From an optimization exercise on the open Yosys and OpenROAD flow, aimed at small area and a short achievable clock period; shortcuts taken in it are not production practice. Only simulation tests tie the RTL to the original design; equivalence was not proved. The series may have gaps, and a smaller design here may also do less where the tests do not look. Power and IR drop assume default switching activity.

===== flow/config.mk =====
export PLATFORM = sky130hd
export DESIGN_NAME = mmu_l1tlb_entry
export DESIGN_NICKNAME = mmu_l1tlb_entry
export VERILOG_FILES = /design/flow/design.v
export SDC_FILE = /design/flow/constraint.sdc
export NUM_CORES = 4
export LEC_CHECK = 0
export CAP_MARGIN = 20
export CORE_MARGIN = 2
export CORE_UTILIZATION = 40
export SETUP_SLACK_MARGIN = 5
export SLEW_MARGIN = 20
export SYNTH_HIERARCHICAL = 1

===== flow/constraint.sdc =====
create_clock -name core_clock -period 12.0 [get_ports {clk}]
set_input_delay 2.4000 -clock core_clock [delete_from_list [all_inputs] [get_ports {clk}]]
set_output_delay 2.4000 -clock core_clock [all_outputs]
set_load 0.01 [all_outputs]

===== flow/design.v =====
`timescale 1ns / 1ps
module mmu_l1tlb_entry (
    input         rstn,
    input         clk,
    output [31:0] o_normal_valid_32,
    output [ 3:0] o_super_valid_4,
    input  [28:0] i_read_contrast_29,
    output [31:0] o_hit_pte_32,
    output [ 1:0] o_hit_2,
    input  [ 4:0] i_write_position_5,
    input  [60:0] i_write_data_61,
    input  [ 1:0] i_write_en_2,
    input  [38:0] i_flush_contrast_39,
    input         i_flush_en_1
);
    wire [19:0] w_write_vpn_20;
    wire [ 8:0] w_write_asid_9;
    wire [31:0] w_write_pte_32;
    assign {w_write_vpn_20, w_write_asid_9, w_write_pte_32} = i_write_data_61;
    wire [19:0] w_flush_vpn_20;
    wire [ 8:0] w_flush_asid_9;
    wire [ 4:0] w_flush_rs1_5;
    wire [ 4:0] w_flush_rs2_5;
    assign {w_flush_rs2_5, w_flush_rs1_5, w_flush_asid_9, w_flush_vpn_20} = i_flush_contrast_39;
    wire w_flush_asid_any_1 = (w_flush_rs2_5 == 5'd0);
    wire w_flush_vpn_any_1  = (w_flush_rs1_5 == 5'd0);
    wire w_wr_normal_1 = i_write_en_2[0];
    wire w_wr_super_1  = ~i_write_en_2[0] & i_write_en_2[1];
    wire w_flush_1     = (i_write_en_2 == 2'b00) & i_flush_en_1;
    reg  [31:0] r_normal_valid_32;
    reg  [ 3:0] r_super_valid_4;
    wire [31:0] w_normal_hit_32;
    wire [ 3:0] w_super_hit_4;
    wire [31:0] w_normal_we_32;
    wire [ 3:0] w_super_we_4;
    wire [31:0] w_normal_fm_32;
    wire [ 3:0] w_super_fm_4;
    wire [36*31-1:0] w_pte_hi;
    genvar i;
    generate
        for (i = 0; i < 32; i = i + 1) begin : g_normal
            reg [28:0] r_tag_29;    
            reg [30:0] r_pte_31;    
            assign w_normal_we_32[i] = w_wr_normal_1 & (i_write_position_5 == i);
            always @(posedge clk) begin
                if (w_normal_we_32[i]) begin
                    r_tag_29 <= {w_write_asid_9, w_write_vpn_20};
                    r_pte_31 <= w_write_pte_32[31:1];
                end
            end
            tlb_flush_match #(.AW(9), .VW(20)) u_fm (
                .i_tag({r_tag_29[28:20], r_tag_29[19:0]}),
                .i_asid(w_flush_asid_9), .i_vpn(w_flush_vpn_20),
                .i_asid_any(w_flush_asid_any_1), .i_vpn_any(w_flush_vpn_any_1),
                .o_match(w_normal_fm_32[i]));
            tlb_hit #(.W(29)) u_hit (
                .i_valid(r_normal_valid_32[i]), .i_tag(r_tag_29), .i_key(i_read_contrast_29),
                .o_hit(w_normal_hit_32[i]));
            assign w_pte_hi[i*31 +: 31] = r_pte_31;
        end
        for (i = 0; i < 4; i = i + 1) begin : g_super
            reg [18:0] r_tag_19;    
            reg [30:0] r_pte_31;
            assign w_super_we_4[i] = w_wr_super_1 & (i_write_position_5 == i);
            always @(posedge clk) begin
                if (w_super_we_4[i]) begin
                    r_tag_19 <= {w_write_asid_9, w_write_vpn_20[19:10]};
                    r_pte_31 <= w_write_pte_32[31:1];
                end
            end
            tlb_flush_match #(.AW(9), .VW(10)) u_fm (
                .i_tag(r_tag_19),
                .i_asid(w_flush_asid_9), .i_vpn(w_flush_vpn_20[19:10]),
                .i_asid_any(w_flush_asid_any_1), .i_vpn_any(w_flush_vpn_any_1),
                .o_match(w_super_fm_4[i]));
            tlb_hit #(.W(19)) u_hit (
                .i_valid(r_super_valid_4[i]), .i_tag(r_tag_19), .i_key(i_read_contrast_29[28:10]),
                .o_hit(w_super_hit_4[i]));
            assign w_pte_hi[(32+i)*31 +: 31] = r_pte_31;
        end
    endgenerate
    always @(posedge clk or negedge rstn) begin
        if (!rstn) begin
            r_normal_valid_32 <= 32'b0;
            r_super_valid_4   <= 4'b0;
        end else begin
            r_normal_valid_32 <= (w_normal_we_32 & {32{w_write_pte_32[0]}}) |
                                 (~w_normal_we_32 & r_normal_valid_32 & ~({32{w_flush_1}} & w_normal_fm_32));
            r_super_valid_4   <= (w_super_we_4 & {4{w_write_pte_32[0]}}) |
                                 (~w_super_we_4 & r_super_valid_4 & ~({4{w_flush_1}} & w_super_fm_4));
        end
    end
    assign o_normal_valid_32 = r_normal_valid_32;
    assign o_super_valid_4   = r_super_valid_4;
    tlb_hit_select u_sel (
        .i_hit({w_super_hit_4, w_normal_hit_32}), .i_pte_hi(w_pte_hi),
        .o_hit_2(o_hit_2), .o_hit_pte_32(o_hit_pte_32));
endmodule
module tlb_hit #(parameter W = 29) (
    input          i_valid,
    input  [W-1:0] i_tag,
    input  [W-1:0] i_key,
    output         o_hit
);
    assign o_hit = i_valid & (i_tag == i_key);
endmodule
module tlb_flush_match #(parameter AW = 9, parameter VW = 20) (
    input  [AW+VW-1:0] i_tag,
    input  [AW-1:0]    i_asid,
    input  [VW-1:0]    i_vpn,
    input              i_asid_any,
    input              i_vpn_any,
    output             o_match
);
    assign o_match = (i_asid_any | (i_tag[AW+VW-1:VW] == i_asid)) &
                     (i_vpn_any  | (i_tag[VW-1:0] == i_vpn));
endmodule
module tlb_hit_select (
    input  [35:0]      i_hit,
    input  [36*31-1:0] i_pte_hi,
    output [ 1:0]      o_hit_2,
    output [31:0]      o_hit_pte_32
);
    wire [ 8:0] w_grp_any_9;
    wire [35:0] w_local_sel_36;
    genvar g;
    generate
        for (g = 0; g < 9; g = g + 1) begin : g_grp
            wire [3:0] h = i_hit[4*g +: 4];
            assign w_grp_any_9[g] = |h;
            assign w_local_sel_36[4*g+0] = h[0];
            assign w_local_sel_36[4*g+1] = h[1] & ~h[0];
            assign w_local_sel_36[4*g+2] = h[2] & ~(h[0] | h[1]);
            assign w_local_sel_36[4*g+3] = h[3] & ~(h[0] | h[1] | h[2]);
        end
    endgenerate
    wire [8:0] w_grp_before_9;
    assign w_grp_before_9[0] = 1'b0;
    assign w_grp_before_9[1] = w_grp_any_9[0];
    assign w_grp_before_9[2] = |w_grp_any_9[1:0];
    assign w_grp_before_9[3] = |w_grp_any_9[2:0];
    assign w_grp_before_9[4] = |w_grp_any_9[3:0];
    assign w_grp_before_9[5] = |w_grp_any_9[4:0];
    assign w_grp_before_9[6] = |w_grp_any_9[5:0];
    assign w_grp_before_9[7] = |w_grp_any_9[6:0];
    assign w_grp_before_9[8] = |w_grp_any_9[7:0];
    wire [35:0] w_sel_36;
    genvar k;
    generate
        for (k = 0; k < 36; k = k + 1) begin : g_sel
            assign w_sel_36[k] = w_local_sel_36[k] & ~w_grp_before_9[k/4];
        end
    endgenerate
    wire [30:0] r_pte_hi_31;
    tlb_pte_mux u_mux (.i_sel(w_sel_36), .i_pte_hi(i_pte_hi), .o_pte_hi(r_pte_hi_31));
    wire w_any_normal_1 = w_grp_before_9[8];
    wire w_any_super_1  = w_grp_any_9[8];
    assign o_hit_2      = {~w_any_normal_1 & w_any_super_1, w_any_normal_1};
    assign o_hit_pte_32 = {r_pte_hi_31, w_any_normal_1 | w_any_super_1};
endmodule
module tlb_pte_mux (
    input  [35:0]      i_sel,
    input  [36*31-1:0] i_pte_hi,
    output reg [30:0]  o_pte_hi
);
    integer j;
    always @(*) begin
        o_pte_hi = 31'b0;
        for (j = 0; j < 36; j = j + 1)
            o_pte_hi = o_pte_hi | ({31{i_sel[j]}} & i_pte_hi[j*31 +: 31]);
    end
endmodule

===== flow/run.sh =====
#!/bin/bash
# synth_recipe.tcl (not shown) runs the flow's synth.tcl, then flattens the netlist and writes it again
# the make line also repeats each setting of config.mk as NAME=value (left out here)
make -C /OpenROAD-flow-scripts/flow DESIGN_CONFIG=/design/flow/config.mk WORK_HOME=/design/flow/orfs CLKGATE_MAP_FILE= SYNTH_SCRIPT=/design/flow/synth_recipe.tcl finish

run_1/final_worst_path.png
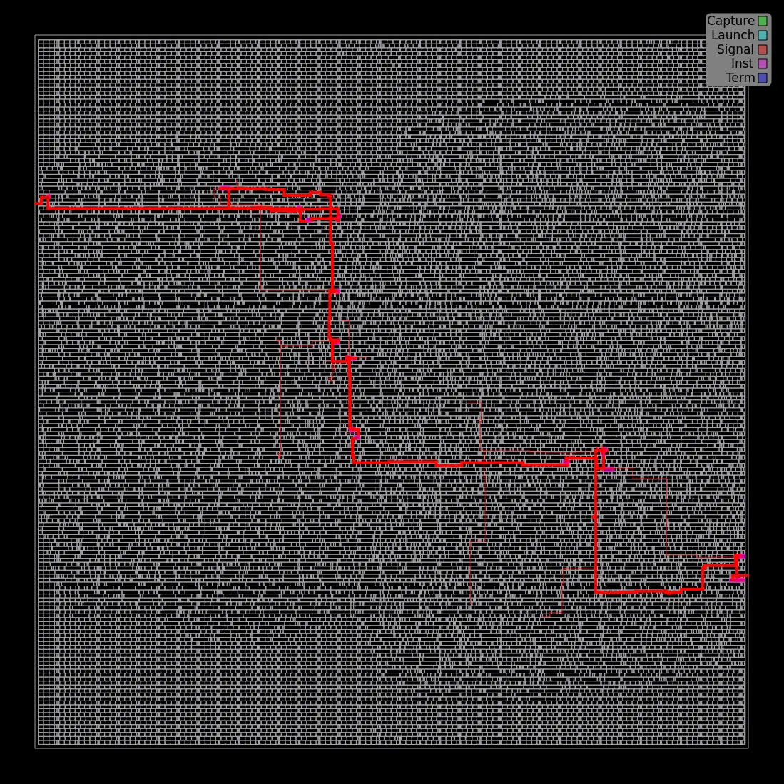
final non-filler cell total: 10,300
worst setup margin: 3.27 ns

run_1/zoom.png
Bar = 10 microns. Region (230, 132) to (260, 162) microns. Cells in grey, sequential cells in the stronger grey; small squares are vias.
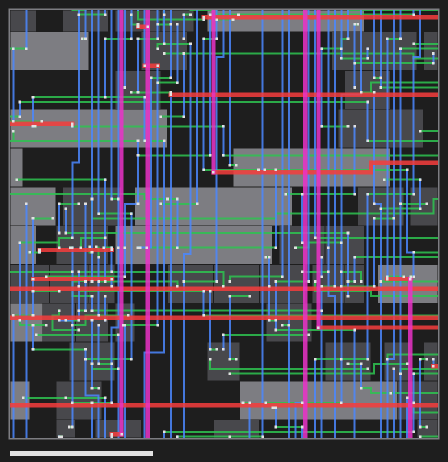
legend:
  red:
    layer: met3
  magenta:
    layer: met4
  green:
    layer: met1
  blue:
    layer: met2
sequential cells in the window: 7
cells with their middle in the window: 38
netlist names of flops here include: `g_normal.r_tag_29` (7)
most frequent: xnor2_1 (12), edfxtp_1 (7), xor2_1 (4)

run_1/clock_map.png
Bar = 100 microns.
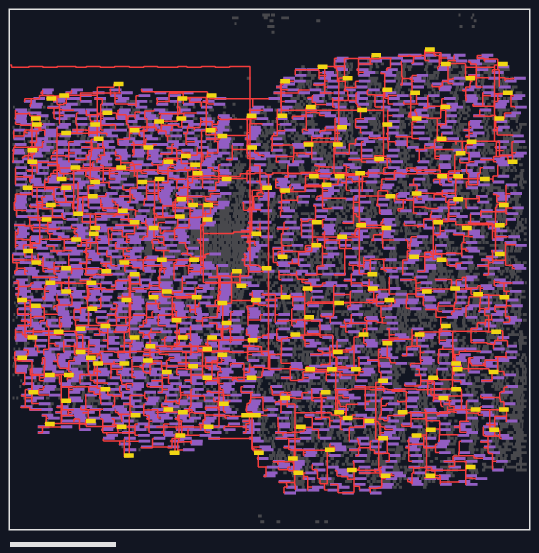
legend:
  yellow:
    item: cells driving clock nets
    count: 214
  red:
    item: clock wires
    length: 25.7 mm
  purple:
    item: flip-flops
    count: 2,156
routed clock nets: 215
Final Skew: 0.0367 ns
Clock Latency Late Sink: 0.88 ns
clk pwr: 6.57 mW
Clock power frac: 40.1%

[run 1: layer usage]
layer	GRT usage (%)	part of all wire, %	vias up
met2	47.2	43	5667
met4	16.9	6.5	18
li1	-	-	25400
met3	9.22	14	1273
met5	0.0198	0.031	-
met1	42.7	36	33500
[run 1: sequential cells by signal, summed over array words and instances (netlist names)]
signal / cells
g_normal.r_pte_31: 992
r_normal_valid_32: 32
g_super.r_tag_19: 76
g_super.r_pte_31: 124
r_super_valid_4: 4
g_normal.r_tag_29: 928
[run 1: critical path: cells and delay by family]
| family | cells | cell delay [ns] |
|---|---|---|
| buffers and inverters | 5 | 0.91 |
| AOI/OAI and AO/OA | 1 | 0.06 |
| and+or+nand+nor | 10 | 2.77 |
| xor gates and xnor gates | 1 | 0.13 |
[run 1: modules after synthesis, one instance, submodules excluded, excerpt]
module	flip-flops and latches	cell area, sq um
mmu_l1tlb_entry	2156	65700
tlb_pte_mux	0	5820
tlb_hit_select	0	546
[run 1: cell families after synthesis]
logic type	Yosys count	share of synthesized area, %
XOR/XNOR	1912	18.0
AND/OR/NAND/NOR	978	6.29
AO/OA/AOI/OAI	766	6.06
buffers and inverters	234	1.01
multiplexers	32	0.381
flip-flops	2156	68.3
==> flow_metrics.env, run 1 <==
export IMPL_worst_pin_slew_ns=1.25
export IMPL_syn2layout_area_growth_pct=22.2
export IMPL_design_seq_count=2156
export IMPL_core_sq_um=235000
export IMPL_synthTopCellsByArea="edfxtp_1, xnor2_1, xor2_1"
export IMPL_cts_tree="done"
export IMPL_tns_ns=0
export IMPL_drtAntennaViolNets=0
export IMPL_grt_pass1_vias=62700
export IMPL_dp_slack_ns=1.34
export IMPL_critPathLaunchType="input port"
export IMPL_seqCellArea_sq_um=64600
export IMPL_setup_viol_count_final=0
export IMPL_cts_made_buffers=214
export IMPL_drt_iter0_drc=12200
export IMPL_critPathMaxFanout=7
export IMPL_synthCells=6078
export IMPL_inv_count=109
export IMPL_synth_top_area_cell="edfxtp_1"
export IMPL_synth_most_common_cell="edfxtp_1"
export IMPL_intPower_mw=12.5
export IMPL_yosys_top_cells_count="edfxtp_1, xnor2_1, a22oi_1, xor2_1, nand4_1"
export IMPL_worstPathArrival_ns=6.33
export IMPL_powerDensity_nw_per_um2=142
export IMPL_max_cap_viol_count=0
export IMPL_io_buffers=208
export IMPL_power_frac_comb_pct=8.1
export IMPL_clk_pin_slew_worst_paths_ns=0.06
export IMPL_crit_path_start="i_read_contrast_29[10]"
export IMPL_drtPass1Iterations=9
export IMPL_clk_path_buf_depth=3
export IMPL_rows=178
export IMPL_min_from="r_normal_valid_32[15]"
export IMPL_outcome="timing/DRC/antenna clean"
export IMPL_dieArea_sq_um=240000
export IMPL_synth_warnings=8
export IMPL_synthArstFlopShare_pct=1.67
run_1/metal_stack.png
Bar = 100 microns. Only two layers are drawn.
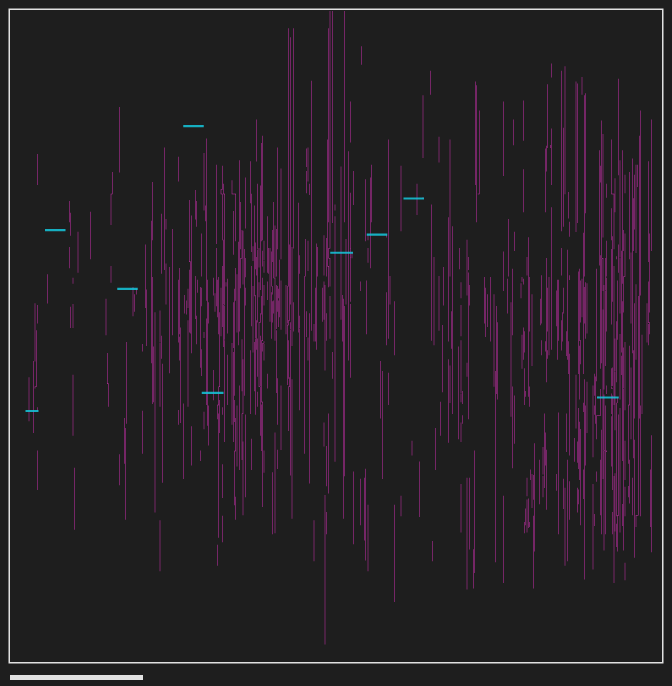

==> run 2, diff against run 1 <==
--- a/flow/config.mk
+++ b/flow/config.mk
@@ -9,3 +9,3 @@
 export CORE_MARGIN = 2
-export CORE_UTILIZATION = 40
+export CORE_UTILIZATION = 65
 export SETUP_SLACK_MARGIN = 5
run_2/metal_stack.png
Bar = 100 microns. Only two layers are drawn.
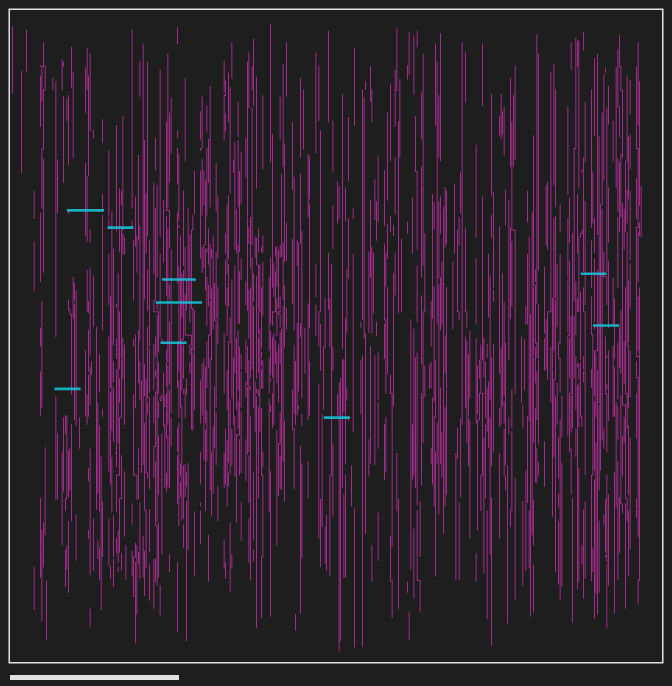
legend:
  cyan:
    layer: met5
    wire_length: 147 microns
  magenta:
    layer: met4
    wire_length: 37.5 mm
gr usage total: 51.2%
WL per Instance: 42.8 microns
Via Count: 67,600
DRT Wirelength: 387 mm

run_2/met3.png
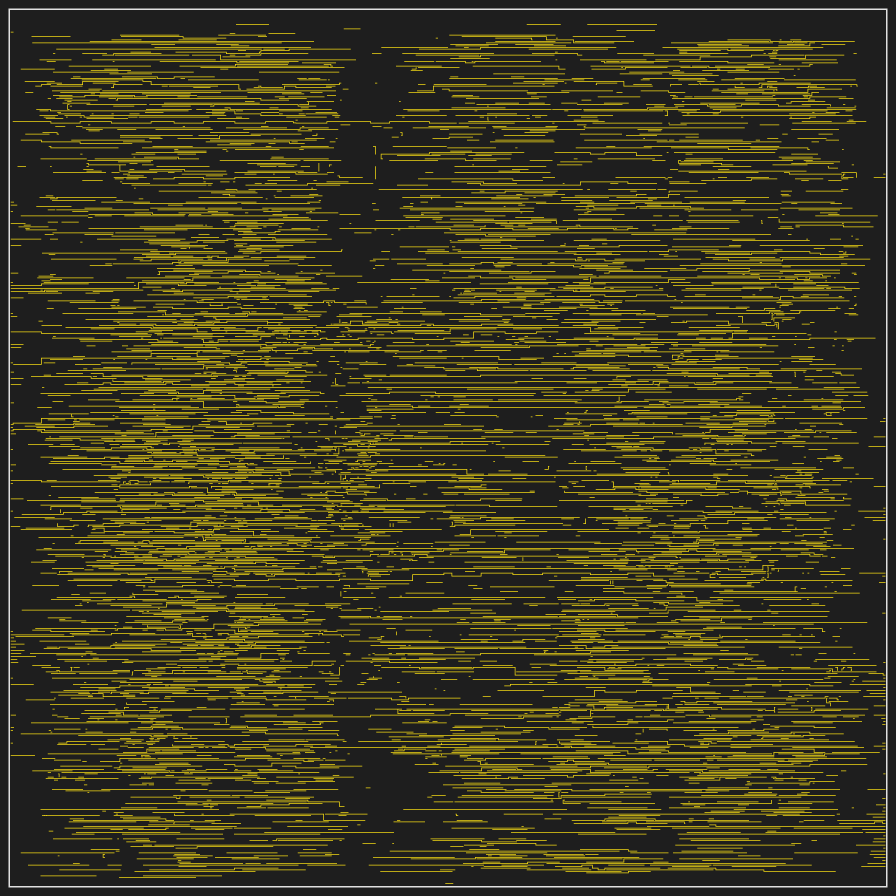
wire length on this layer: 68.0 mm
share of all routed wire: 18%
met3 GRT Util: 18.3%

run_2/clock_map.png
Bar = 100 microns.
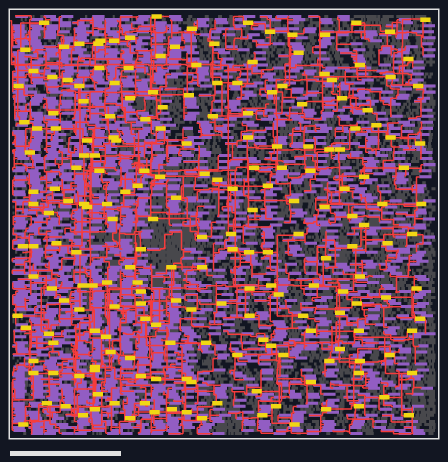
legend:
  purple:
    item: flip-flops
    count: 2,156
  yellow:
    item: cells driving clock nets
    count: 211
  red:
    item: clock wires
    length: 24.8 mm
routed clock nets: 212
Final Skew: 0.0532 ns
clk pwr: 6.70 mW
Clock power frac: 40.6%

run_2/final_worst_path.png
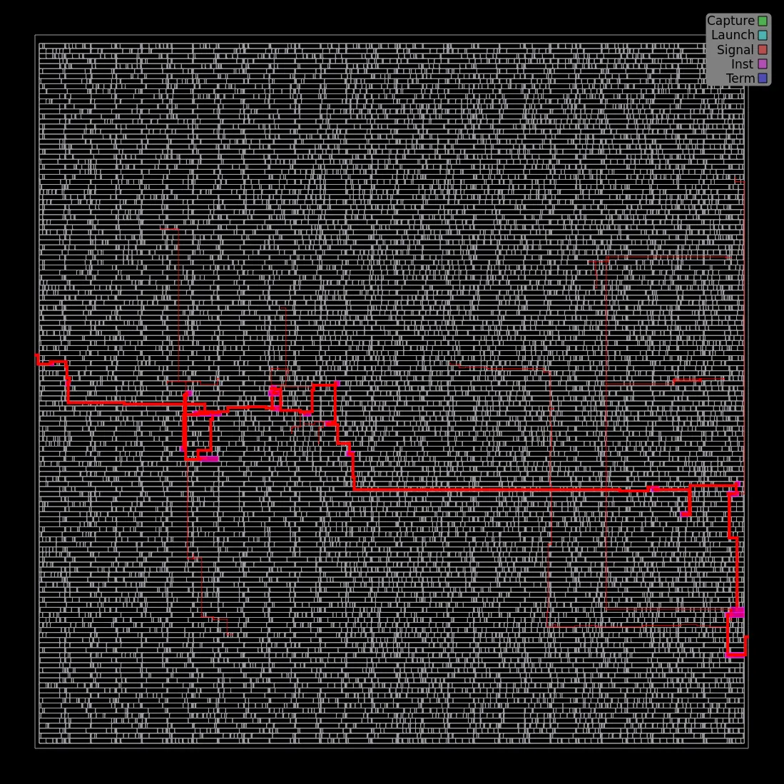
final non-filler cell total: 9,033
Setup TNS: 0 ns

==> flow_metrics.env, run 2 <==
export IMPL_outcome="timing/DRC/antenna clean"
export IMPL_clkLatencyLatePin_ns=0.89
export IMPL_dieArea_sq_um=149000
export IMPL_critPathMaxFanout=7
export IMPL_dp_slack_ns=1.45
export IMPL_max_cap_viol_count=0
export IMPL_worstPathArrival_ns=6.40
export IMPL_synth_most_common_cell="edfxtp_1"
export IMPL_min_from="r_normal_valid_32[30]"
export IMPL_critPathLaunchType="input port"
export IMPL_top_register="g_normal.r_pte_31"
export IMPL_largest_reg_flops=992
export IMPL_drt_iter0_drc=13100
export IMPL_top_regs="g_normal.r_pte_31 x992, g_normal.r_tag_29 x928, g_super.r_pte_31 x124"
export IMPL_rows=139
export IMPL_syn2layout_area_growth_pct=20.0
export IMPL_crit_path_start="i_read_contrast_29[6]"
export IMPL_intPower_mw=12.5
export IMPL_critPathBufInv=9
export IMPL_synthArstFlopShare_pct=1.67
export IMPL_drtPass1Iterations=8
export IMPL_clk_path_buf_depth=3
export IMPL_cts_tree="done"
export IMPL_yosys_top_cells_count="edfxtp_1, xnor2_1, a22oi_1, xor2_1, nand4_1"
export IMPL_cts_made_buffers=211
export IMPL_grt_pass1_vias=64100
export IMPL_synthTopCellsByArea="edfxtp_1, xnor2_1, xor2_1"
export IMPL_core_sq_um=144000
export IMPL_powerDensity_nw_per_um2=146
export IMPL_setup_slack_ns=3.20
export IMPL_synth_mux_area_share_pct=0.381
export IMPL_io_buffers=208
## run 2: cell counts after synthesis
Identical to the previous run, type by type.
## run 2: routing by layer
layer  part of all wire, %  wire length [microns]  GRT usage (%)  up-vias
met5                 0.038                    147          0.130        -
met4                   9.7                  37500           37.7       18
met3                    18                  68000           18.3     2070
met2                    42                 163000           74.0     7475
met1                    31                 118000           63.9    32700
li1                      -                      -              -    25300
## run 2: what timing repair did
item	in CTS	in global routing
setup endpoints to repair	34	34
gates cloned	28	3
gates resized for setup	641	132
setup buffers	245	79
pin swaps	143	129
## run 2: cell type report
type,instances,area [sq um]
flip-flops and latches,2156,64600
multi-input cells,3695,30800
fillers,8117,30600
repair buffers,760,8430
clock buffers,281,5700
well taps,1903,2380
clock inverters,113,1130
inverters,109,418
diodes,16,40.0
## run 2: per-module statistics from Yosys, one instance, submodules excluded, a selection
module,cells inside,flops+latches,times used
tlb_hit_select,83,0,1
tlb_pte_mux,851,0,1
mmu_l1tlb_entry,2312,2156,1
## run 2: per-stage QoR
step	area, sq um	std cells
floorplan	94700	6078
global placement	100000	8265
detailed placement	100000	8267
CTS	112000	8934
global route	113000	9017
finish	113000	9033
run_2/zoom.png
Bar = 10 microns. Region (178, 101) to (208, 131) microns. Cells in grey, sequential cells in the stronger grey; small squares are vias.
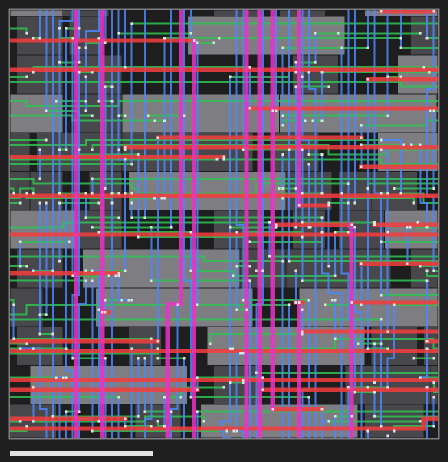

==> run 3, diff against run 2 <==
--- a/flow/design.v
+++ b/flow/design.v
@@ -123,4 +123,4 @@
 );
-    wire [ 8:0] w_grp_any_9;
     wire [35:0] w_local_sel_36;
+    wire [9*31-1:0] w_grp_pte;
     genvar g;
@@ -128,38 +128,62 @@
         for (g = 0; g < 9; g = g + 1) begin : g_grp
-            wire [3:0] h = i_hit[4*g +: 4];
-            assign w_grp_any_9[g] = |h;
-            assign w_local_sel_36[4*g+0] = h[0];
-            assign w_local_sel_36[4*g+1] = h[1] & ~h[0];
-            assign w_local_sel_36[4*g+2] = h[2] & ~(h[0] | h[1]);
-            assign w_local_sel_36[4*g+3] = h[3] & ~(h[0] | h[1] | h[2]);
+            tlb_grp_sel u_gs (.i_hit(i_hit[4*g +: 4]), .o_sel(w_local_sel_36[4*g +: 4]));
+            tlb_grp_mux u_gm (.i_sel(w_local_sel_36[4*g +: 4]), .i_pte_hi(i_pte_hi[4*g*31 +: 4*31]),
+                              .o_pte_hi(w_grp_pte[g*31 +: 31]));
         end
     endgenerate
-    wire [8:0] w_grp_before_9;
-    assign w_grp_before_9[0] = 1'b0;
-    assign w_grp_before_9[1] = w_grp_any_9[0];
-    assign w_grp_before_9[2] = |w_grp_any_9[1:0];
-    assign w_grp_before_9[3] = |w_grp_any_9[2:0];
-    assign w_grp_before_9[4] = |w_grp_any_9[3:0];
-    assign w_grp_before_9[5] = |w_grp_any_9[4:0];
-    assign w_grp_before_9[6] = |w_grp_any_9[5:0];
-    assign w_grp_before_9[7] = |w_grp_any_9[6:0];
-    assign w_grp_before_9[8] = |w_grp_any_9[7:0];
-    wire [35:0] w_sel_36;
+    wire [8:0] w_none_below_9;
+    tlb_none_below u_nb (.i_hit(i_hit[31:0]), .o_none(w_none_below_9));
+    wire [30:0] w_pte_hi_31;
+    tlb_top_mux u_tm (.i_pass(w_none_below_9), .i_pte_hi(w_grp_pte), .o_pte_hi(w_pte_hi_31));
+    tlb_hit_code u_hc (.i_hit(i_hit), .o_hit_2(o_hit_2), .o_any(o_hit_pte_32[0]));
+    assign o_hit_pte_32[31:1] = w_pte_hi_31;
+endmodule
+module tlb_grp_sel (
+    input  [3:0] i_hit,
+    output [3:0] o_sel
+);
+    assign o_sel[0] = i_hit[0];
+    assign o_sel[1] = i_hit[1] & ~i_hit[0];
+    assign o_sel[2] = i_hit[2] & ~(i_hit[0] | i_hit[1]);
+    assign o_sel[3] = i_hit[3] & ~(i_hit[0] | i_hit[1] | i_hit[2]);
+endmodule
+module tlb_none_below (
+    input  [31:0] i_hit,
+    output [ 8:0] o_none
+);
     genvar k;
     generate
-        for (k = 0; k < 36; k = k + 1) begin : g_sel
-            assign w_sel_36[k] = w_local_sel_36[k] & ~w_grp_before_9[k/4];
+        for (k = 0; k < 9; k = k + 1) begin : g_n
+            if (k == 0) begin : g0
+                assign o_none[k] = 1'b1;
+            end else begin : gk
+                assign o_none[k] = ~(|i_hit[4*k-1:0]);
+            end
         end
     endgenerate
-    wire [30:0] r_pte_hi_31;
-    tlb_pte_mux u_mux (.i_sel(w_sel_36), .i_pte_hi(i_pte_hi), .o_pte_hi(r_pte_hi_31));
-    wire w_any_normal_1 = w_grp_before_9[8];
-    wire w_any_super_1  = w_grp_any_9[8];
-    assign o_hit_2      = {~w_any_normal_1 & w_any_super_1, w_any_normal_1};
-    assign o_hit_pte_32 = {r_pte_hi_31, w_any_normal_1 | w_any_super_1};
 endmodule
-module tlb_pte_mux (
-    input  [35:0]      i_sel,
-    input  [36*31-1:0] i_pte_hi,
-    output reg [30:0]  o_pte_hi
+module tlb_hit_code (
+    input  [35:0] i_hit,
+    output [ 1:0] o_hit_2,
+    output        o_any
+);
+    wire w_any_normal_1 = |i_hit[31:0];
+    wire w_any_super_1  = |i_hit[35:32];
+    assign o_hit_2 = {~w_any_normal_1 & w_any_super_1, w_any_normal_1};
+    assign o_any   = w_any_normal_1 | w_any_super_1;
+endmodule
+module tlb_grp_mux (
+    input  [3:0]      i_sel,
+    input  [4*31-1:0] i_pte_hi,
+    output [30:0]     o_pte_hi
+);
+    assign o_pte_hi = ({31{i_sel[0]}} & i_pte_hi[0*31 +: 31]) |
+                      ({31{i_sel[1]}} & i_pte_hi[1*31 +: 31]) |
+                      ({31{i_sel[2]}} & i_pte_hi[2*31 +: 31]) |
+                      ({31{i_sel[3]}} & i_pte_hi[3*31 +: 31]);
+endmodule
+module tlb_top_mux (
+    input  [8:0]      i_pass,
+    input  [9*31-1:0] i_pte_hi,
+    output reg [30:0] o_pte_hi
 );
@@ -168,4 +192,4 @@
         o_pte_hi = 31'b0;
-        for (j = 0; j < 36; j = j + 1)
-            o_pte_hi = o_pte_hi | ({31{i_sel[j]}} & i_pte_hi[j*31 +: 31]);
+        for (j = 0; j < 9; j = j + 1)
+            o_pte_hi = o_pte_hi | ({31{i_pass[j]}} & i_pte_hi[j*31 +: 31]);
     end
--- a/flow/config.mk
+++ b/flow/config.mk
@@ -9,4 +9,7 @@
 export CORE_MARGIN = 2
-export CORE_UTILIZATION = 65
-export SETUP_SLACK_MARGIN = 5
+export CORE_UTILIZATION = 40
+export CTS_BUF_LIST = sky130_fd_sc_hd__clkbuf_16
+export CTS_CLUSTER_DIAMETER = 60
+export CTS_CLUSTER_SIZE = 20
+export SETUP_SLACK_MARGIN = 4
 export SLEW_MARGIN = 20
run_3/zoom.png
Bar = 10 microns. Region (232, 133) to (262, 163) microns. Cells in grey, sequential cells in the stronger grey; small squares are vias.
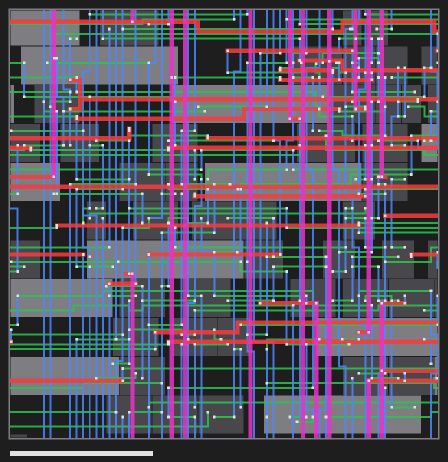
legend:
  blue:
    layer: met2
  green:
    layer: met1
  magenta:
    layer: met4
  red:
    layer: met3
sequential cells in the window: 9
cells with their middle in the window: 49
most frequent: xnor2_1 (12), xor2_1 (8), edfxtp_1 (8)
netlist names of flops here include: `g_normal.r_tag_29` (8), `r_normal_valid_32` (1)

run_3/final_worst_path.png
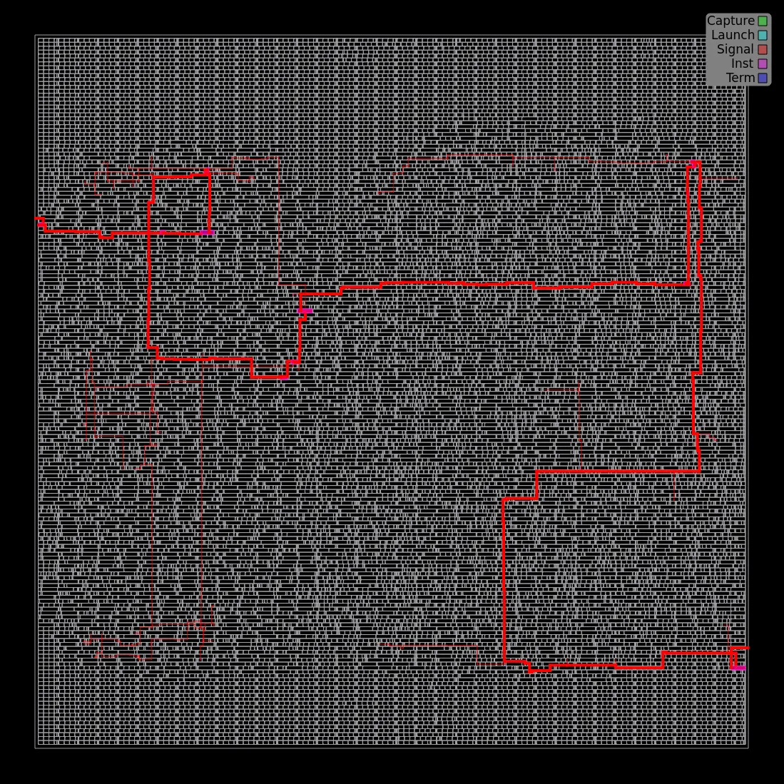
final non-filler cell total: 10,200
utilization after layout: 46.9%
worst setup margin: 3.95 ns

run_3/met3.png
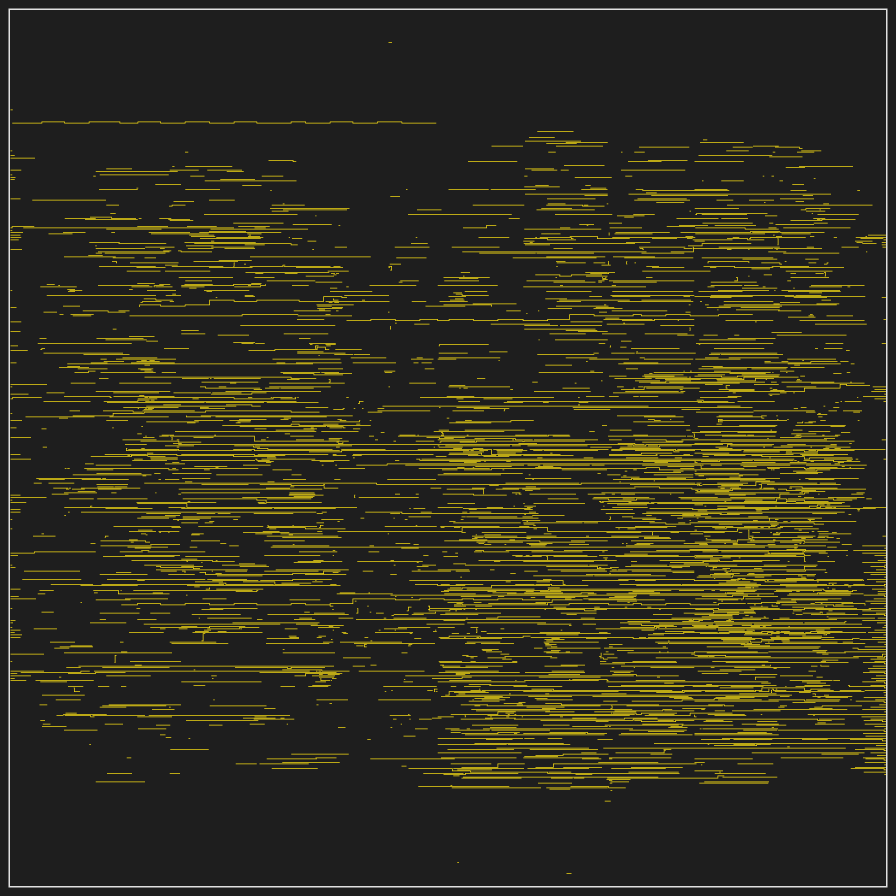
share of all routed wire: 13%
wire length on this layer: 51.4 mm
nets with wire on the layer: 986
longest straight run: 279 microns
main direction: horizontal
Via Count: 64,700
met3 GRT Util: 8.26%

run_3/metal_stack.png
Bar = 100 microns. Only two layers are drawn.
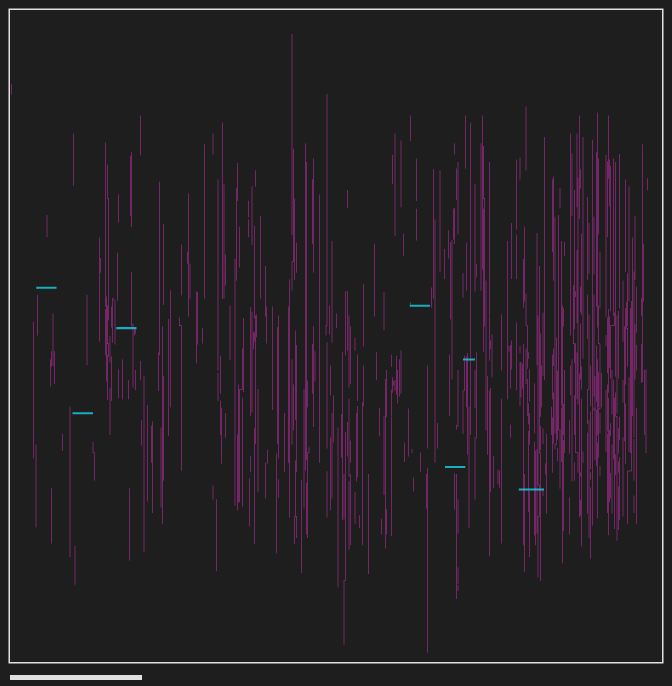
DRT Wirelength: 388 mm
gr usage total: 30.7%
WL per Instance: 37.9 microns

==> flow_metrics.env, run 3 <==
export IMPL_outcome="timing/DRC/antenna clean"
export IMPL_intPower_mw=11.5
export IMPL_rows=180
export IMPL_dp_slack_ns=2.08
export IMPL_drtPass1Iterations=9
export IMPL_synthArstFlopShare_pct=1.67
export IMPL_min_from="r_super_valid_4[0]"
export IMPL_final_area_sq_um=113000
export IMPL_clkLatencyLatePin_ns=0.81
export IMPL_clkPwrFrac_pct=35.6
export IMPL_cts_resized=491
export IMPL_clk_path_buf_depth=3
export IMPL_dieArea_sq_um=245000
export IMPL_wl_met1_mm=143
export IMPL_top_layer="met5"
export IMPL_finClkSkew_ns=0.0235
export IMPL_drt_iter0_drc=11200
export IMPL_cts_tree="done"
export IMPL_largest_reg_flops=992
export IMPL_top_regs="g_normal.r_pte_31 x992, g_normal.r_tag_29 x928, g_super.r_pte_31 x124"
export IMPL_critPathLaunchType="input port"
export IMPL_max_cap_viol_count=0
export IMPL_worstPathArrival_ns=5.65
export IMPL_clk_pin_slew_worst_paths_ns=0.08
export IMPL_core_sq_um=240000
export IMPL_grt_ovfl_total=0
export IMPL_yosys_top_cells_count="edfxtp_1, xnor2_1, a22oi_1"
export IMPL_synth_most_common_cell="edfxtp_1"
export IMPL_place_area_sq_um=103000
export IMPL_grt_pass1_vias=61500
export IMPL_use_met2_pct=45.9
export IMPL_powerDensity_nw_per_um2=135
export IMPL_met2_wirelength_mm=168
export IMPL_postCtsSetupRepairBufs=88
export IMPL_syn2layout_area_growth_pct=17.0
export IMPL_synth_mux_area_share_pct=0.374
export IMPL_use_met1_pct=40.8
export IMPL_fin_nets=7065
export IMPL_io_buffers=208
export IMPL_synthTopCellsByArea="edfxtp_1, xnor2_1, a22oi_1"
export IMPL_top_register="g_normal.r_pte_31"
export IMPL_power_mw=15.2
export IMPL_wl_met3_mm=51.4
export IMPL_place_inst=9782
export IMPL_pg_clk_mw=5.41
export IMPL_critPathMaxFanout=33
-- run 3: worst max-delay path, cell delays in order --
cell and delay (ns):
buf_16 0.15, xnor2_1 0.27, nand4_1 0.12, nor2_1 0.25, and4_4 0.42, buf_16 0.30, nor3b_2 0.11, buf_8 0.21
a22oi_1 0.21, nand2_1 0.14, a221oi_4 0.33, nand3_2 0.19, clkdlybuf4s15_2 0.27
-- run 3: layout make-up --
class | count | area, sq um
Clock buffer | 156 | 3900
Clock inverter | 102 | 968
Antenna cell | 11 | 27.5
Timing Repair Buffer | 586 | 6930
Fill cell | 20800 | 127000
Inverter | 107 | 413
Multi-Input combinational cell | 3924 | 31900
Tap cell | 3185 | 3990
Sequential cell | 2156 | 64600
-- run 3: how the worst max path moves through the flow --
stage / from / end / cells after the start
floorplan: i_read_contrast_29[17] / o_hit_pte_32[31] / 10
global placement: i_read_contrast_29[14] / o_hit_pte_32[30] / 14
detailed placement: i_read_contrast_29[14] / o_hit_pte_32[30] / 14
CTS: i_read_contrast_29[24] / o_hit_pte_32[30] / 16
global route: i_read_contrast_29[28] / o_hit_pte_32[30] / 16
finish: i_read_contrast_29[27] / o_hit_pte_32[3] / 13
run_3/clock_map.png
Bar = 100 microns.
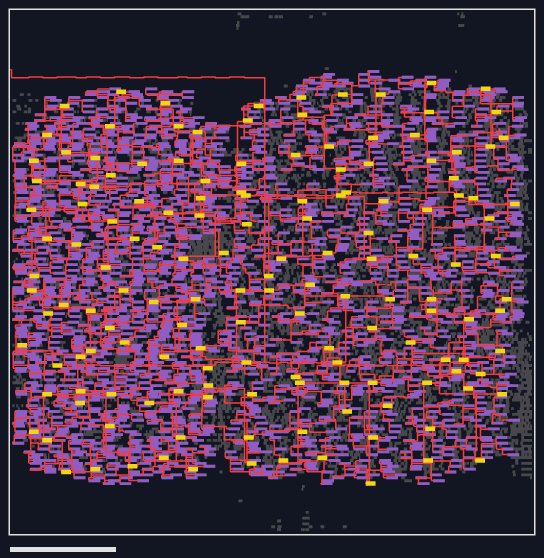

## Run 4: files that changed since run 3, shown whole
==> flow/design.v <==
`timescale 1ns / 1ps
module mmu_l1tlb_entry (
    input         rstn,
    input         clk,
    output [31:0] o_normal_valid_32,
    output [ 3:0] o_super_valid_4,
    input  [28:0] i_read_contrast_29,
    output [31:0] o_hit_pte_32,
    output [ 1:0] o_hit_2,
    input  [ 4:0] i_write_position_5,
    input  [60:0] i_write_data_61,
    input  [ 1:0] i_write_en_2,
    input  [38:0] i_flush_contrast_39,
    input         i_flush_en_1
);
    wire [19:0] w_write_vpn_20;
    wire [ 8:0] w_write_asid_9;
    wire [31:0] w_write_pte_32;
    assign {w_write_vpn_20, w_write_asid_9, w_write_pte_32} = i_write_data_61;
    wire [19:0] w_flush_vpn_20;
    wire [ 8:0] w_flush_asid_9;
    wire [ 4:0] w_flush_rs1_5;
    wire [ 4:0] w_flush_rs2_5;
    assign {w_flush_rs2_5, w_flush_rs1_5, w_flush_asid_9, w_flush_vpn_20} = i_flush_contrast_39;
    wire w_flush_asid_any_1 = (w_flush_rs2_5 == 5'd0);
    wire w_flush_vpn_any_1  = (w_flush_rs1_5 == 5'd0);
    wire w_wr_normal_1 = i_write_en_2[0];
    wire w_wr_super_1  = ~i_write_en_2[0] & i_write_en_2[1];
    wire w_flush_1     = (i_write_en_2 == 2'b00) & i_flush_en_1;
    reg  [31:0] r_normal_valid_32;
    reg  [ 3:0] r_super_valid_4;
    wire [31:0] w_normal_hit_n_32;
    wire [ 3:0] w_super_hit_n_4;
    wire [31:0] w_normal_we_32;
    wire [ 3:0] w_super_we_4;
    wire [31:0] w_normal_fm_32;
    wire [ 3:0] w_super_fm_4;
    wire [36*31-1:0] w_pte_hi;
    genvar i;
    generate
        for (i = 0; i < 32; i = i + 1) begin : g_normal
            reg [28:0] r_tag_29;    
            reg [30:0] r_pte_31;    
            assign w_normal_we_32[i] = w_wr_normal_1 & (i_write_position_5 == i);
            always @(posedge clk) begin
                if (w_normal_we_32[i]) begin
                    r_tag_29 <= {w_write_asid_9, w_write_vpn_20};
                    r_pte_31 <= w_write_pte_32[31:1];
                end
            end
            tlb_flush_match #(.AW(9), .VW(20)) u_fm (
                .i_tag({r_tag_29[28:20], r_tag_29[19:0]}),
                .i_asid(w_flush_asid_9), .i_vpn(w_flush_vpn_20),
                .i_asid_any(w_flush_asid_any_1), .i_vpn_any(w_flush_vpn_any_1),
                .o_match(w_normal_fm_32[i]));
            tlb_hit #(.W(29)) u_hit (
                .i_valid(r_normal_valid_32[i]), .i_tag(r_tag_29), .i_key(i_read_contrast_29),
                .o_hit_n(w_normal_hit_n_32[i]));
            assign w_pte_hi[i*31 +: 31] = r_pte_31;
        end
        for (i = 0; i < 4; i = i + 1) begin : g_super
            reg [18:0] r_tag_19;    
            reg [30:0] r_pte_31;
            assign w_super_we_4[i] = w_wr_super_1 & (i_write_position_5 == i);
            always @(posedge clk) begin
                if (w_super_we_4[i]) begin
                    r_tag_19 <= {w_write_asid_9, w_write_vpn_20[19:10]};
                    r_pte_31 <= w_write_pte_32[31:1];
                end
            end
            tlb_flush_match #(.AW(9), .VW(10)) u_fm (
                .i_tag(r_tag_19),
                .i_asid(w_flush_asid_9), .i_vpn(w_flush_vpn_20[19:10]),
                .i_asid_any(w_flush_asid_any_1), .i_vpn_any(w_flush_vpn_any_1),
                .o_match(w_super_fm_4[i]));
            tlb_hit #(.W(19)) u_hit (
                .i_valid(r_super_valid_4[i]), .i_tag(r_tag_19), .i_key(i_read_contrast_29[28:10]),
                .o_hit_n(w_super_hit_n_4[i]));
            assign w_pte_hi[(32+i)*31 +: 31] = r_pte_31;
        end
    endgenerate
    always @(posedge clk or negedge rstn) begin
        if (!rstn) begin
            r_normal_valid_32 <= 32'b0;
            r_super_valid_4   <= 4'b0;
        end else begin
            r_normal_valid_32 <= (w_normal_we_32 & {32{w_write_pte_32[0]}}) |
                                 (~w_normal_we_32 & r_normal_valid_32 & ~({32{w_flush_1}} & w_normal_fm_32));
            r_super_valid_4   <= (w_super_we_4 & {4{w_write_pte_32[0]}}) |
                                 (~w_super_we_4 & r_super_valid_4 & ~({4{w_flush_1}} & w_super_fm_4));
        end
    end
    assign o_normal_valid_32 = r_normal_valid_32;
    assign o_super_valid_4   = r_super_valid_4;
    tlb_hit_select u_sel (
        .i_hit_n({w_super_hit_n_4, w_normal_hit_n_32}), .i_pte_hi(w_pte_hi),
        .o_hit_2(o_hit_2), .o_hit_pte_32(o_hit_pte_32));
endmodule
module tlb_hit #(parameter W = 29) (
    input          i_valid,
    input  [W-1:0] i_tag,
    input  [W-1:0] i_key,
    output         o_hit_n
);
    assign o_hit_n = ~(i_valid & (i_tag == i_key));
endmodule
module tlb_flush_match #(parameter AW = 9, parameter VW = 20) (
    input  [AW+VW-1:0] i_tag,
    input  [AW-1:0]    i_asid,
    input  [VW-1:0]    i_vpn,
    input              i_asid_any,
    input              i_vpn_any,
    output             o_match
);
    assign o_match = (i_asid_any | (i_tag[AW+VW-1:VW] == i_asid)) &
                     (i_vpn_any  | (i_tag[VW-1:0] == i_vpn));
endmodule
module tlb_hit_select (
    input  [35:0]      i_hit_n,
    input  [36*31-1:0] i_pte_hi,
    output [ 1:0]      o_hit_2,
    output [31:0]      o_hit_pte_32
);
    wire [35:0] w_local_sel_36;
    wire [6*31-1:0] w_grp_pte;
    genvar g;
    generate
        for (g = 0; g < 6; g = g + 1) begin : g_grp
            tlb_grp_sel u_gs (.i_hit_n(i_hit_n[6*g +: 6]), .o_sel(w_local_sel_36[6*g +: 6]));
            tlb_grp_mux u_gm (.i_sel(w_local_sel_36[6*g +: 6]), .i_pte_hi(i_pte_hi[6*g*31 +: 6*31]),
                              .o_pte_hi(w_grp_pte[g*31 +: 31]));
        end
    endgenerate
    wire [5:1] w_none_below_5;
    tlb_none_below u_nb (.i_hit_n(i_hit_n[29:0]), .o_none(w_none_below_5));
    wire [30:0] w_pte_hi_31;
    tlb_top_mux u_tm (.i_pass(w_none_below_5), .i_pte_hi(w_grp_pte), .o_pte_hi(w_pte_hi_31));
    tlb_hit_code u_hc (.i_hit_n(i_hit_n), .o_hit_2(o_hit_2), .o_any(o_hit_pte_32[0]));
    assign o_hit_pte_32[31:1] = w_pte_hi_31;
endmodule
module tlb_grp_sel (
    input  [5:0] i_hit_n,
    output [5:0] o_sel
);
    genvar k;
    generate
        for (k = 0; k < 6; k = k + 1) begin : g_s
            if (k == 0) begin : g0
                assign o_sel[k] = ~i_hit_n[0];
            end else begin : gk
                assign o_sel[k] = ~i_hit_n[k] & (&i_hit_n[k-1:0]);
            end
        end
    endgenerate
endmodule
module tlb_none_below (
    input  [29:0] i_hit_n,
    output [ 5:1] o_none
);
    genvar k;
    generate
        for (k = 1; k < 6; k = k + 1) begin : g_n
            assign o_none[k] = &i_hit_n[6*k-1:0];
        end
    endgenerate
endmodule
module tlb_hit_code (
    input  [35:0] i_hit_n,
    output [ 1:0] o_hit_2,
    output        o_any
);
    wire w_any_normal_1 = ~(&i_hit_n[31:0]);
    wire w_any_super_1  = ~(&i_hit_n[35:32]);
    assign o_hit_2 = {~w_any_normal_1 & w_any_super_1, w_any_normal_1};
    assign o_any   = w_any_normal_1 | w_any_super_1;
endmodule
module tlb_grp_mux (
    input  [5:0]      i_sel,
    input  [6*31-1:0] i_pte_hi,
    output reg [30:0] o_pte_hi
);
    integer j;
    always @(*) begin
        o_pte_hi = 31'b0;
        for (j = 0; j < 6; j = j + 1)
            o_pte_hi = o_pte_hi | ({31{i_sel[j]}} & i_pte_hi[j*31 +: 31]);
    end
endmodule
module tlb_top_mux (
    input  [5:1]      i_pass,
    input  [6*31-1:0] i_pte_hi,
    output reg [30:0] o_pte_hi
);
    integer j;
    always @(*) begin
        o_pte_hi = i_pte_hi[0 +: 31];
        for (j = 1; j < 6; j = j + 1)
            o_pte_hi = o_pte_hi | ({31{i_pass[j]}} & i_pte_hi[j*31 +: 31]);
    end
endmodule
run_4/clock_map.png
Bar = 100 microns.
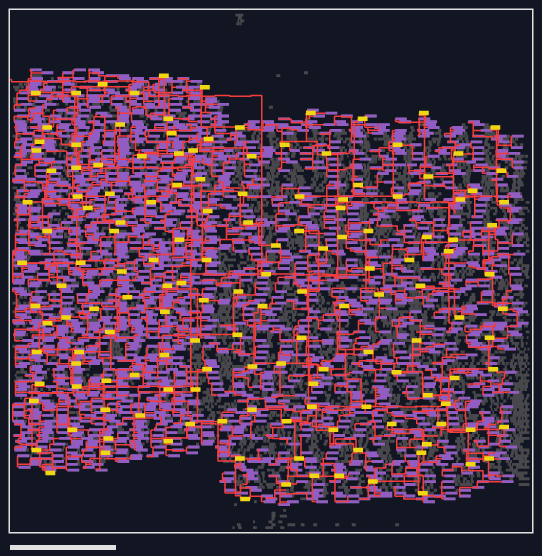
legend:
  purple:
    item: flip-flops
    count: 2,156
  yellow:
    item: cells driving clock nets
    count: 150
  red:
    item: clock wires
    length: 24.7 mm
routed clock nets: 151
Final Skew: 0.0374 ns
clk pwr: 5.47 mW
Clock power frac: 35.9%
Clock Latency Late Sink: 0.85 ns

run_4/final_worst_path.png
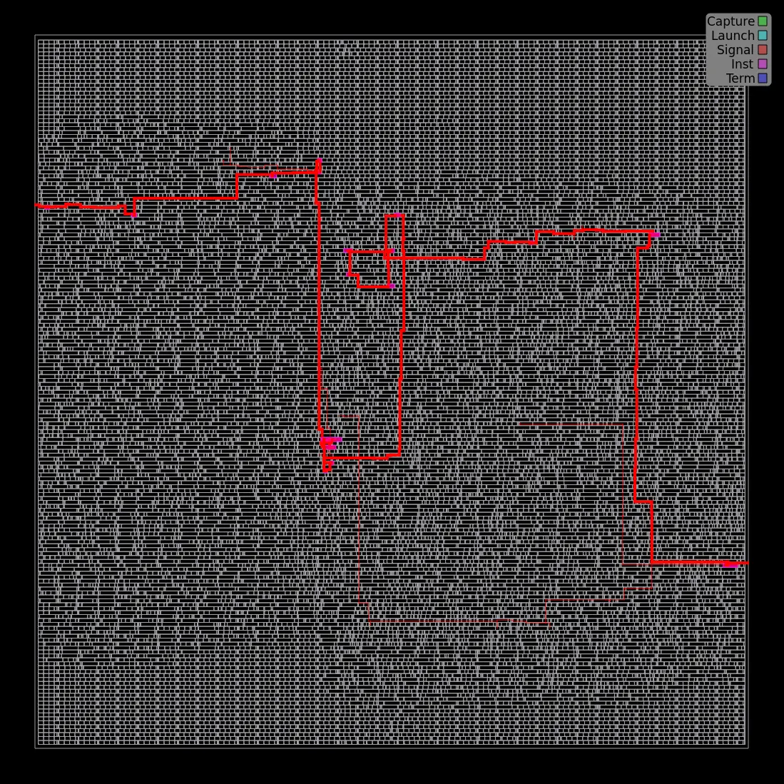
utilization after layout: 47.0%
min Tclk post-route: 8.16 ns
worst setup margin: 3.84 ns
final non-filler cell total: 10,100

==> flow_metrics.env, run 4 <==
export IMPL_top_register="g_normal.r_pte_31"
export IMPL_yosys_top_cells_count="edfxtp_1, xnor2_1, a22oi_1"
export IMPL_grt_pass1_vias=60900
export IMPL_synth_most_common_cell="edfxtp_1"
export IMPL_clk_path_buf_depth=3
export IMPL_largest_reg_flops=992
export IMPL_endpoint="o_hit_pte_32[26]"
export IMPL_place_area_sq_um=102000
export IMPL_synthTopCellsByArea="edfxtp_1, xnor2_1, a22oi_1"
export IMPL_max_cap_viol_count=0
export IMPL_synth_mux_area_share_pct=0.377
export IMPL_critPathMaxFanout=8
export IMPL_use_met1_pct=42.4
export IMPL_rows=179
export IMPL_top_regs="g_normal.r_pte_31 x992, g_normal.r_tag_29 x928, g_super.r_pte_31 x124"
export IMPL_wl_met1_mm=145
export IMPL_yosys_cell_types_count=51
export IMPL_worstPathArrival_ns=5.76
export IMPL_dieArea_sq_um=243000
export IMPL_place_inst=9664
export IMPL_fin_nets=6962
export IMPL_intPower_mw=11.4
export IMPL_postCtsSetupRepairBufs=82
export IMPL_synthArstFlopShare_pct=1.67
export IMPL_drtPass1Iterations=29
export IMPL_powerDensity_nw_per_um2=136
export IMPL_busiest_layer="met2"
export IMPL_top_layer="met5"
export IMPL_final_area_sq_um=112000
export IMPL_holdPathEnd="r_normal_valid_32[22]"
export IMPL_core_sq_um=238000
export IMPL_cts_resized=384
export IMPL_drt_iter0_drc=11800
export IMPL_cts_tree="done"
export IMPL_met2_wirelength_mm=164
export IMPL_outcome="timing/DRC/antenna clean"
export IMPL_grt_ovfl_total=0
run_4/metal_stack.png
Bar = 100 microns. Only two layers are drawn.
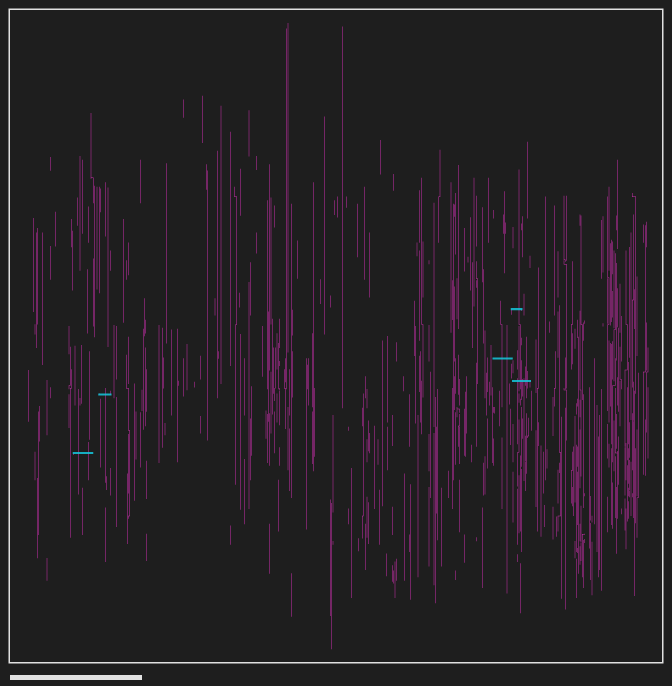
DRT Wirelength: 389 mm
Via Count: 65,200
WL per Instance: 38.5 microns

run_4/met3.png
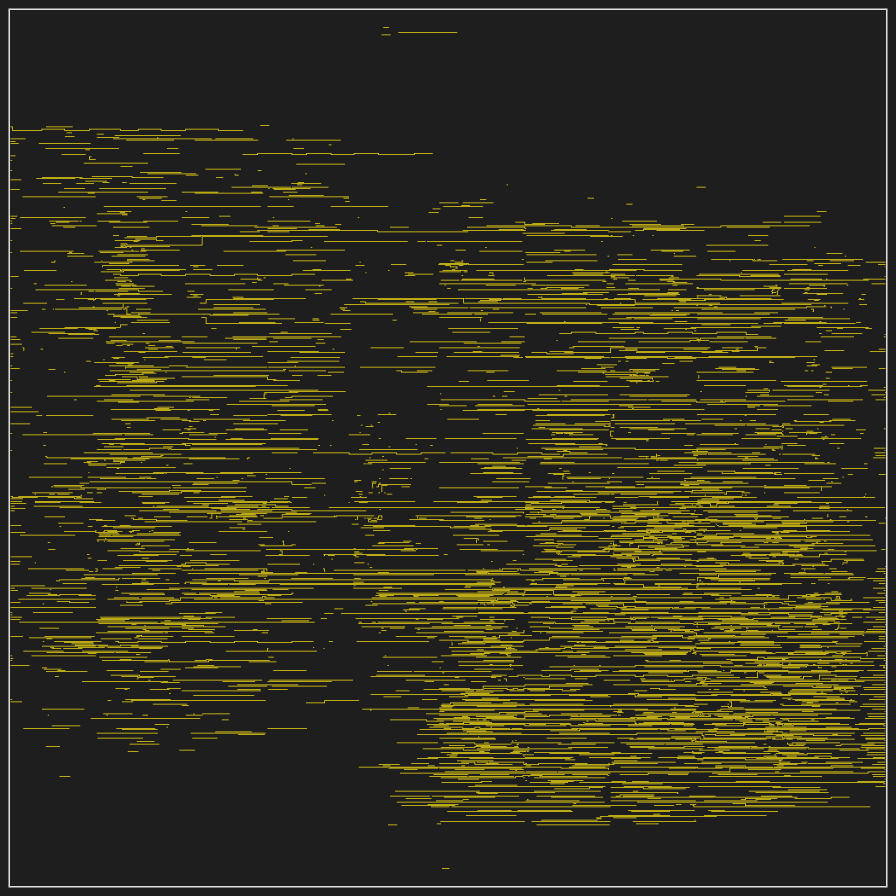
met3 GRT Util: 8.52%

==> run 4: worst max-delay path: stages <==
cell           delay [ns]
buf_16               0.16
buf_12               0.16
buf_4                0.17
xnor2_2              0.14
nand4_1              0.15
nor4_2               0.36
nand4_1              0.20
buf_6                0.20
nand4_1              0.10
buf_4                0.15
nor3b_4              0.05
clkbuf_16            0.18
buf_12               0.15
a22oi_1              0.16
nand3_1              0.15
a22oi_2              0.33
nand3_2              0.18
dlygate4sd2_1        0.32
==> run 4: power by group through the flow <==
stage	sequential, mW	clock [mW]	combinational (mW)
6_report	8.47	5.47	1.30
5_1_grt	8.48	5.73	1.31
4_1_cts	8.47	5.49	1.23
3_5_place_dp	8.64	0	1.15
3_3_place_gp	8.64	0	1.14
2_1_floorplan	8.60	0	0.426
==> run 4: layout make-up <==
| cell class | instances | area [sq um] |
|---|---|---|
| sequential | 2156 | 64600 |
| clock inverter | 103 | 1150 |
| antenna | 20 | 50.0 |
| multi-input combinational | 3820 | 31300 |
| timing repair buffer | 584 | 6650 |
| inverter | 111 | 424 |
| tap | 3167 | 3960 |
| fill | 20600 | 126000 |
| clock buffer | 151 | 3780 |
run_4/zoom.png
Bar = 10 microns. Region (232, 133) to (262, 163) microns. Cells in grey, sequential cells in the stronger grey; small squares are vias.
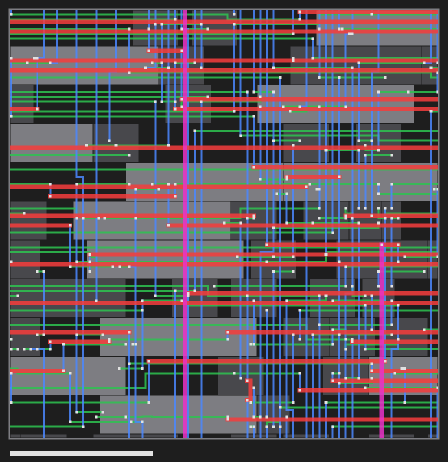

==> run 5, diff against run 4 <==
==> flow/flow/run.sh (new file) <==
#!/bin/bash
# Layout flow: the standard ORFS flow (standard.sh) with three changes to
# how the layout is made, none to the design or its constraints:
#  - the port buffers that buffer_ports inserts are buf_4 cells,
#  - clock tree synthesis inserts no dummy loads,
#  - the resizer may swap a cell for one with a different footprint.
# Synthesis is the standard one, run unchanged.
set -euo pipefail
bash standard.sh synth > synth_make.log 2>&1
bash standard.sh \
  MATCH_CELL_FOOTPRINT=0 \
  "BUFFER_PORTS_ARGS=-buffer_cell sky130_fd_sc_hd__buf_4" \
  "CTS_ARGS=-sink_clustering_enable -repair_clock_nets -sink_clustering_size 20 -sink_clustering_max_diameter 60 -buf_list sky130_fd_sc_hd__clkbuf_16 -dont_use_dummy_load" \
  finish > layout_make.log 2>&1
==> flow/standard.sh (new file) <==
#!/bin/bash
# synth_recipe.tcl (not shown) runs the flow's synth.tcl, then flattens the netlist and writes it again
# the make line also repeats each setting of config.mk as NAME=value (left out here)
make -C /OpenROAD-flow-scripts/flow DESIGN_CONFIG=/design/flow/config.mk WORK_HOME=/design/flow/orfs CLKGATE_MAP_FILE= SYNTH_SCRIPT=/design/flow/synth_recipe.tcl "${@:-finish}"
removed: flow/run.sh
run_5/zoom.png
Bar = 10 microns. Region (232, 133) to (262, 163) microns. Cells in grey, sequential cells in the stronger grey; small squares are vias.
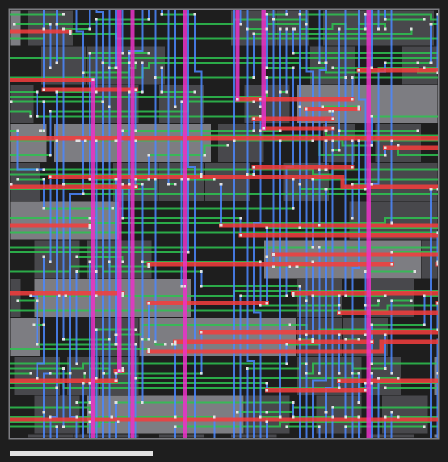
legend:
  blue:
    layer: met2
  red:
    layer: met3
  magenta:
    layer: met4
  green:
    layer: met1
netlist names of flops here include: `g_normal.r_tag_29` (4), `g_super.r_tag_19` (3)
cells with their middle in the window: 46
most frequent: xnor2_1 (16), xor2_1 (12), edfxtp_1 (7)
sequential cells in the window: 7

run_5/metal_stack.png
Bar = 100 microns. Only two layers are drawn.
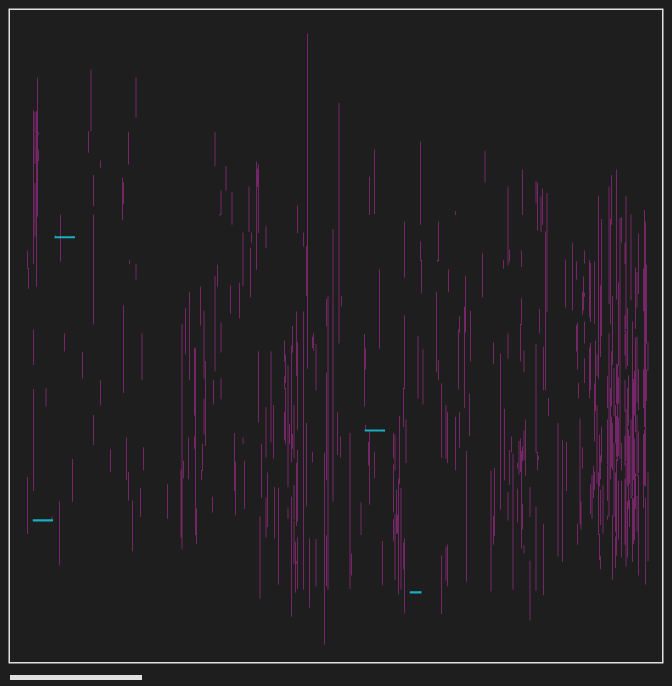
legend:
  cyan:
    layer: met5
    wire_length: 48.8 microns
  magenta:
    layer: met4
    wire_length: 15,400 microns
WL per Instance: 37.1 microns
Via Count: 63,000
DRT Wirelength: 366 mm
gr usage total: 29.1%

run_5/final_worst_path.png
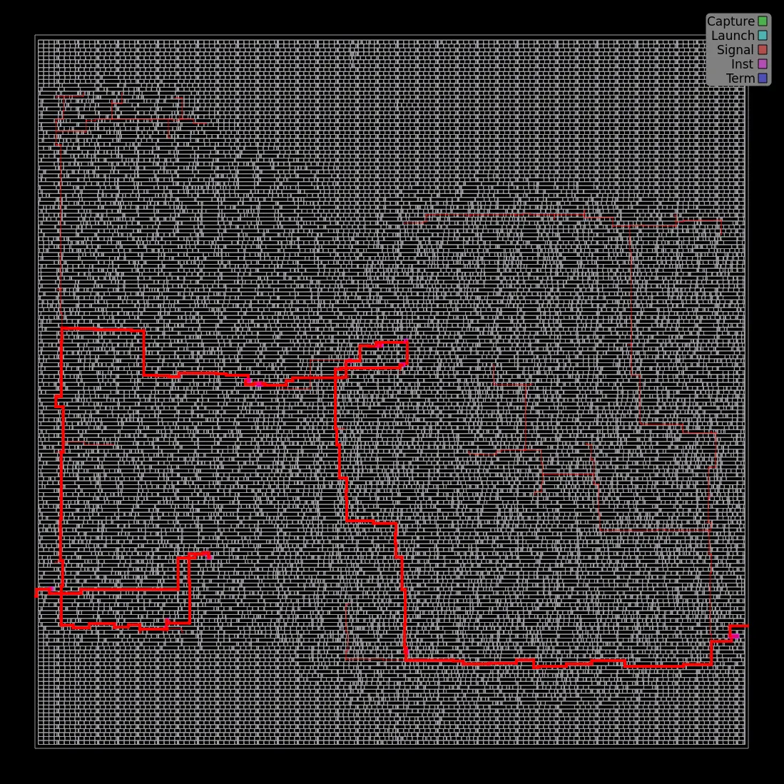
worst setup margin: 3.91 ns
final non-filler cell total: 9,878
min Tclk post-route: 8.09 ns
utilization after layout: 45.7%

run_5/met3.png
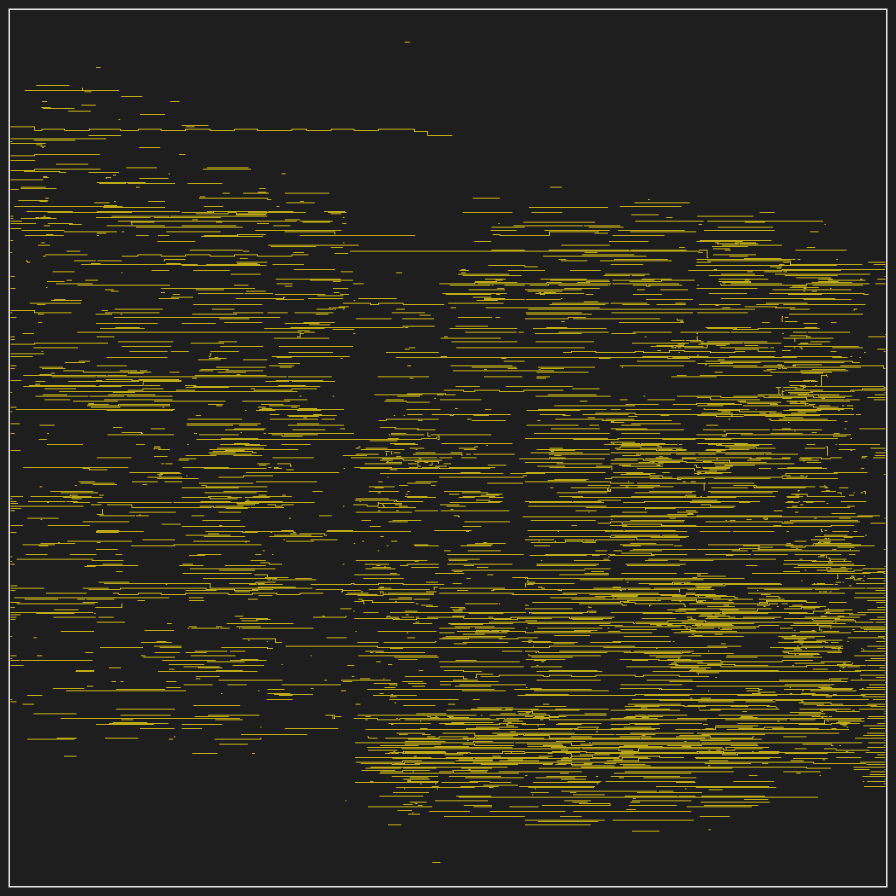
share of all routed wire: 13%
main direction: horizontal
wire length on this layer: 48.6 mm
longest straight run: 202 microns
met3 GRT Util: 6.52%

==> flow_metrics.env, run 5 <==
export IMPL_crit_chain="buf_12 > buf_4 > xor2_1 > nor4_1 > nand4_1 > buf_4 > buf_4 > nor3b_2 > buf_6 > a22oi_1 > nand3_1 > a22oi_1 > nand3_2 > buf_4"
export IMPL_worst_endpoint_required_ns=9.60
export IMPL_drt_iter0_drc=10700
export IMPL_crit_slowest_cell="nor4_1"
export IMPL_clkLatencyLatePin_ns=0.81
export IMPL_place_inst=9588
export IMPL_yosys_cell_types_count=51
export IMPL_die_w_microns=493
export IMPL_netlist_area_sq_um=95700
export IMPL_final_area_sq_um=109000
export IMPL_synthTopCellsByArea="edfxtp_1, xnor2_1, a22oi_1"
export IMPL_powerDensity_nw_per_um2=133
export IMPL_top_register="g_normal.r_pte_31"
export IMPL_multiInputGateArea_sq_um=30800
export IMPL_critPathMaxStageDelay_ns=0.41
export IMPL_cts_root_buf="clkbuf_16"
export IMPL_yosys_top_cells_count="edfxtp_1, xnor2_1, a22oi_1"
export IMPL_grt_start_max_net_pins=62
export IMPL_grt_ovfl_total=0
export IMPL_clkPwrFrac_pct=33.0
export IMPL_dieArea_sq_um=243000
export IMPL_finClkSkew_ns=0.0511
export IMPL_cts_tree="done"
export IMPL_hpwl_mm=202
export IMPL_finalHoldViolCount=0
export IMPL_synth_most_common_cell="edfxtp_1"
export IMPL_clk_path_buf_depth=3
export IMPL_r2r_end="r_normal_valid_32[0]"
export IMPL_outcome="timing/DRC/antenna clean"
export IMPL_worst_pin_slew_ns=1.18
export IMPL_synth_mux_area_share_pct=0.377
export IMPL_crit_path_frequent_cell="buf_4"
export IMPL_worstPathArrival_ns=5.69
export IMPL_use_met2_pct=43.8
export IMPL_rows=179
export IMPL_synth_warnings=9
export IMPL_holdPathEnd="r_normal_valid_32[8]"
export IMPL_fin_crit_sh_pct=67.4
export IMPL_grt_pass1_vias=59500
export IMPL_busiest_layer="met2"
export IMPL_top_regs="g_normal.r_pte_31 x992, g_normal.r_tag_29 x928, g_super.r_pte_31 x124"
export IMPL_synth_adder_area_share_pct=0
export IMPL_use_met1_pct=41.1
export IMPL_core_sq_um=238000
export IMPL_critPathMaxFanout=31
export IMPL_top_layer="met5"
export IMPL_met2_wirelength_mm=161
export IMPL_nFillCells=20800
export IMPL_largest_reg_flops=992
export IMPL_r2r_slack_ns=9.33
export IMPL_r2r_start="g_normal[0].r_tag_29[26]"
export IMPL_fin_nets=6841
export IMPL_synthArstFlopShare_pct=1.67
export IMPL_place_area_sq_um=102000
export IMPL_intPower_mw=11.1
export IMPL_endpoint="o_hit_pte_32[6]"
export IMPL_synth_top_area_cell="edfxtp_1"
export IMPL_seqCellArea_sq_um=64600
export IMPL_wl_met1_mm=142
export IMPL_drtPass1Iterations=24
run 5: repair_timing:
item | 4_1_cts | 5_1_grt
cloned | 7 | 8
setup endpoints to repair | 34 | 31
resized for setup | 282 | 151
buffers inserted | 77 | 29
pin swaps | 41 | 45
run 5: area by class of cell:
| class | count | share of cell area (%) |
|---|---|---|
| multi-input cells | 3817 | 28.4 |
| diodes | 11 | 0.0253 |
| flip-flops and latches | 2156 | 59.4 |
| well taps | 3167 | 3.65 |
| clock buffers | 156 | 3.59 |
| inverters | 111 | 0.394 |
| repair buffers | 460 | 4.51 |
run 5: kinds of logic after synthesis:
logic type      count (synthesis)
compound gates                859
mux                            32
simple gates                 1009
flops                        2156
xor+xnor                     1912
buf+inv                       248
run 5: critical path: cells and delay by family:
kind / cells / cell delay (ns)
buffers and inverters: 6 / 1.46
AND/OR/NAND/NOR: 5 / 1.10
AO/OA/AOI/OAI: 2 / 0.46
XOR/XNOR: 1 / 0.13
run 5: power groups by stage:
stage	logic, mW	registers [mW]	clock network, mW
4_1_cts	1.17	8.46	4.81
2_1_floorplan	0.426	8.60	0
3_3_place_gp	1.12	8.63	0
6_report	1.23	8.46	4.78
5_1_grt	1.25	8.47	5.05
3_5_place_dp	1.13	8.63	0
run_5/clock_map.png
Bar = 100 microns.
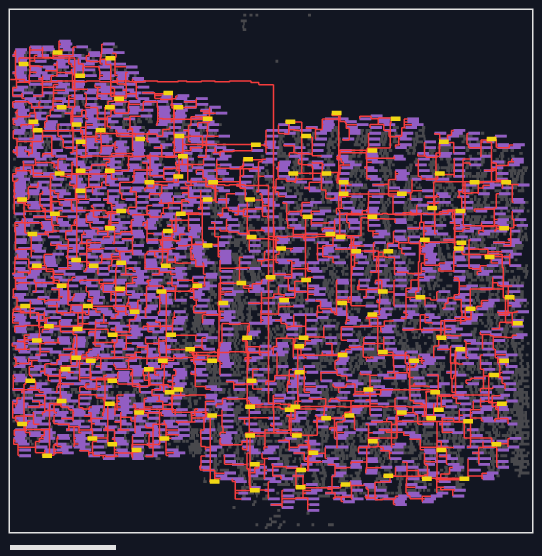

==> run 6, diff against run 5 <==
--- a/flow/design.v
+++ b/flow/design.v
@@ -104,3 +104,39 @@
 );
-    assign o_hit_n = ~(i_valid & (i_tag == i_key));
+    localparam NG = W / 3;                     
+    localparam R  = W - 3 * NG;                
+    wire [NG:0] w_ne;                          
+    genvar k;
+    generate
+        for (k = 0; k < NG; k = k + 1) begin : g_l1
+            tlb_eq3_n u_eq (.i_a(i_tag[3*k +: 3]), .i_b(i_key[3*k +: 3]), .o_ne(w_ne[k]));
+        end
+        if (R == 0) begin : g_v0
+            assign w_ne[NG] = ~i_valid;
+        end else begin : g_vr
+            tlb_eqv_n #(.R(R)) u_eqv (.i_valid(i_valid), .i_a(i_tag[W-1 -: R]), .i_b(i_key[W-1 -: R]),
+                                      .o_ne(w_ne[NG]));
+        end
+    endgenerate
+    tlb_any #(.N(NG + 1)) u_any (.i_a(w_ne), .o_y(o_hit_n));
+endmodule
+module tlb_eq3_n (
+    input  [2:0] i_a,
+    input  [2:0] i_b,
+    output       o_ne
+);
+    assign o_ne = ~(i_a == i_b);
+endmodule
+module tlb_eqv_n #(parameter R = 2) (
+    input          i_valid,
+    input  [R-1:0] i_a,
+    input  [R-1:0] i_b,
+    output         o_ne
+);
+    assign o_ne = ~(i_valid & (i_a == i_b));
+endmodule
+module tlb_any #(parameter N = 10) (
+    input  [N-1:0] i_a,
+    output         o_y
+);
+    assign o_y = |i_a;
 endmodule
run_6/clock_map.png
Bar = 100 microns.
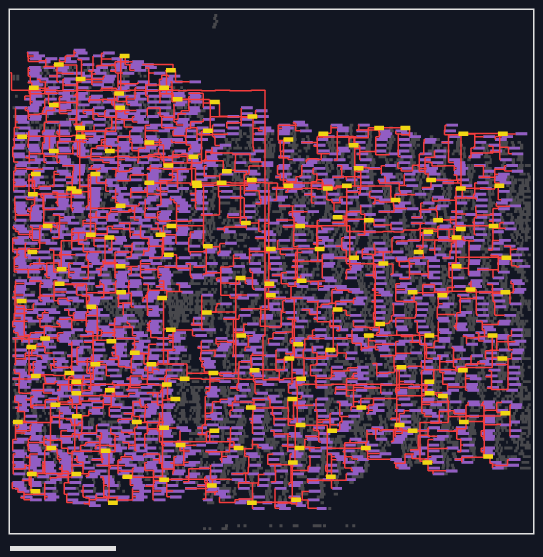
legend:
  yellow:
    item: cells driving clock nets
    count: 155
  red:
    item: clock wires
    length: 24.1 mm
  purple:
    item: flip-flops
    count: 2,156
routed clock nets: 156
flops lie: widely spread
Clock power frac: 33.1%
Clock Latency Late Sink: 0.81 ns
clk pwr: 4.72 mW
Final Skew: 0.0623 ns

run_6/metal_stack.png
Bar = 100 microns. Only two layers are drawn.
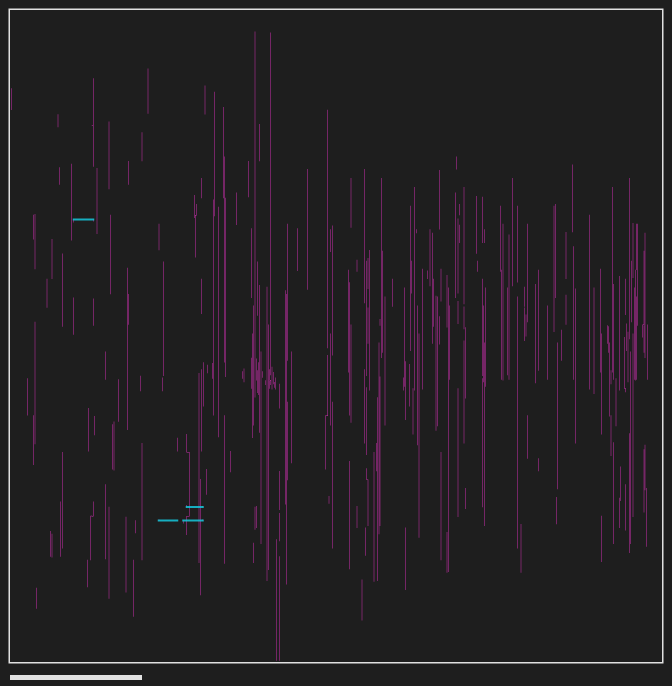
gr usage total: 25.4%
DRT Wirelength: 318 mm
Via Count: 58,000
WL per Instance: 32.4 microns

==> flow_metrics.env, run 6 <==
export IMPL_outcome="timing/DRC/antenna clean"
export IMPL_place_area_sq_um=102000
export IMPL_netlist_area_sq_um=95800
export IMPL_r2r_start="g_normal[2].r_tag_29[18]"
export IMPL_powerDensity_nw_per_um2=132
export IMPL_top_register="g_normal.r_pte_31"
export IMPL_synth_mux_area_share_pct=0.376
export IMPL_seqAreaFraction_pct=59.7
export IMPL_cts_tree="done"
export IMPL_tap_cells=3167
export IMPL_multi_input_gates=3952
export IMPL_clkbuf_count=155
export IMPL_stdcell_count=9839
export IMPL_nFillCells=20800
export IMPL_buffer_area_share_pct=3.52
export IMPL_buffers=391
export IMPL_intPower_mw=11.0
export IMPL_fin_nets=6810
export IMPL_cts_root_buf="clkbuf_16"
export IMPL_power_leader="sequential cells"
export IMPL_r2r_slack_ns=9.24
export IMPL_synth_most_common_cell="edfxtp_1"
export IMPL_largest_reg_flops=992
export IMPL_multi_input_area_share_pct=29.5
export IMPL_endpoint="o_hit_pte_32[18]"
export IMPL_area_dominant_class="flip-flops and latches"
export IMPL_critPathMaxFanout=31
export IMPL_seq_power_mw=8.45
export IMPL_finalHoldViolCount=0
export IMPL_fin_crit_sh_pct=67.0
export IMPL_fin_crit_ns=8.04
export IMPL_clockNetworkAreaShare_pct=3.59
export IMPL_yosys_cell_types_count=48
export IMPL_grt_start_max_net_pins=62
export IMPL_design_seq_count=2156
export IMPL_setup_slack_ns=3.96
export IMPL_drtPass1Iterations=5
run_6/zoom.png
Bar = 10 microns. Region (232, 133) to (262, 163) microns. Cells in grey, sequential cells in the stronger grey; small squares are vias.
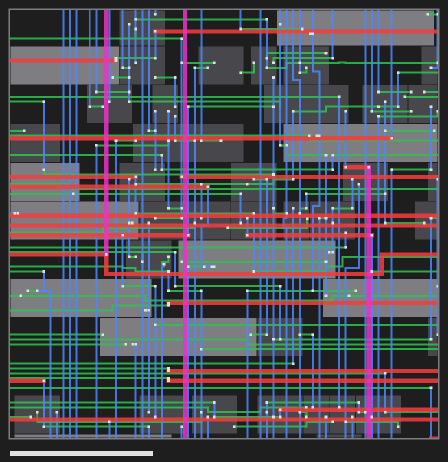
legend:
  magenta:
    layer: met4
  green:
    layer: met1
  red:
    layer: met3
  blue:
    layer: met2
netlist names of flops here include: `g_super.r_tag_19` (6), `g_normal.r_tag_29` (2)
cells with their middle in the window: 37
most frequent: xnor2_1 (15), edfxtp_1 (8), xor2_1 (6)
sequential cells in the window: 8

run_6/met3.png
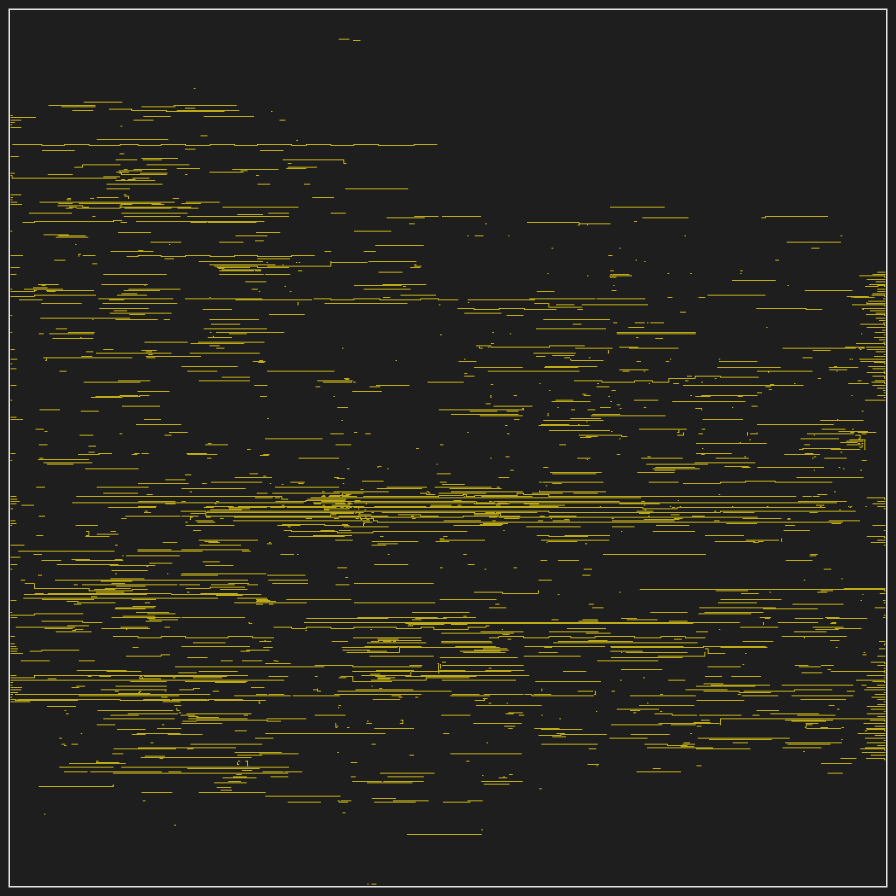
nets with wire on the layer: 733
longest straight run: 262 microns
wire length on this layer: 25.2 mm
share of all routed wire: 7.9%
main direction: horizontal
met3 GRT Util: 4.90%

-- run 6: cell types whose count changed after synthesis, sizes merged --
cell,change
a222oi,-32
inv,-96
nand2,+8
nand3,+376
nand4,-236
nor2,-4
nor3,+4
nor4,-8
o21ai,-32
o22ai,-32
xnor2,+208
xor2,-112
-- run 6: worst max-delay path, cell delays in order --
cell and delay (ns):
buf_8 0.23, buf_12 0.26, xnor2_1 0.14, nand3_1 0.16, nor4_4 0.38, nand3_1 0.32
nand4_1 0.27, nor3b_4 0.07, buf_6 0.23, a22oi_1 0.21, nand3_1 0.26, a21oi_2 0.27
nand3_1 0.15, buf_4 0.17
-- run 6: metal layers --
layer / track usage, % / routed length, microns / up-vias
met4: 11.1 / 15500 / 8
met2: 41.8 / 153000 / 2645
met5: 0 / 55 / -
met1: 32.7 / 125000 / 30300
li1: - / - / 24500
met3: 4.90 / 25200 / 590
-- run 6: repair_timing --
item	4_1_cts	5_1_grt
setup buffers	24	12
resized for setup	345	90
cloned	2	6
pin swaps	26	35
setup endpoints to repair	34	31

[afterwards: timing with drivers on the ports]
No port has a modelled driver above. Below, the same layouts with a new extraction and two added sets of constraints.
Step 1 (the two cells are an assumption about what drives the block):
set clk [get_ports {clk}]
set_driving_cell -lib_cell sky130_fd_sc_hd__clkbuf_16 $clk
set_driving_cell -lib_cell sky130_fd_sc_hd__buf_2 [delete_from_list [all_inputs] $clk]
Step 2 moves the port delays by t, midway between the first and last clock arrival at a register: inputs arrive t later, outputs are due t later. That takes back most of the time a late clock gives input paths.
Slacks: ideal ports / drivers / drivers and shift; pairs: ideal ports / drivers.
run	t, ns	setup slack, ns	worst setup path at the end	latest minus earliest clock arrival (ns)	cell pins on the clock port's net
run 1	0.947	3.271 / 3.128 / 3.128	input to output	0.040 / 0.040	1
run 2	0.968	3.201 / 2.957 / 2.957	input to output	0.081 / 0.082	1
run 3	0.893	3.953 / 3.692 / 3.692	input to output	0.040 / 0.040	1
run 4	0.930	3.837 / 3.500 / 3.500	input to output	0.045 / 0.046	1
run 5	0.897	3.912 / 3.708 / 3.708	input to output	0.108 / 0.109	1
run 6	0.889	3.959 / 3.840 / 3.840	input to output	0.093 / 0.093	1
After both steps every run listed still meets setup and hold. The setup slack of run 4, which loses most, moves by -0.337 ns with the drivers and by -0.337 ns with both steps.
